This design comes from an exercise in tuning for small area, a short achievable clock period and few clock cycles per item on the open sky130 flow, not from production work. At most, simulation tests tie the RTL to the original design; equivalence was not proved. Not every run is shown, and edits may drop behaviour that the tests do not exercise. No functional check of the RTL was part of runs 2 and 7. No activity file was given, so power comes from the tool's default toggle rates.

<file path="run.sh">
#!/bin/bash
# synth_recipe.tcl (not shown) runs the flow's synth.tcl, then flattens the netlist and writes it again
# the make line also repeats each setting of config.mk as NAME=value (left out here)
make -C /OpenROAD-flow-scripts/flow DESIGN_CONFIG=/design/flow/config.mk WORK_HOME=/design/flow/orfs CLKGATE_MAP_FILE= SYNTH_SCRIPT=/design/flow/synth_recipe.tcl finish
</file>
<file path="config.mk">
export PLATFORM = sky130hd
export DESIGN_NAME = alu_top
export DESIGN_NICKNAME = alu_top
export VERILOG_FILES = /design/flow/design.v
export SDC_FILE = /design/flow/constraint.sdc
export NUM_CORES = 4
export LEC_CHECK = 0
export CAP_MARGIN = 20
export CORE_MARGIN = 2
export CORE_UTILIZATION = 40
export SLEW_MARGIN = 20
</file>
<file path="constraint.sdc">
create_clock -name core_clock -period 100.0 [get_ports {clk}]
set_input_delay 20.0000 -clock core_clock [delete_from_list [all_inputs] [get_ports {clk}]]
set_output_delay 20.0000 -clock core_clock [all_outputs]
set_load 0.01 [all_outputs]
</file>
<file path="design.v">
module alu_top (
    input wire clk,
    input wire rst,
    input wire in_valid,
    output wire in_ready,
    input wire [2:0] opcode,
    input wire [31:0] a,
    input wire [31:0] b,
    output reg out_valid,
    output reg [31:0] result
);
    localparam K = 4;           
    localparam NCH = 32 / K;    
    localparam ADD = 3'd0, MUL = 3'd1, SUB = 3'd2, DIV = 3'd3,
               SHR = 3'd4, SHL = 3'd5, NOR = 3'd6, XOR = 3'd7;
    reg [31:0] A, B;
    reg [2:0]  op;
    reg        full;        
    reg        first;       
    reg        ready_q;     
    reg [5:0]  cnt;         
    assign in_ready = ready_q;
    function [5:0] nchunks(input [31:0] v);
        integer j;
        begin
            nchunks = 6'd0;
            for (j = 0; j < NCH; j = j + 1)
                if (|v[K*j +: K]) nchunks = j + 1;
        end
    endfunction
    wire is_mul = (op == MUL);
    wire is_div = (op == DIV);
    wire is_md  = is_mul | is_div;
    wire [5:0] cha = nchunks(A);
    wire [5:0] chb = nchunks(B);
    wire       b_zero = (chb == 6'd0);
    wire       swp   = first & is_mul & (chb < cha);
    wire [5:0] n_mul = swp ? chb : cha;
    wire [6:0] n_div = {1'b0, cha} - {1'b0, chb} + 7'd1;
    wire       div_short = n_div[6] | (n_div == 7'd0);    
    wire [5:0] n = is_mul ? n_mul : n_div[5:0];
    wire md_zero = is_mul ? (n_mul == 6'd0) : (is_div & ~b_zero & div_short);
    wire md_ones = is_div & b_zero;
    wire md_const = md_zero | md_ones;
    wire [5:0] r = is_md ? (n * K) :
                   (op == SHL) ? (6'd32 - {1'b0, B[4:0]}) : {1'b0, B[4:0]};
    wire [5:0] m = 6'd32 - r;
    wire [31:0] rin = swp ? B : A;
    wire [63:0] rr = {rin, rin} >> r[4:0];
    wire [31:0] rot = rr[31:0];
    reg  [31:0] low;
    integer i;
    always @(*) begin
        for (i = 0; i < 32; i = i + 1)
            low[i] = (i < m);
    end
    wire big = |B[31:5];
    wire [31:0] rot_lo = rot & low;
    wire [31:0] rot_hi = rot & ~low;
    wire [31:0] R0 = first ? rot_lo : result;
    wire [31:0] Q0 = first ? rot_hi : A;
    wire [31:0] D  = swp ? A : B;
    reg  [31:0] Rs, Qs;
    reg  [32:0] r2, y;
    reg  [33:0] s;
    integer k;
    always @(*) begin
        Rs = R0;
        Qs = Q0;
        for (k = 0; k < K; k = k + 1) begin
            r2 = {Rs, is_div & Qs[31]};
            y  = is_div ? {1'b1, ~D} : (Qs[31] ? {1'b0, D} : 33'd0);
            s  = {1'b0, r2} + {1'b0, y} + {33'd0, is_div};
            if (is_div) begin
                Rs = s[33] ? s[31:0] : r2[31:0];
                Qs = {Qs[30:0], s[33]};
            end else begin
                Rs = s[31:0];
                Qs = {Qs[30:0], 1'b0};
            end
        end
    end
    reg [31:0] simple;
    always @(*) begin
        case (op)
            ADD: simple = A + B;
            SUB: simple = A - B;
            SHR: simple = big ? 32'd0 : rot_lo;
            SHL: simple = big ? 32'd0 : rot_hi;
            NOR: simple = ~(A | B);
            default: simple = A ^ B;
        endcase
    end
    wire fin_first = ~is_md | md_const | (n == 6'd1);
    wire fin = full & (first ? fin_first : (cnt == 6'd0));
    wire fin_next = first ? (n == 6'd2) : (cnt == 6'd1);
    always @(posedge clk) begin
        if (ready_q) begin
            A  <= a;
            B  <= b;
            op <= opcode;
        end else begin
            A <= Qs;
            if (first & swp) B <= A;
        end
        if (full & ~first & is_md | full & first & is_md & ~md_const)
            result <= (fin & is_div) ? Qs : Rs;
        if (full & first & ~is_md)
            result <= simple;
        if (full & first & md_const)
            result <= md_ones ? 32'hFFFFFFFF : 32'd0;
        if (first) cnt <= n - 6'd2;
        else       cnt <= cnt - 6'd1;
        if (rst) begin
            full <= 1'b0;
            first <= 1'b0;
            ready_q <= 1'b1;
            out_valid <= 1'b0;
        end else begin
            out_valid <= fin;
            if (ready_q) begin
                full <= in_valid;
                first <= in_valid;
                ready_q <= ~in_valid | (opcode != MUL && opcode != DIV);
            end else begin
                full <= ~fin;
                first <= 1'b0;
                ready_q <= fin | fin_next;
            end
        end
    end
endmodule
</file>
run_1/io_fan.png
(1.5 px per µm)
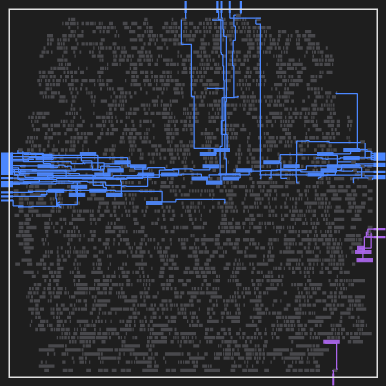
result -> blue  # bits 32, direction output, edge 18 west, 9 east, 5 north, end cells 32, wire 2,930 µm
opcode -> purple  # bits 3, direction input, edge 2 east, 1 south, end cells 5, wire 99.4 µm
I/O pin total: 104
Port-buffer cells: 103

run_1/placement_by_type.png
(2 px per µm)
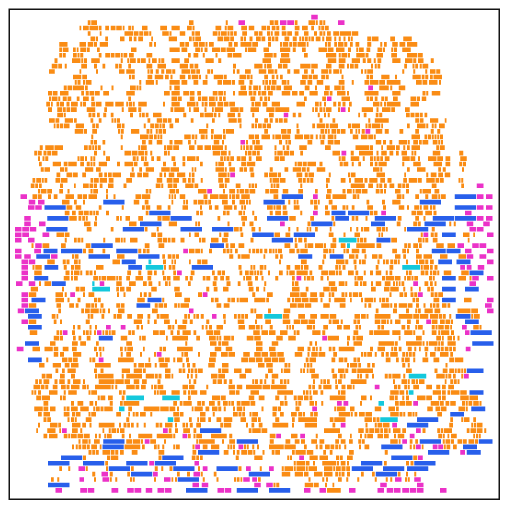
clock drivers and dummy loads -> cyan  # cells 16
other buffers and delay cells -> magenta  # cells 173
combinational and other logic -> orange  # cells 2,878
flops -> blue  # cells 109
core area: 57,400 µm²
Final Cell Area: 25,100 µm²
# rows: 88

run_1/clk_routes.png
(2 px per µm)
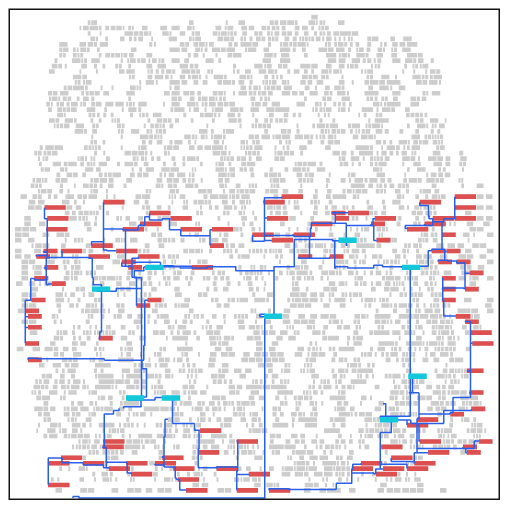
flip-flops -> red  # count 109
clock drivers -> cyan  # count 9
clock wires -> blue  # length 2,120 µm
routed clock nets = 10
Setup Skew: 0.0150 ns
Clock Power: 0.0000386 W
clk latency of the worst-skew pair: 0.41 ns

run_1/placement.png
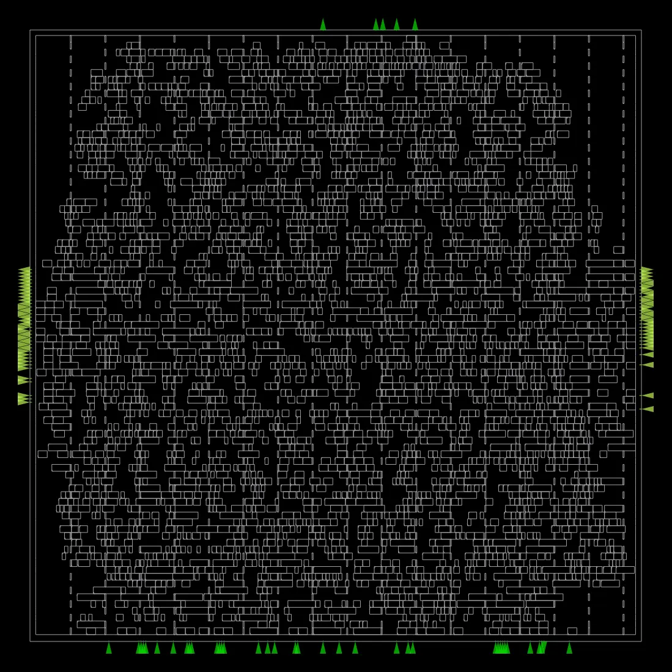
Finished Layout Cells: 3,941
Seq cells: 109
# fillers: 5,924

run 1: worst max-delay path, delay by kind of cell, from the launching register on:
kind            cells  cell delay [ns]
compound gates     53            13.26
xor+xnor            1             0.16
fa+ha+maj           8             2.82
buf+inv             9             1.97
flops               1             0.52
mux                 4             1.07
simple gates       14             3.90
run 1: routing by layer:
| layer | track usage [%] | vias up |
|---|---|---|
| li1 | - | 11737 |
| met1 | 50.7 | 12709 |
| met2 | 56.7 | 1880 |
| met3 | 9.53 | 337 |
| met4 | 20.2 | 2 |
| met5 | 0 | - |
run 1: layout make-up:
| class | instances | area, µm² |
|---|---|---|
| clock buffers | 9 | 225 |
| well taps | 765 | 957 |
| multi-input cells | 2729 | 18900 |
| clock inverters | 7 | 47.5 |
| inverters | 149 | 559 |
| flip-flops and latches | 109 | 2860 |
| fillers | 5924 | 32200 |
| repair buffers | 173 | 1560 |
run 1: metrics by stage:
step	cells	total power, W	instance area [µm²]	util, %
6_report	3941	0.00119	25100	43.8
5_1_grt	3941	0.00126	25100	43.8
4_1_cts	3941	0.00115	25100	43.8
3_5_place_dp	3925	0.00111	24900	43.3
3_3_place_gp	3925	0.00110	24900	43.3
2_1_floorplan	3186	0.000819	23100	-
==> impl_metrics.yaml, run 1 <==
synth:
  synthCells: 3186
  synth_most_common_cell: "o21ai_0"
  synth_top_area_share_pct: 11.3
  ys.flop_type: "edfxtp_1"
  yosys_warnings: 1
  synth_area_leaders: "ha_1 11%, edfxtp_1 8.7%, o21ai_0 7.4%"
  synth_simple_gate_area_share_pct: 20.4
  ys_types: 112
setup_path:
  reg2reg_from: "B[0]"
  r2r-end: "result[22]"
  arrival_ns: 24.17
  critPathMaxStageDelay_ns: 0.82
  cp_data_required_time_ns: 100.28
  setup.worst_path.class: "reg -> reg"
placement:
  dp_slack_ns: 77.08
clocking:
  clockBufferDepth: 2
  cts-resized-gates: 0
  hold_buffers: 0
power:
  top_power_group: "combinational logic"
  p_sw_w: 0.000675
run:
  cap_viol_max_count: 0
routing:
  drc: 0
  routed_wl_mm: 117
  top_layer_used: "met5"
sta:
  drv_slew: 0
  setup_slack_ns: 76.10
global_route:
  grt_use_total_pct: 38.2
  grt_overflow: 0
  grt_max_degree: 68
outcome:
  status: "complete, no violations"
finish:
  diodes: 0
Testbench counts for the RTL of run 1, summed over its fixed seeds: cycles 98,907, ops 64,000.
==> run 2, diff against run 1 <==
--- a/design.v
+++ b/design.v
@@ -19,10 +19,10 @@
     reg        first;       
     reg        ready_q;     
-    reg [5:0]  cnt;         
+    reg [3:0]  cnt;         
     assign in_ready = ready_q;
-    function [5:0] nchunks(input [31:0] v);
+    function [3:0] nchunks(input [31:0] v);
         integer j;
         begin
-            nchunks = 6'd0;
+            nchunks = 4'd0;
             for (j = 0; j < NCH; j = j + 1)
                 if (|v[K*j +: K]) nchunks = j + 1;
@@ -32,13 +32,13 @@
     wire is_div = (op == DIV);
     wire is_md  = is_mul | is_div;
-    wire [5:0] cha = nchunks(A);
-    wire [5:0] chb = nchunks(B);
-    wire       b_zero = (chb == 6'd0);
+    wire [3:0] cha = nchunks(A);
+    wire [3:0] chb = nchunks(B);
+    wire       b_zero = (chb == 4'd0);
     wire       swp   = first & is_mul & (chb < cha);
-    wire [5:0] n_mul = swp ? chb : cha;
-    wire [6:0] n_div = {1'b0, cha} - {1'b0, chb} + 7'd1;
-    wire       div_short = n_div[6] | (n_div == 7'd0);    
-    wire [5:0] n = is_mul ? n_mul : n_div[5:0];
-    wire md_zero = is_mul ? (n_mul == 6'd0) : (is_div & ~b_zero & div_short);
+    wire [3:0] n_mul = swp ? chb : cha;
+    wire [4:0] n_div = {1'b0, cha} - {1'b0, chb} + 5'd1;
+    wire       div_short = n_div[4] | (n_div == 5'd0);    
+    wire [3:0] n = is_mul ? n_mul : n_div[3:0];
+    wire md_zero = is_mul ? (n_mul == 4'd0) : (is_div & ~b_zero & div_short);
     wire md_ones = is_div & b_zero;
     wire md_const = md_zero | md_ones;
@@ -92,7 +92,7 @@
         endcase
     end
-    wire fin_first = ~is_md | md_const | (n == 6'd1);
-    wire fin = full & (first ? fin_first : (cnt == 6'd0));
-    wire fin_next = first ? (n == 6'd2) : (cnt == 6'd1);
+    wire fin_first = ~is_md | md_const | (n == 4'd1);
+    wire fin = full & (first ? fin_first : (cnt == 4'd0));
+    wire fin_next = first ? (n == 4'd2) : (cnt == 4'd1);
     always @(posedge clk) begin
         if (ready_q) begin
@@ -110,6 +110,6 @@
         if (full & first & md_const)
             result <= md_ones ? 32'hFFFFFFFF : 32'd0;
-        if (first) cnt <= n - 6'd2;
-        else       cnt <= cnt - 6'd1;
+        if (first) cnt <= n - 4'd2;
+        else       cnt <= cnt - 4'd1;
         if (rst) begin
             full <= 1'b0;
run_2/placement_by_type.png
(2 px per µm)
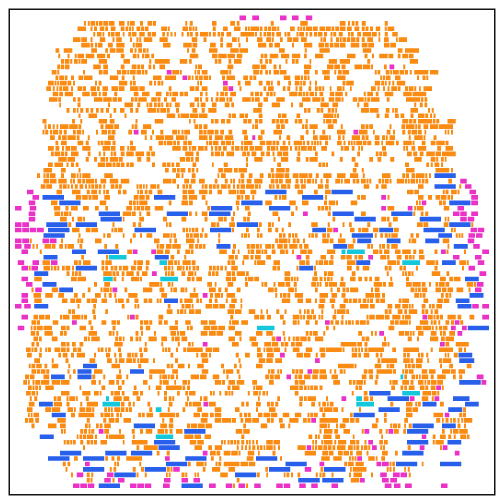
final core utilization: 43.9%
sequential cell area share: 11.4%
core area: 56,200 µm²

run_2/clk_routes.png
(2 px per µm)
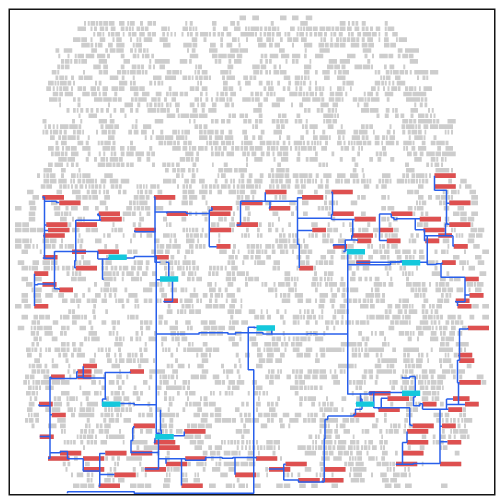
flip-flops -> red  # count 107
clock wires -> blue  # length 1,960 µm
clock drivers -> cyan  # count 9
routed clock nets = 10
Setup Skew: 0.0121 ns
Clk pwr share: 3.6%
clk latency of the worst-skew pair: 0.40 ns
Clock Power: 0.0000383 W

run_2/congestion.png
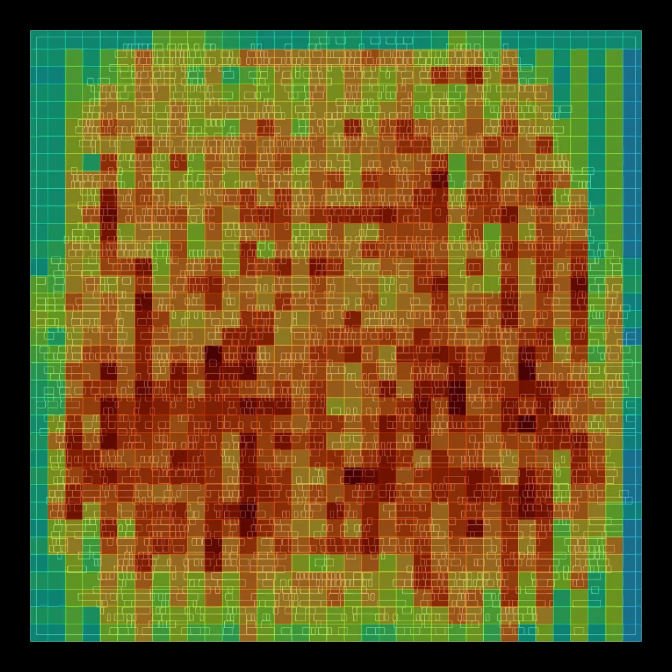
GR peak layer: met2
wire per inst: 28.0 µm
met3 Use GR: 7.24%
routing usage on met1: 48.1%

==> impl_metrics.yaml, run 2 <==
synth:
  ys.flop_type: "edfxtp_1"
  synth_top_area_share_pct: 11.5
  yosys_warnings: 1
  synth_area_leaders: "ha_1 12%, edfxtp_1 8.9%, o21ai_0 7.3%"
  synthCells: 3192
clocking:
  hold_buffers: 0
power:
  power_w: 0.00107
  top_power_group: "combinational logic"
placement:
  dp_slack_ns: 77.34
  port_buffers: 103
outcome:
  status: "complete, no violations"
global_route:
  grt.met2_usage_pct: 55.4
  grt_use_total_pct: 36.3
finish:
  stdcell_count: 3930
  final_area_um2: 24600
routing:
  top_layer_used: "met5"
  drc: 0
sta:
  drv_slew: 0
setup_path:
  path_delay_family: "compound AO/OA/AOI/OAI gates"
  critPathMaxStageDelay_ns: 0.83
  cp_data_required_time_ns: 100.14
  arrival_ns: 23.57
  setup.worst_path.class: "reg -> reg"
die:
  pin_count: 104
run:
  cap_viol_max_count: 0
## run 2: kinds of logic (layout without fill, tap and decap cells)
kind of cell / Yosys count / count (layout) / synth area share, %
XOR/XNOR: 178 / 178 / 6.88
buffers and inverters: 414 / 391 / 7.13
AO/OA/AOI/OAI: 1139 / 1139 / 31.4
multiplexers: 206 / 206 / 10.3
AND/OR/NAND/NOR: 927 / 927 / 19.3
other: 0 / 5 / 0
flip-flops: 107 / 107 / 12.4
adder cells (fa/ha/maj): 221 / 221 / 12.5
## run 2: final timing paths
| path | cells after the start | to | start |
|---|---|---|---|
| max | 83 | result[19] | A[18] |
| min | 1 | cnt[0] | cnt[0] |
| max reg2reg | 83 | result[19] | A[18] |
| min reg2reg | 1 | cnt[0] | cnt[0] |
## run 2: cell type report
class / instances / area, µm² / area share, %
multi-input combinational: 2671 / 18300 / 74.2
sequential: 107 / 2820 / 11.4
timing repair buffer: 166 / 1500 / 6.09
tap: 756 / 946 / 3.84
inverter: 209 / 785 / 3.18
clock buffer: 10 / 239 / 0.970
clock inverter: 6 / 45.0 / 0.183
antenna: 5 / 12.5 / 0.0508
==> run 3, diff against run 2 <==
==> design.v (replaced) <==
module alu_top (
    input wire clk,
    input wire rst,
    input wire in_valid,
    output wire in_ready,
    input wire [2:0] opcode,
    input wire [31:0] a,
    input wire [31:0] b,
    output reg out_valid,
    output reg [31:0] result
);
    localparam K = 4;           
    localparam NCH = 32 / K;    
    localparam ADD = 3'd0, MUL = 3'd1, SUB = 3'd2, DIV = 3'd3,
               SHR = 3'd4, SHL = 3'd5, NOR = 3'd6, XOR = 3'd7;
    reg [31:0] A, B;
    reg [2:0]  op;
    reg        full;        
    reg        first;       
    reg        ready_q;     
    reg [5:0]  cnt;         
    assign in_ready = ready_q;
    function [5:0] nchunks(input [31:0] v);
        integer j;
        begin
            nchunks = 6'd0;
            for (j = 0; j < NCH; j = j + 1)
                if (|v[K*j +: K]) nchunks = j + 1;
        end
    endfunction
    function [33:0] add33(input [32:0] x, input [32:0] y, input ci);
        integer i, l;
        reg [33:0] g, p, g2, p2;
        begin
            g = {x & y, ci};
            p = {x ^ y, 1'b0};
            for (l = 1; l < 34; l = l * 2) begin
                g2 = g;
                p2 = p;
                for (i = 0; i < 34; i = i + 1)
                    if ((i / l) % 2 == 1) begin
                        g2[i] = g[i] | (p[i] & g[(i / l) * l - 1]);
                        p2[i] = p[i] & p[(i / l) * l - 1];
                    end
                g = g2;
                p = p2;
            end
            add33 = {g[33], (x ^ y) ^ g[32:0]};
        end
    endfunction
    wire is_mul = (op == MUL);
    wire is_div = (op == DIV);
    wire is_md  = is_mul | is_div;
    wire is_as  = (op == ADD) | (op == SUB);
    wire [5:0] cha = nchunks(A);
    wire [5:0] chb = nchunks(B);
    wire       b_zero = (chb == 6'd0);
    wire       swp   = first & is_mul & (chb < cha);
    wire [5:0] n_mul = swp ? chb : cha;
    wire [6:0] n_dd  = {1'b0, cha} - {1'b0, chb};
    wire [5:0] n_div = b_zero ? NCH : (n_dd[6] ? 6'd1 : n_dd[5:0] + 6'd1);
    wire [5:0] n = is_mul ? n_mul : n_div;
    wire [5:0] r = is_md ? (n * K) :
                   (op == SHL) ? (6'd32 - {1'b0, B[4:0]}) :
                   (op == SHR) ? {1'b0, B[4:0]} : K;
    wire [5:0] m = 6'd32 - r;
    wire [31:0] rin = swp ? B : A;
    wire [63:0] rr = {rin, rin} >> r[4:0];
    wire [31:0] rot = rr[31:0];
    reg  [31:0] low;
    integer i;
    always @(*) begin
        for (i = 0; i < 32; i = i + 1)
            low[i] = (i < m);
    end
    wire [31:0] rot_lo = rot & low;
    wire [31:0] rot_hi = rot & ~low;
    wire inv = is_div | (op == SUB);
    wire [31:0] R0 = first ? rot_lo : result;
    wire [31:0] Q0 = first ? rot_hi : A;
    wire [31:0] D  = swp ? A : B;
    reg  [31:0] Rs, Qs;
    reg  [32:0] r2, y;
    reg  [33:0] s;
    reg         en;
    integer k;
    always @(*) begin
        Rs = R0;
        Qs = Q0;
        for (k = 0; k < K; k = k + 1) begin
            en = is_mul ? Qs[31] : (is_div | (k == K - 1));
            r2 = {Rs, ~is_mul & Qs[31]};
            y  = en ? ({1'b0, D} ^ {33{inv}}) : 33'd0;
            s  = add33(r2, y, inv & en);
            Rs = (is_div & ~s[33]) ? r2[31:0] : s[31:0];
            Qs = {Qs[30:0], is_div & s[33]};
        end
    end
    wire fin_first = ~is_md | (n <= 6'd1);
    wire fin = full & (first ? fin_first : (cnt == 6'd0));
    wire fin_next = first ? (n == 6'd2) : (cnt == 6'd1);
    wire big = |B[31:5];
    reg [31:0] misc;
    always @(*) begin
        case (op[1:0])
            2'b00: misc = big ? 32'd0 : rot_lo;     
            2'b01: misc = big ? 32'd0 : rot_hi;     
            2'b10: misc = ~(A | B);                 
            default: misc = A ^ B;                  
        endcase
    end
    always @(posedge clk) begin
        if (ready_q) begin
            A  <= a;
            B  <= b;
            op <= opcode;
        end else begin
            A <= Qs;
            if (swp) B <= A;
        end
        result <= (is_div & fin) ? Qs : (op[2] ? misc : Rs);
        if (first) cnt <= n - 6'd2;
        else       cnt <= cnt - 6'd1;
        if (rst) begin
            full <= 1'b0;
            first <= 1'b0;
            ready_q <= 1'b1;
            out_valid <= 1'b0;
        end else begin
            out_valid <= fin;
            if (ready_q) begin
                full <= in_valid;
                first <= in_valid;
                ready_q <= ~in_valid | (opcode != MUL && opcode != DIV) |
                           (opcode == MUL && (~|a[31:K] || ~|b[31:K]));
            end else begin
                full <= ~fin;
                first <= 1'b0;
                ready_q <= fin | fin_next;
            end
        end
    end
endmodule
--- a/config.mk
+++ b/config.mk
@@ -6,4 +6,5 @@
 export NUM_CORES = 4
 export LEC_CHECK = 0
+export ABC_AREA = 1
 export CAP_MARGIN = 20
 export CORE_MARGIN = 2
run_3/clk_routes.png
(2 px per µm)
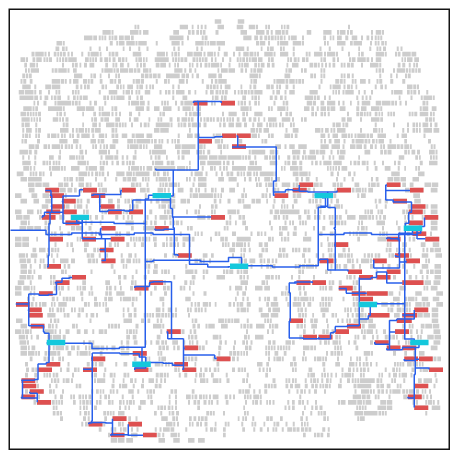
flip-flops -> red  # count 109
clock drivers -> cyan  # count 9
clock wires -> blue  # length 1,930 µm
routed clock nets = 10
clk latency of the worst-skew pair: 0.41 ns
Clk pwr share: 7.7%
Clock Power: 0.0000397 W
Setup Skew: 0.0177 ns

run_3/placement_by_type.png
(2 px per µm)
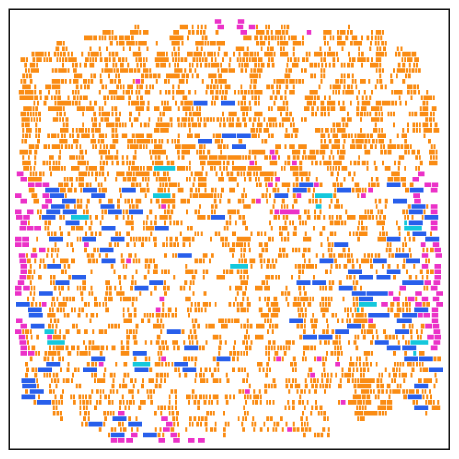
Final Cell Area: 20,100 µm²
core area: 45,600 µm²
sequential cell area share: 11.0%

run_3/placement.png
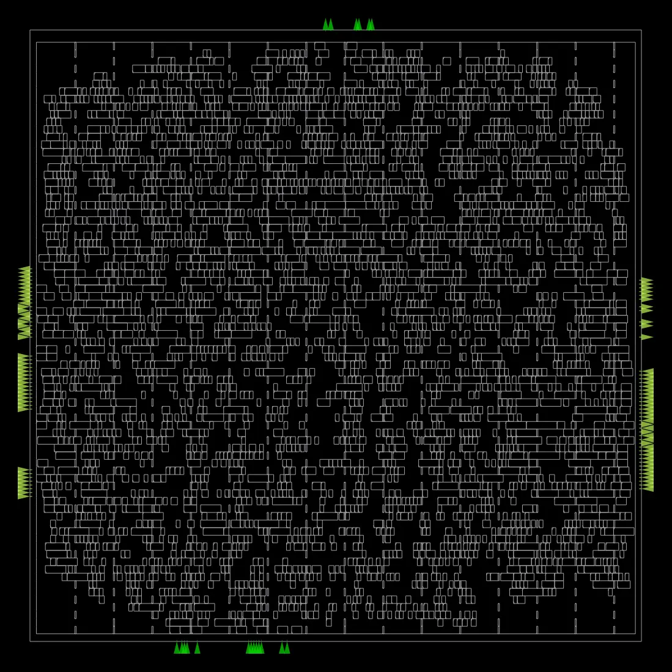
Finished Layout Cells: 3,828
# rows: 78
final core utilization: 44.1%
# fillers: 5,095

==> impl_metrics.yaml, run 3 <==
power:
  p_sw_w: 0.000287
  top_power_group: "combinational logic"
setup_path:
  arrival_ns: 22.04
  r2r-end: "result[15]"
  r2r_cells: 119
  cp_data_required_time_ns: 100.32
  critical_path.endpoint_type: "register"
  reg2reg_from: "A[9]"
  path_delay_family: "simple AND/OR/NAND/NOR gates"
  critPathMaxStageDelay_ns: 0.63
  setup.worst_path.class: "in -> reg"
  cp-endpoint: "ready_q"
synth:
  synth_compound_area_share_pct: 17.7
  synthCells: 3230
  synth_simple_gate_area_share_pct: 38.7
  synth_most_common_cell: "nand2_1"
  synthesis.nets: 3493
  yosys_warnings: 1
  ys_types: 58
  synth-adder-area-share_pct: 13.9
  ys.flop_type: "dfxtp_1"
  synth_top_family_by_area: "simple AND/OR/NAND/NOR gates"
  synth_area_leaders: "nand2_1 20%, ha_1 12%, dfxtp_1 11%"
finish:
  n_all_inverters: 381
  largest_class: "multi-input gates"
  layout_commonest_cell: "nand2_1"
  diodes: 0
  seq_area_um2: 2210
  multi_input_area_um2: 14100
  multiInputCombCellCount: 2585
  areaGrowthSynthToFinish_pct: 8.48
  nFlopsAndLatches: 109
  multi_input_area_share_pct: 70.1
  layout-drive-gt1-share_pct: 5.79
  num-nonclk-buffers: 138
  clock_buffers: 11
  buffer_area_share_pct: 6.53
placement:
  dp_slack_ns: 78.01
clocking:
  hold_buffers: 0
outcome:
  status: "complete, no violations"
routing:
  routed_wl_mm: 79.6
  ant_nets: 0
  drc: 0
run:
  cap_viol_max_count: 0
min_path:
  hp-start: "cnt[3]"
die:
  tapCellCount: 600
  pin_count: 104
global_route:
  grt_max_degree: 99
  grt_use_total_pct: 33.0
  grt_overflow: 0
  grt_pass1_wl_mm: 120
sta:
  setup_viol_count_final: 0
  drv_slew: 0
Testbench counts for the RTL of run 3, summed over its fixed seeds: cycles 97,820, ops 64,000.
==> run 3: cell count changes after synthesis, moves of 64 or more <==
| cell | change |
|---|---|
| o21ai_1 | +87 |
| a21oi_1 | -115 |
| a21o_1 | -70 |
| o21ai_0 | -130 |
| dfxtp_1 | +66 |
| nand2_1 | +688 |
| xnor2_1 | -103 |
| nor3_1 | -92 |
| clkbuf_1 | -82 |
| edfxtp_1 | -64 |
| nand3_1 | +209 |
| inv_1 | +151 |
| mux2i_1 | -138 |
==> run 3: metrics by stage <==
step	total power, W	instance area (µm²)	std cells
after detailed placement	0.000469	19800	3812
after floorplan	0.000357	18500	3230
final	0.000514	20100	3828
after CTS	0.000511	20100	3827
after global routing	0.000566	20100	3828
after global placement	0.000463	19800	3812
==> run 3: worst min path at each step <==
stage | slack (ns) | cells past startpoint | end
floorplan | 0.49 | 2 | out_valid
global placement | 0.52 | 2 | cnt[3]
detailed placement | 0.52 | 2 | cnt[3]
CTS | 0.53 | 2 | cnt[3]
global route | 0.60 | 2 | cnt[3]
finish | 0.53 | 2 | cnt[3]
==> run 3: per-layer routing <==
metal	share of wire (%)	GRT usage, %
met1	45	45.1
met3	6.8	3.73
met4	4.9	14.7
met2	44	52.0
met5	0	0
==> run 4, diff against run 3 <==
--- a/design.v
+++ b/design.v
@@ -29,9 +29,9 @@
         end
     endfunction
-    function [33:0] add33(input [32:0] x, input [32:0] y, input ci);
+    function [33:0] add33(input [32:0] x, input [32:0] y, input ci, input kill);
         integer i, l;
         reg [33:0] g, p, g2, p2;
         begin
-            g = {x & y, ci};
+            g = {x & y & {33{~kill}}, ci & ~kill};
             p = {x ^ y, 1'b0};
             for (l = 1; l < 34; l = l * 2) begin
@@ -63,5 +63,5 @@
     wire [5:0] r = is_md ? (n * K) :
                    (op == SHL) ? (6'd32 - {1'b0, B[4:0]}) :
-                   (op == SHR) ? {1'b0, B[4:0]} : K;
+                   (op == SHR) ? {1'b0, B[4:0]} : K;    
     wire [5:0] m = 6'd32 - r;
     wire [31:0] rin = swp ? B : A;
@@ -83,5 +83,6 @@
     reg  [32:0] r2, y;
     reg  [33:0] s;
-    reg         en;
+    reg         en, kl;
+    wire is_xor = (op == XOR);
     integer k;
     always @(*) begin
@@ -90,7 +91,8 @@
         for (k = 0; k < K; k = k + 1) begin
             en = is_mul ? Qs[31] : (is_div | (k == K - 1));
+            kl = is_xor & (k == K - 1);
             r2 = {Rs, ~is_mul & Qs[31]};
             y  = en ? ({1'b0, D} ^ {33{inv}}) : 33'd0;
-            s  = add33(r2, y, inv & en);
+            s  = add33(r2, y, inv & en, kl);
             Rs = (is_div & ~s[33]) ? r2[31:0] : s[31:0];
             Qs = {Qs[30:0], is_div & s[33]};
@@ -107,7 +109,16 @@
             2'b01: misc = big ? 32'd0 : rot_hi;     
             2'b10: misc = ~(A | B);                 
-            default: misc = A ^ B;                  
+            default: misc = ~(A | B);               
         endcase
     end
+    reg [NCH-1:0] anz, tb;
+    integer j;
+    always @(*) begin
+        for (j = 0; j < NCH; j = j + 1)
+            anz[j] = |a[K*j +: K];
+        for (j = 0; j < NCH; j = j + 1)
+            tb[j] = |(b >> (K*j));
+    end
+    wire div_fast = tb[0] & &(~anz | tb);
     always @(posedge clk) begin
         if (ready_q) begin
@@ -119,5 +130,5 @@
             if (swp) B <= A;
         end
-        result <= (is_div & fin) ? Qs : (op[2] ? misc : Rs);
+        result <= (is_div & fin) ? Qs : ((op[2] & ~is_xor) ? misc : Rs);
         if (first) cnt <= n - 6'd2;
         else       cnt <= cnt - 6'd1;
@@ -133,5 +144,6 @@
                 first <= in_valid;
                 ready_q <= ~in_valid | (opcode != MUL && opcode != DIV) |
-                           (opcode == MUL && (~|a[31:K] || ~|b[31:K]));
+                           (opcode == MUL && (~|a[31:K] || ~|b[31:K])) |
+                           (opcode == DIV && div_fast);
             end else begin
                 full <= ~fin;
run_4/sizes.png
(1.5 px per µm)
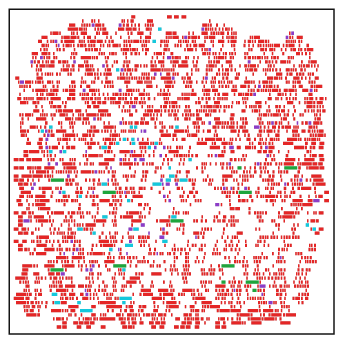
_3 and _4 cells -> cyan  # cells 44
_6 and larger -> green  # cells 12
_0 and _1 cells -> red  # cells 2,989
_2 cells -> purple  # cells 106
area grow syn2layout: 8.89%
Final Cell Area: 19,500 µm²

run_4/clk_routes.png
(3 px per µm)
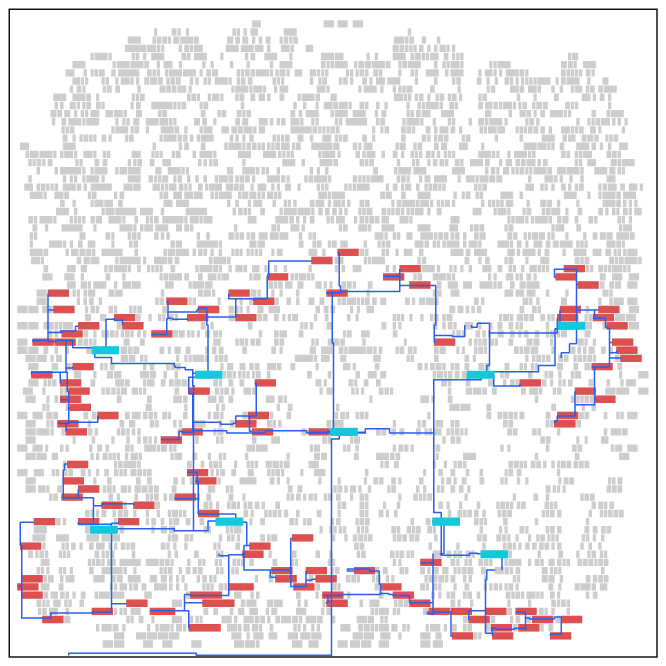
clock wires -> blue  # length 1,810 µm
flip-flops -> red  # count 109
clock drivers -> cyan  # count 9
routed clock nets = 10
Setup Skew: 0.0248 ns
clk latency of the worst-skew pair: 0.40 ns
Clock Power: 0.0000363 W
Clk pwr share: 6.9%

run_4/congestion.png
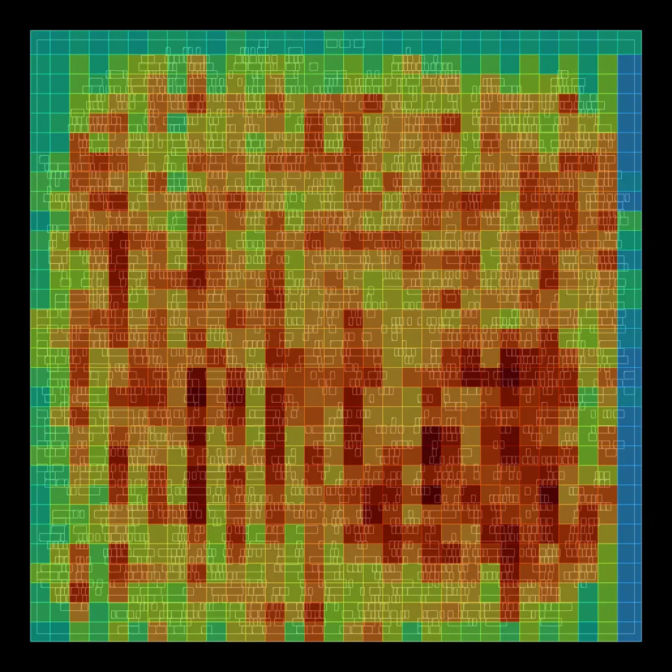
routing usage on met1: 42.2%
GRT Overall Usage: 33.0%
wire per inst: 20.9 µm

==> impl_metrics.yaml, run 4 <==
min_path:
  hp-start: "cnt[0]"
  whs_path_depth: 1
  holdPathEnd: "cnt[0]"
synth:
  synth_most_common_cell: "nand2_1"
  ys.flop_type: "dfxtp_1"
  synth_top_area_share_pct: 19.9
  yosys_warnings: 1
  synth_top_family_by_area: "simple AND/OR/NAND/NOR gates"
  synth-adder-area-share_pct: 12.1
  ys_types: 65
  synthesis.nets: 3381
  synth_simple_gate_area_share_pct: 41.1
sta:
  setup_slack_ns: 77.98
  setup_viol_count_final: 0
  drv_slew: 0
finish:
  n_fill_cell: 4901
  stdcell_count: 3746
  final_util_pct: 44.1
  layout_commonest_cell: "nand2_1"
global_route:
  grt_pass1_wl_mm: 117
  grt_overflow: 0
clocking:
  clockBufferDepth: 2
  cts-resized-gates: 0
setup_path:
  critical_path.endpoint_type: "register"
  setup.worst_path.class: "in -> reg"
  reg2reg_from: "A[29]"
  r2r-end: "result[27]"
  critPathMaxStageDelay_ns: 0.90
power:
  power_w: 0.000528
outcome:
  status: "complete, no violations"
placement:
  port_buffers: 103
  dp_cells: 3727
die:
  rows: 77
  coreArea_um2: 44100
routing:
  ant_nets: 0
run:
  cap_viol_max_count: 0
Testbench counts for the RTL of run 4, summed over its fixed seeds: cycles 93,116, ops 64,000.
## run 4: cell count changes in the layout (fill, tap and decap cells not counted), moves of 13 or more
cell	change
nand3_1	+80
nor2_1	-59
a21oi_1	-27
ha_1	-26
nand2_1	-26
o21ai_0	-25
o21ai_2	-25
a31oi_1	+18
o21ai_1	+17
or2_2	+14
inv_1	-13
## run 4: how the worst max path moves through the flow
stage | startpoint | endpoint | slack (ns) | cells after the start
after detailed placement | a[7] | ready_q | 77.53 | 8
final | a[11] | ready_q | 77.98 | 8
after global routing | A[29] | result[25] | 76.46 | 110
after floorplan | b[1] | ready_q | 78.83 | 7
after global placement | a[7] | ready_q | 77.60 | 8
after CTS | a[7] | ready_q | 77.92 | 8
## run 4: layer usage
metal	global-route usage, %	wire [µm]	vias up	part of all wire, %
li1	-	-	10291	-
met1	42.2	33200	9712	42
met2	54.9	35400	849	45
met3	4.68	5690	145	7.3
met4	15.4	4090	0	5.2
met5	0	0	-	0
## run 4: area by class of cell
class	count	area, µm²	area share, %
timing repair buffer	130	1230	6.34
multi-input combinational	2529	13600	70.0
clock buffer	12	236	1.21
tap	592	741	3.80
clock inverter	4	31.3	0.161
antenna	3	7.51	0.0386
sequential	109	2220	11.4
inverter	367	1380	7.09
==> run 5, diff against run 4 <==
--- a/design.v
+++ b/design.v
@@ -18,6 +18,9 @@
     reg        full;        
     reg        first;       
-    reg        ready_q;     
+    reg        ready_c;     
+    reg        ready_f;     
+    wire       ready_q = ready_c | ready_f;
     reg [5:0]  cnt;         
+    reg        swp_q;       
     assign in_ready = ready_q;
     function [5:0] nchunks(input [31:0] v);
@@ -56,5 +59,5 @@
     wire [5:0] chb = nchunks(B);
     wire       b_zero = (chb == 6'd0);
-    wire       swp   = first & is_mul & (chb < cha);
+    wire       swp   = first & is_mul & swp_q;
     wire [5:0] n_mul = swp ? chb : cha;
     wire [6:0] n_dd  = {1'b0, cha} - {1'b0, chb};
@@ -66,6 +69,13 @@
     wire [5:0] m = 6'd32 - r;
     wire [31:0] rin = swp ? B : A;
-    wire [63:0] rr = {rin, rin} >> r[4:0];
-    wire [31:0] rot = rr[31:0];
+    reg  [31:0] rot;
+    always @(*) begin
+        rot = rin;
+        if (r[0]) rot = {rot[0], rot[31:1]};
+        if (r[1]) rot = {rot[1:0], rot[31:2]};
+        if (r[2]) rot = {rot[3:0], rot[31:4]};
+        if (r[3]) rot = {rot[7:0], rot[31:8]};
+        if (r[4]) rot = {rot[15:0], rot[31:16]};
+    end
     reg  [31:0] low;
     integer i;
@@ -120,5 +130,6 @@
             tb[j] = |(b >> (K*j));
     end
-    wire div_fast = tb[0] & &(~anz | tb);
+    wire b_fewer = |(anz & ~tb);
+    wire div_fast = tb[0] & ~b_fewer;
     always @(posedge clk) begin
         if (ready_q) begin
@@ -126,4 +137,5 @@
             B  <= b;
             op <= opcode;
+            swp_q <= b_fewer;
         end else begin
             A <= Qs;
@@ -136,5 +148,6 @@
             full <= 1'b0;
             first <= 1'b0;
-            ready_q <= 1'b1;
+            ready_c <= 1'b1;
+            ready_f <= 1'b0;
             out_valid <= 1'b0;
         end else begin
@@ -143,11 +156,12 @@
                 full <= in_valid;
                 first <= in_valid;
-                ready_q <= ~in_valid | (opcode != MUL && opcode != DIV) |
-                           (opcode == MUL && (~|a[31:K] || ~|b[31:K])) |
+                ready_c <= ~in_valid | (opcode != MUL && opcode != DIV);
+                ready_f <= (opcode == MUL && (~|a[31:K] || ~|b[31:K])) |
                            (opcode == DIV && div_fast);
             end else begin
                 full <= ~fin;
                 first <= 1'b0;
-                ready_q <= fin | fin_next;
+                ready_c <= fin | fin_next;
+                ready_f <= 1'b0;
             end
         end
run_5/io_fan.png
(1.5 px per µm)
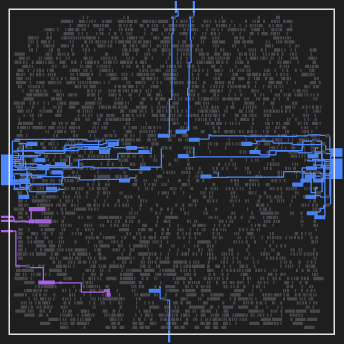
result -> blue  # bits 32, direction output, edge 15 west, 14 east, 2 north, 1 south, end cells 32, wire 1,930 µm
opcode -> purple  # bits 3, direction input, edge west, end cells 7, wire 151 µm

run_5/sizes.png
(1.5 px per µm)
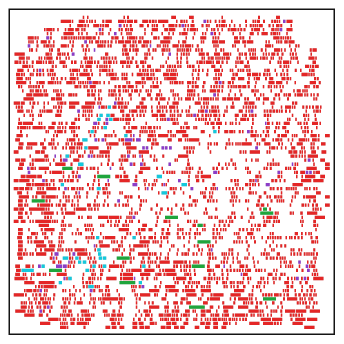
Non-clk bufs: 132
area grow syn2layout: 9.69%

run_5/placement.png
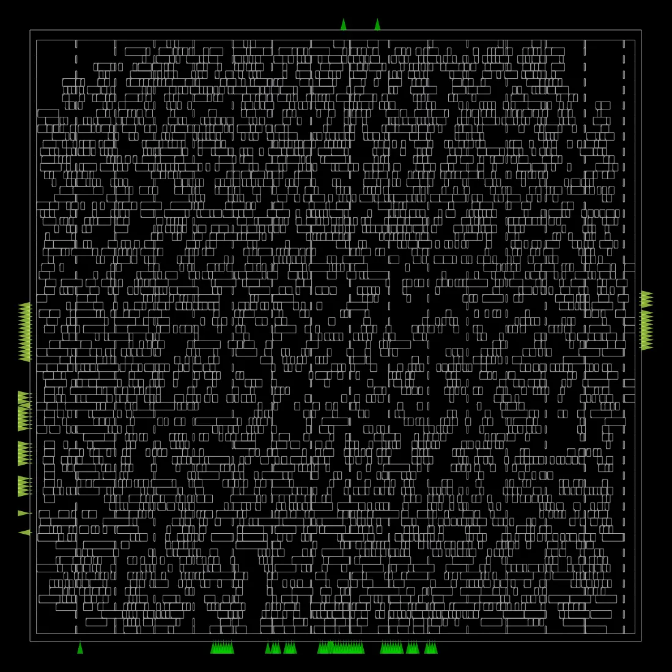
final core utilization: 44.5%
Seq cells: 111

==> impl_metrics.yaml, run 5 <==
outcome:
  status: "complete, no violations"
synth:
  synth_simple_gate_area_share_pct: 40.9
  synth_top_family_by_area: "simple AND/OR/NAND/NOR gates"
  synth_top_area_share_pct: 20.8
  ys.flop_type: "dfxtp_1"
  ys_types: 56
  synthesis.nets: 3408
  yosys_warnings: 1
  synth_most_common_cell: "nand2_1"
  synth_compound_area_share_pct: 17.4
  synth.mux.area_fraction_pct: 0.726
die:
  pin_count: 104
routing:
  ant_nets: 0
  drt-wirelength-per-cell_um: 21.5
  routed_wl_mm: 81.0
  wl_met3_mm: 5.68
  wl_met1_mm: 34.3
  drc: 0
  dr_wl_met2_mm: 36.2
finish:
  layout-drive-gt1-share_pct: 4.71
  stdcell_count: 3774
power:
  top_power_group: "combinational logic"
  p_sw_w: 0.000300
  pwr-share-clk_pct: 7.9
clocking:
  hold_buffers: 0
  cts-resized-gates: 0
setup_path:
  critical_path.endpoint_type: "register"
  path_delay_family: "simple AND/OR/NAND/NOR gates"
  cp_data_required_time_ns: 100.27
  setup.worst_path.class: "in -> reg"
placement:
  dp_cells: 3758
  port_buffers: 103
global_route:
  grt.met2_usage_pct: 56.4
  top_usage_layer: "met2"
  met3_usage_pct: 4.61
  met1_usage_pct: 43.9
  grt_overflow: 0
  grt_use_total_pct: 34.4
sta:
  drv_slew: 0
  setup_viol_count_final: 0
Testbench counts for the RTL of run 5, summed over its fixed seeds: cycles 93,116, ops 64,000.
run 5: cell types whose count changed after synthesis, sizes merged, moves of 14 or more:
| cell | previous run | this run |
|---|---|---|
| nor2 | 218 | 199 |
| nand3 | 353 | 315 |
| clkbuf | 61 | 86 |
| nand2 | 964 | 998 |
| o21ai | 310 | 324 |
| buf | 83 | 57 |
run 5: final timing paths:
kind | from | slack (ns) | endpoint | depth (start not counted)
worst max-delay path | b[30] | 77.54 | ready_f | 15
worst max register to register | B[0] | 79.09 | result[29] | 111
worst min-delay path | cnt[0] | 0.49 | cnt[0] | 1
worst min register to register | cnt[0] | 0.49 | cnt[0] | 1
run 5: per-stage QoR:
stage,total power [W],setup slack (ns)
2_1_floorplan,0.000366,78.26
3_3_place_gp,0.000483,77.29
3_5_place_dp,0.000489,77.24
4_1_cts,0.000533,77.63
5_1_grt,0.000590,77.26
6_report,0.000537,77.54
run 5: cell type report:
| class | instances | area [µm²] |
|---|---|---|
| multi-input cells | 2556 | 13700 |
| well taps | 592 | 741 |
| inverters | 367 | 1380 |
| clock buffers | 10 | 229 |
| fillers | 4930 | 24600 |
| flip-flops and latches | 111 | 2270 |
| clock inverters | 6 | 92.6 |
| repair buffers | 132 | 1250 |
==> run 6, diff against run 5 <==
==> flow/run.sh (new file) <==
#!/bin/bash
# Standard layout, with buf_2 cells as the port buffers (instead of the
# delay buffer buffer_ports picks by default), and the operand pins (a[i]
# next to b[i]) and the result pins each kept together on the die edge.
export BUFFER_PORTS_ARGS="-buffer_cell sky130_fd_sc_hd__buf_2"
export PLACE_PINS_ARGS="-group_pins {in_valid opcode[0] opcode[1] opcode[2] a[0] b[0] a[1] b[1] a[2] b[2] a[3] b[3] a[4] b[4] a[5] b[5] a[6] b[6] a[7] b[7] a[8] b[8] a[9] b[9] a[10] b[10] a[11] b[11] a[12] b[12] a[13] b[13] a[14] b[14] a[15] b[15] a[16] b[16] a[17] b[17] a[18] b[18] a[19] b[19] a[20] b[20] a[21] b[21] a[22] b[22] a[23] b[23] a[24] b[24] a[25] b[25] a[26] b[26] a[27] b[27] a[28] b[28] a[29] b[29] a[30] b[30] a[31] b[31]} -group_pins {in_ready out_valid result[0] result[1] result[2] result[3] result[4] result[5] result[6] result[7] result[8] result[9] result[10] result[11] result[12] result[13] result[14] result[15] result[16] result[17] result[18] result[19] result[20] result[21] result[22] result[23] result[24] result[25] result[26] result[27] result[28] result[29] result[30] result[31]}"
bash standard.sh > standard.log 2>&1
==> standard.sh (new file) <==
#!/bin/bash
# synth_recipe.tcl (not shown) runs the flow's synth.tcl, then flattens the netlist and writes it again
# the make line also repeats each setting of config.mk as NAME=value (left out here)
make -C /OpenROAD-flow-scripts/flow DESIGN_CONFIG=/design/flow/config.mk WORK_HOME=/design/flow/orfs CLKGATE_MAP_FILE= SYNTH_SCRIPT=/design/flow/synth_recipe.tcl "${@:-finish}"
removed: run.sh
run_6/io_fan.png
(1.5 px per µm)
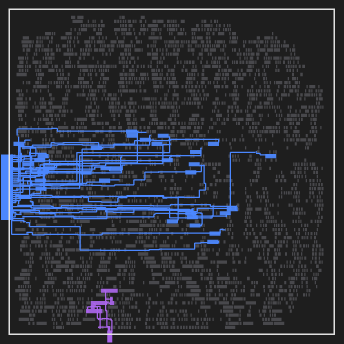
result -> blue  # bits 32, direction output, edge west, end cells 32, wire 3,660 µm
opcode -> purple  # bits 3, direction input, edge south, end cells 7, wire 116 µm

run_6/sizes.png
(1.5 px per µm)
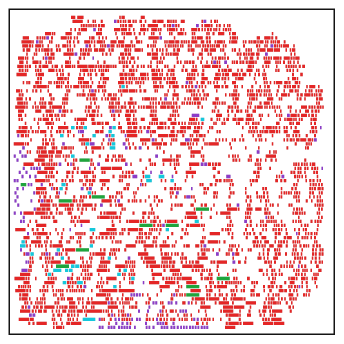
setup ws final: 77.99 ns
area grow syn2layout: 6.83%

run_6/placement.png
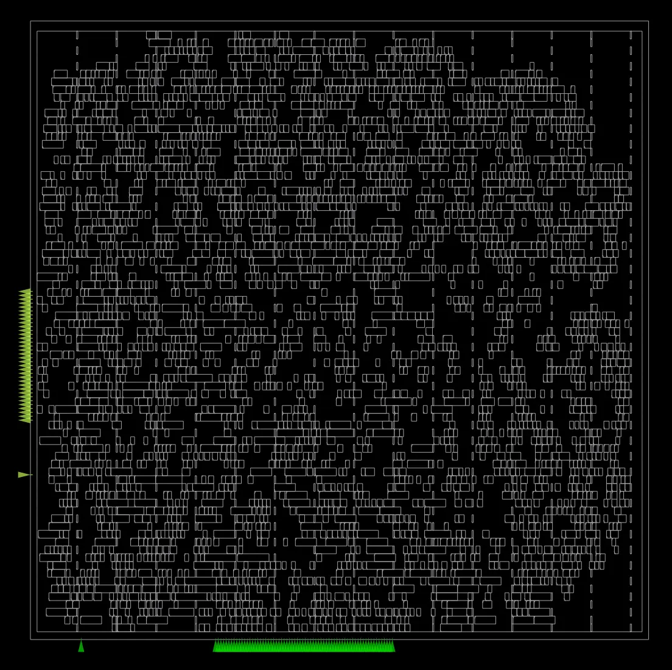
core area: 44,200 µm²
sequential cell area share: 11.8%
# rows: 77

==> impl_metrics.yaml, run 6 <==
outcome:
  status: "complete, no violations"
synth:
  synth.mux.area_fraction_pct: 0.726
  yosys_warnings: 1
  synth_top_area_share_pct: 20.8
  synth_simple_gate_area_share_pct: 40.9
  yosys.area_share.xor_xnor_pct: 5.42
  synth_top_family_by_area: "simple AND/OR/NAND/NOR gates"
  synth-adder-area-share_pct: 11.9
  synth_area_leaders: "nand2_1 21%, dfxtp_1 12%, ha_1 10%"
  synth_compound_area_share_pct: 17.4
  ys.flop_type: "dfxtp_1"
  synthesis.nets: 3408
  synth_most_common_cell: "nand2_1"
  synthCells: 3177
  ys_types: 56
finish:
  seq_area_um2: 2270
  layout_commonest_cell: "nand2_1"
  n_fill_cell: 4986
  final_area_um2: 19200
  stdcell_count: 3779
  multi_input_area_um2: 13700
clocking:
  cts-resized-gates: 0
  clockBufferDepth: 2
  hold_buffers: 0
placement:
  port_buffers: 103
  dpl_cell_area_um2: 18800
  dp_cells: 3759
setup_path:
  r2r_setup_slack_ns: 79.45
  r2r_cells: 106
  cp_data_required_time_ns: 100.24
  critPathBufInv: 1
  cp-endpoint: "ready_f"
  setup.worst_path.class: "in -> reg"
  arrival_ns: 22.25
  critical_path.endpoint_type: "register"
  cp-startpoint: "b[30]"
  critPathMaxStageDelay_ns: 0.44
  path_delay_family: "simple AND/OR/NAND/NOR gates"
  path_depth: 15
  reg2reg_from: "op[1]"
run:
  cap_viol_max_count: 0
routing:
  drc: 0
  num_vias: 21775
  routed_wl_mm: 84.5
  drt-wirelength-per-cell_um: 22.3
global_route:
  grt_use_total_pct: 35.5
  met3_usage_pct: 5.60
  top_usage_layer: "met2"
  grt.met2_usage_pct: 57.9
  grt_pass1_wl_mm: 124
  grt_overflow: 0
  grt_max_degree: 127
sta:
  fin_worst_skew_ns: 0.0119
  setup_viol_count_final: 0
min_path:
  hp-start: "cnt[0]"
  whs_path_depth: 1
die:
  pin_count: 104
==> run 6: changes by cell type in the layout (fill, tap and decap cells not counted), moves of 2 or more <==
cell             delta
buf_2             +103
clkinvlp_4          +2
clkdlybuf4s50_1   -103
diode_2             +4
bufinv_16           -2
clkinv_4            +2
==> run 6: power breakdown <==
part	internal (W)	switching (W)
clock network	0.0000187	0.0000195
logic	0.000151	0.000274
registers	0.0000559	0.0000157
==> run 6: per-stage QoR <==
step	total power [W]	setup slack [ns]	utilization [%]	hold WS, ns
5_1_grt	0.000582	77.65	43.3	0.504
3_3_place_gp	0.000481	77.64	42.6	0.463
6_report	0.000535	77.99	43.3	0.480
2_1_floorplan	0.000366	78.26	-	0.440
3_5_place_dp	0.000488	77.66	42.6	0.476
4_1_cts	0.000528	78.06	43.3	0.487
==> run 6: layout make-up <==
type                    count  area share, %
diodes                      4         0.0523
clock buffers              11           1.33
clock inverters             5          0.216
inverters                 367           7.20
multi-input cells        2556           71.6
flip-flops and latches    111           11.8
well taps                 592           3.87
repair buffers            133           3.89
==> run 6: routing by layer <==
layer  wire [µm]  part of all wire [%]
met5           0                     0
met4        4900                   5.8
met3        7440                   8.8
met2       37300                    44
met1       34800                    41
==> run 7, diff against run 6 <==
--- a/design.v
+++ b/design.v
@@ -157,6 +157,5 @@
                 first <= in_valid;
                 ready_c <= ~in_valid | (opcode != MUL && opcode != DIV);
-                ready_f <= (opcode == MUL && (~|a[31:K] || ~|b[31:K])) |
-                           (opcode == DIV && div_fast);
+                ready_f <= opcode[1] ? div_fast : (~|a[31:K] | ~|b[31:K]);
             end else begin
                 full <= ~fin;
run_7/congestion.png
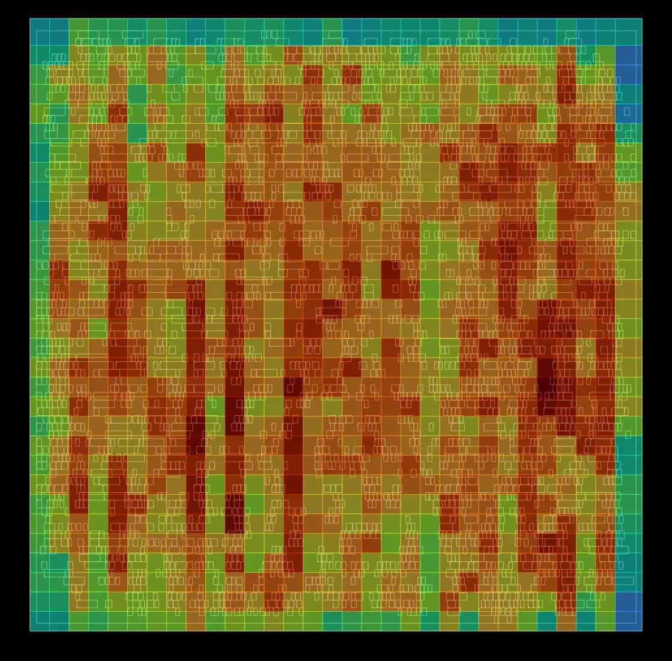
GRT Overall Usage: 37.2%
met2 Use GR: 57.7%

run_7/placement.png
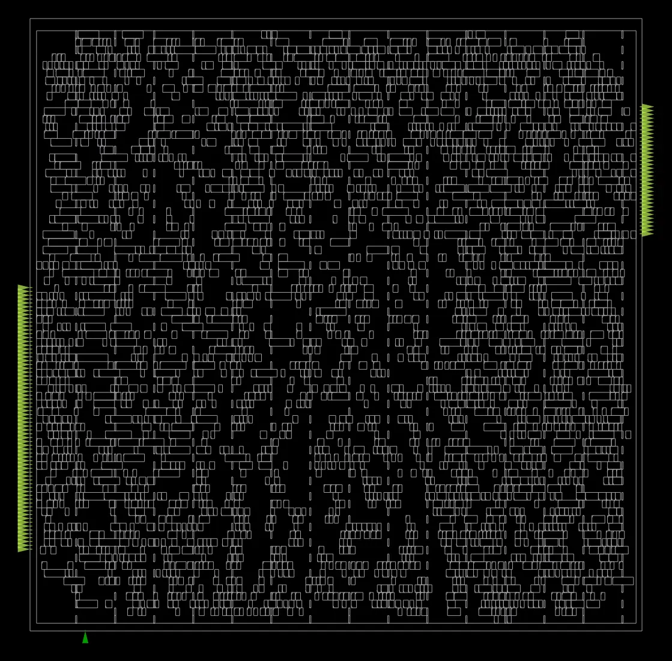
# fillers: 4,958
Finished Layout Cells: 3,756
final core utilization: 43.1%
n_taps: 592

run_7/sizes.png
(1.5 px per µm)
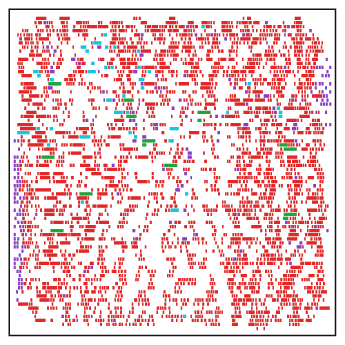
_2 cells -> purple  # cells 213
_3 and _4 cells -> cyan  # cells 41
_0 and _1 cells -> red  # cells 2,895
_6 and larger -> green  # cells 15
setup ws final: 77.22 ns
area grow syn2layout: 6.02%

==> impl_metrics.yaml, run 7 <==
outcome:
  status: "complete, no violations"
finish:
  layout-drive-gt1-share_pct: 8.50
  multi_input_area_share_pct: 72.2
  layout_commonest_cell: "nand2_1"
  buffer_area_share_pct: 3.71
  nFlopsAndLatches: 111
  seq_area_um2: 2270
  largest_class: "multi-input gates"
  final-clk-cell-share_pct: 1.52
  multi_input_area_um2: 13800
routing:
  wl_met1_mm: 39.0
  routed_wl_mm: 89.1
  num_vias: 21742
  dr_wl_met2_mm: 37.8
  ant_nets: 0
power:
  pwr-share-clk_pct: 7.4
  power_frac_seq_pct: 13.2
  power_w: 0.000522
global_route:
  met3_usage_pct: 5.12
  met1_usage_pct: 51.0
  grt_pass1_wl_mm: 129
  top_usage_layer: "met2"
setup_path:
  setup.worst_path.class: "reg -> out"
  path_delay_family: "buffers and inverters"
  critPathBufInv: 2
  cp-startpoint: "ready_f"
  r2r_setup_slack_ns: 79.21
  r2r-end: "result[15]"
  arrival_ns: 2.78
  r2r_cells: 94
  reg2reg_from: "op[1]"
  critical_path.endpoint_type: "primary output"
synth:
  synth_area_leaders: "nand2_1 20%, dfxtp_1 12%, ha_1 10%"
  synth_compound_area_share_pct: 16.7
  synth.mux.area_fraction_pct: 0.277
  synth_simple_gate_area_share_pct: 42.1
  synth_most_common_cell: "nand2_1"
  ys.flop_type: "dfxtp_1"
  synth_top_family_by_area: "simple AND/OR/NAND/NOR gates"
  ys_types: 65
min_path:
  holdPathEnd: "cnt[0]"
clocking:
  clockBufferDepth: 2
  hold_buffers: 0
placement:
  port_buffers: 103
die:
  pin_count: 104
sta:
  fin_worst_skew_ns: 0.0149
run:
  cap_viol_max_count: 0
-- run 7: cells by family (layout without fill, tap and decap cells) --
group                      Yosys count  count (layout)
muxes                                5               5
and+or+nand+nor                   1731            1731
buffers and inverters              490             493
adders and majority gates          161             161
AOI/OAI and AO/OA                  547             547
xor gates and xnor gates           116             116
DFF                                111             111
-- run 7: power groups by stage --
stage          clock network, W  logic (W)  registers, W
2_1_floorplan                 0   0.000293     0.0000647
3_3_place_gp                  0   0.000396     0.0000691
3_5_place_dp                  0   0.000402     0.0000694
4_1_cts               0.0000386   0.000405     0.0000683
5_1_grt               0.0000399   0.000459     0.0000691
6_report              0.0000385   0.000414     0.0000691
-- run 7: stage by stage --
stage	setup WS [ns]	util (%)	cells
floorplan	78.34	-	3161
global placement	77.75	42.4	3740
detailed placement	77.71	42.4	3740
CTS	77.28	43.1	3756
global route	77.06	43.1	3756
finish	77.22	43.1	3756
-- run 7: worst max-delay path by stage --
stage / endpoint / slack [ns] / cells past startpoint
CTS: in_ready / 77.28 / 3
global route: in_ready / 77.06 / 3
detailed placement: in_ready / 77.71 / 3
global placement: ready_f / 77.75 / 12
floorplan: ready_f / 78.34 / 11
finish: in_ready / 77.22 / 3
==> run 8, diff against run 7 <==
--- a/design.v
+++ b/design.v
@@ -23,5 +23,6 @@
     reg [5:0]  cnt;         
     reg        swp_q;       
-    assign in_ready = ready_q;
+    reg        nready_c_o, nready_f_o;
+    assign in_ready = ~(nready_c_o & nready_f_o);
     function [5:0] nchunks(input [31:0] v);
         integer j;
@@ -132,4 +133,6 @@
     wire b_fewer = |(anz & ~tb);
     wire div_fast = tb[0] & ~b_fewer;
+    wire rc_next = ~in_valid | (opcode != MUL && opcode != DIV);
+    wire rf_next = opcode[1] ? div_fast : (~|a[31:K] | ~|b[31:K]);
     always @(posedge clk) begin
         if (ready_q) begin
@@ -150,4 +153,6 @@
             ready_c <= 1'b1;
             ready_f <= 1'b0;
+            nready_c_o <= 1'b0;
+            nready_f_o <= 1'b1;
             out_valid <= 1'b0;
         end else begin
@@ -156,6 +161,8 @@
                 full <= in_valid;
                 first <= in_valid;
-                ready_c <= ~in_valid | (opcode != MUL && opcode != DIV);
-                ready_f <= opcode[1] ? div_fast : (~|a[31:K] | ~|b[31:K]);
+                ready_c <= rc_next;
+                ready_f <= rf_next;
+                nready_c_o <= ~rc_next;
+                nready_f_o <= ~rf_next;
             end else begin
                 full <= ~fin;
@@ -163,4 +170,6 @@
                 ready_c <= fin | fin_next;
                 ready_f <= 1'b0;
+                nready_c_o <= ~(fin | fin_next);
+                nready_f_o <= 1'b1;
             end
         end
--- a/config.mk
+++ b/config.mk
@@ -9,4 +9,4 @@
 export CAP_MARGIN = 20
 export CORE_MARGIN = 2
-export CORE_UTILIZATION = 40
+export CORE_UTILIZATION = 30
 export SLEW_MARGIN = 20
run_8/placement.png
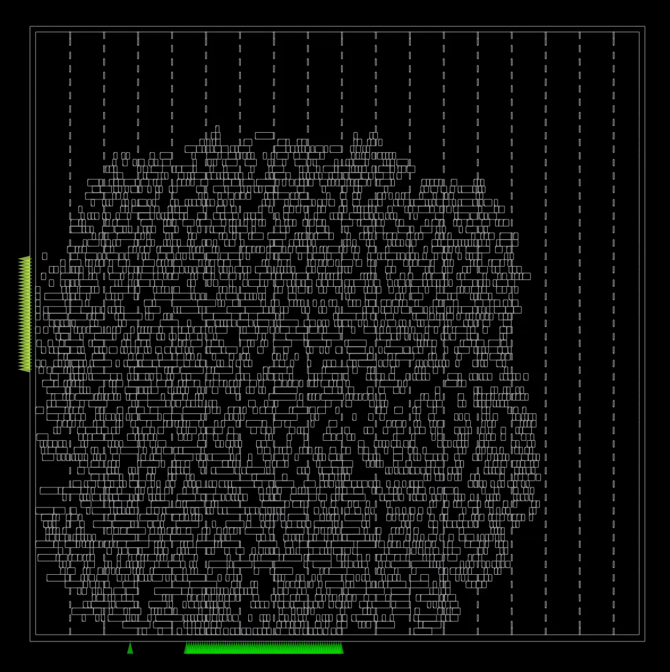
n_taps: 782
Finished Layout Cells: 3,970
final core utilization: 32.9%
sequential cell area share: 11.7%

run_8/io_fan.png
(1.5 px per µm)
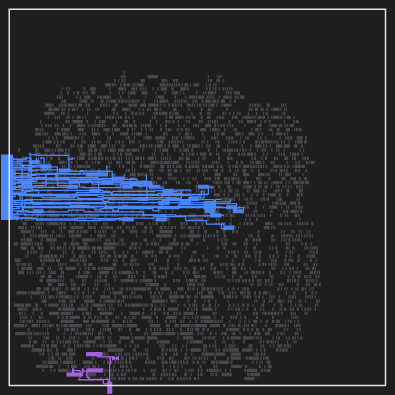
result -> blue  # bits 32, direction output, edge west, end cells 32, wire 3,370 µm
opcode -> purple  # bits 3, direction input, edge south, end cells 7, wire 109 µm

run_8/placement_by_type.png
(2 px per µm)
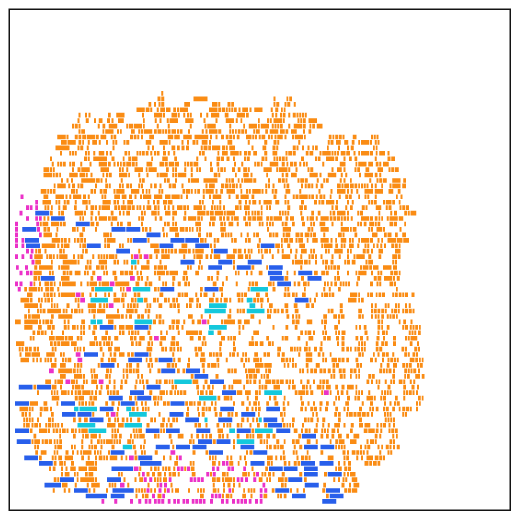
core area: 60,000 µm²
# rows: 90
Final Cell Area: 19,700 µm²

==> impl_metrics.yaml, run 8 <==
outcome:
  status: "complete, no violations"
sta:
  fin_worst_skew_ns: 0.0123
  holdWs_ns: 0.476
  setup_slack_ns: 78.49
synth:
  synth_top_family_by_area: "simple AND/OR/NAND/NOR gates"
  synth-adder-area-share_pct: 11.8
  synth_most_common_cell: "nand2_1"
  synth_top_area_share_pct: 20.4
  yosys.area_share.xor_xnor_pct: 4.98
  synth_compound_area_share_pct: 16.6
global_route:
  top_usage_layer: "met2"
  grt_pass1_wl_mm: 116
  grt_max_degree: 91
setup_path:
  setup.worst_path.class: "in -> reg"
  critPathMaxStageDelay_ns: 0.43
  arrival_ns: 21.85
  critical_path.endpoint_type: "register"
run:
  cap_viol_max_count: 0
power:
  clock_power_w: 0.0000631
  p_sw_share_pct: 54.8
  power_w: 0.000528
  top_power_group: "combinational logic"
  internal-power_w: 0.000238
finish:
  seq_area_um2: 2310
routing:
  ant_nets: 0
  wl_met3_mm: 7.19
placement:
  dp_cells: 3938
  dpl_cell_area_um2: 19100
Testbench counts for the RTL of run 8, summed over its fixed seeds: cycles 93,116, ops 64,000.
==> run 8: worst paths after layout <==
kind | depth (start not counted) | end | startpoint
max | 15 | ready_f | b[29]
min | 2 | cnt[5] | cnt[5]
max reg2reg | 113 | result[7] | B[0]
min reg2reg | 2 | cnt[5] | cnt[5]
==> run 8: logic make-up after synthesis <==
| kind of cell | count (synthesis) |
|---|---|
| muxes | 10 |
| adders and majority gates | 161 |
| AOI/OAI and AO/OA | 543 |
| DFF | 113 |
| buffers and inverters | 488 |
| and+or+nand+nor | 1754 |
| xor gates and xnor gates | 103 |
==> run 8: cell type report <==
type / instances / share of cell area [%]
Clock buffer: 19 / 2.35
Clock inverter: 13 / 0.634
Inverter: 347 / 6.61
Multi-Input combinational cell: 2571 / 70.3
Sequential cell: 113 / 11.7
Tap cell: 782 / 4.96
Timing Repair Buffer: 125 / 3.45
==> run 8: worst max-delay path, delay by kind of cell <==
family	cells	cell delay [ns]
simple gates	9	1.27
buf+inv	4	0.35
compound gates	2	0.22
==> run 9, diff against run 8 <==
--- a/config.mk
+++ b/config.mk
@@ -9,4 +9,4 @@
 export CAP_MARGIN = 20
 export CORE_MARGIN = 2
-export CORE_UTILIZATION = 30
+export CORE_UTILIZATION = 40
 export SLEW_MARGIN = 20
run_9/io_fan.png
(1.5 px per µm)
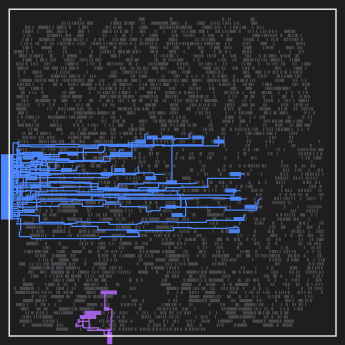
result -> blue  # bits 32, direction output, edge west, end cells 32, wire 3,420 µm
opcode -> purple  # bits 3, direction input, edge south, end cells 7, wire 111 µm

run_9/congestion.png
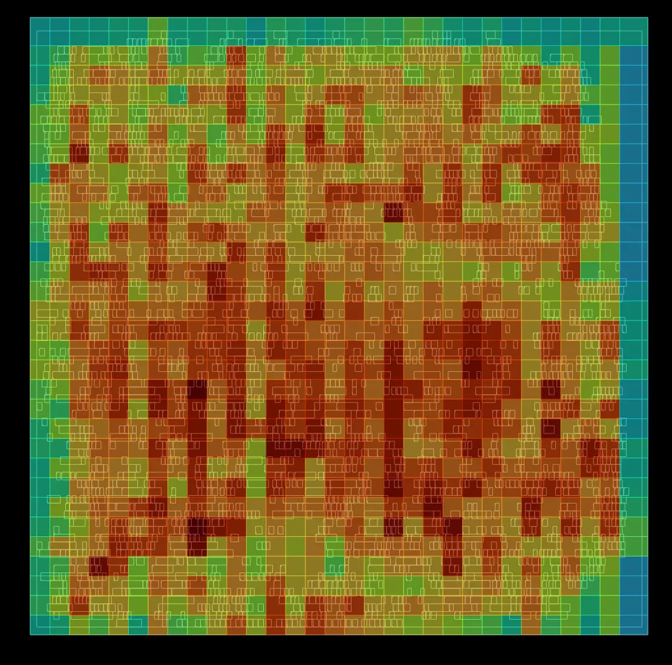
GRT Overall Usage: 36.2%
routing usage on met1: 46.7%

run_9/clk_routes.png
(3 px per µm)
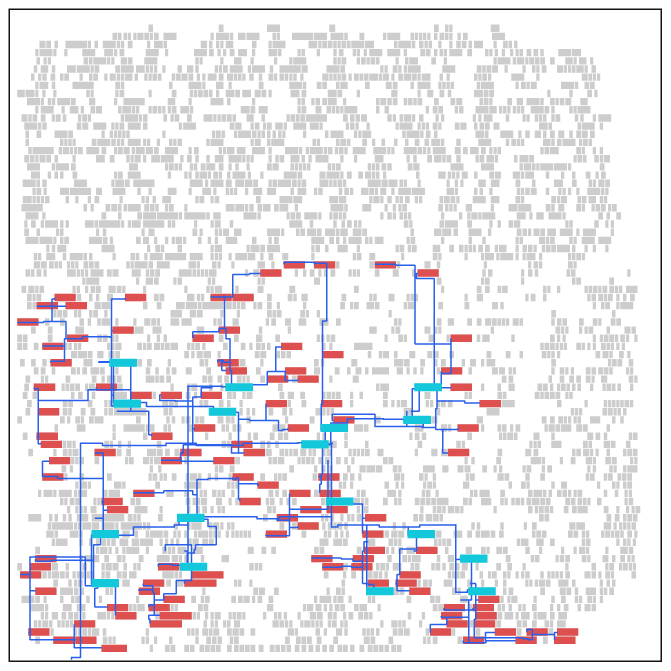
Clock Power: 0.0000639 W
Clk pwr share: 11.8%
clk latency of the worst-skew pair: 0.45 ns
Setup Skew: 0.0155 ns

==> impl_metrics.yaml, run 9 <==
clocking:
  clockBufferDepth: 2
  hold_buffers: 0
  cts-resized-gates: 0
die:
  pin_count: 104
  coreArea_um2: 44500
  rows: 77
power:
  top_power_group: "combinational logic"
  p_sw_share_pct: 55.7
  powerComb_w: 0.000407
  powerSeq_w: 0.0000713
  power_w: 0.000543
setup_path:
  setup.worst_path.class: "in -> reg"
  cp_data_required_time_ns: 100.34
  arrival_ns: 21.82
sta:
  holdWs_ns: 0.471
  setup_viol_count_final: 0
finish:
  layout-drive-gt1-share_pct: 9.00
  n_fill_cell: 4918
synth:
  ys_types: 67
  synth_compound_area_share_pct: 16.6
  synth_simple_gate_area_share_pct: 42.5
  synthCells: 3172
  synth_area_leaders: "nand2_1 20%, dfxtp_1 12%, ha_1 10%"
  synth_top_family_by_area: "simple AND/OR/NAND/NOR gates"
  synth_most_common_cell: "nand2_1"
routing:
  routed_wl_mm: 86.0
outcome:
  status: "complete, no violations"
placement:
  port_buffers: 103
run 9: final cells by class:
type,count,area [µm²],share of cell area [%]
inverters,347,1310,6.69
clock inverters,12,133,0.679
clock buffers,20,457,2.34
flip-flops and latches,113,2310,11.8
well taps,592,741,3.79
repair buffers,127,696,3.56
multi-input cells,2571,13900,71.1
diodes,2,5.00,0.0256
run 9: logic make-up (layout without fill, tap and decap cells):
logic type | Yosys count | count (layout)
compound gates | 543 | 543
xor+xnor | 103 | 103
other cells | 0 | 2
mux | 10 | 10
simple gates | 1754 | 1754
buf+inv | 488 | 506
flops | 113 | 113
fa+ha+maj | 161 | 161
run 9: per-layer routing:
layer | part of all wire (%) | vias up | track usage, %
met2 | 43 | 939 | 56.7
met1 | 42 | 10159 | 46.7
met3 | 8.2 | 227 | 6.97
met4 | 6.4 | 2 | 19.7
met5 | 0.020 | - | 0
li1 | - | 10420 | -
run 9: final timing paths:
path,from,end,slack (ns),cells after the start
max,b[29],ready_f,78.52,15
min,cnt[5],cnt[5],0.47,2
max reg2reg,op[1],result[30],80.13,106
min reg2reg,cnt[5],cnt[5],0.47,2

## separate check: timing with driven ports
How much do the figures lean on ideal ports? The routed layouts below were timed once more, with nothing changed but the port constraints. Step 1 (the two cells are an assumption about what drives the block):
set clk [get_ports {clk}]
set_driving_cell -lib_cell sky130_fd_sc_hd__clkbuf_16 $clk
set_driving_cell -lib_cell sky130_fd_sc_hd__buf_2 [delete_from_list [all_inputs] $clk]
Step 2 adds t to the input delays and takes it off the output delays; t is the mean of the earliest and latest rising clock arrival at the registers after step 1. Input paths then give back, and output paths get back, about the clock's delay inside the block. a / b / c = no drivers / after step 1 / after step 2; a / b = the first two.
| run | t (ns) | slack for setup (ns) | hold WS [ns] | worst setup path at the end | slew at the worst register clock pin (ns) |
|---|---|---|---|---|---|
| run 1 | 0.455 | 76.104 / 76.104 / 76.104 | 0.521 / 0.521 / 0.521 | register to register | 0.09 / 0.09 |
| run 2 | 0.442 | 76.571 / 76.571 / 76.571 | 0.516 / 0.516 / 0.516 | register to register | 0.09 / 0.09 |
| run 3 | 0.451 | 78.272 / 78.292 / 77.841 | 0.533 / 0.533 / 0.533 | input to register | 0.09 / 0.09 |
| run 4 | 0.433 | 77.984 / 78.000 / 77.567 | 0.484 / 0.484 / 0.484 | input to register | 0.09 / 0.09 |
| run 5 | 0.435 | 77.537 / 77.556 / 77.120 | 0.492 / 0.492 / 0.492 | input to register | 0.09 / 0.09 |
| run 6 | 0.415 | 77.987 / 78.012 / 77.597 | 0.480 / 0.480 / 0.480 | input to register | 0.09 / 0.09 |
| run 7 | 0.449 | 77.223 / 77.169 / 77.617 | 0.500 / 0.500 / 0.500 | register to output | 0.09 / 0.09 |
| run 8 | 0.473 | 78.490 / 78.503 / 78.031 | 0.476 / 0.476 / 0.476 | input to register | 0.07 / 0.07 |
| run 9 | 0.492 | 78.516 / 78.550 / 78.058 | 0.471 / 0.471 / 0.471 | input to register | 0.07 / 0.07 |
After both steps setup and hold are still met in every run listed. The setup slack of run 8, which loses most, moves by +0.013 ns with the drivers and by -0.459 ns with both steps.
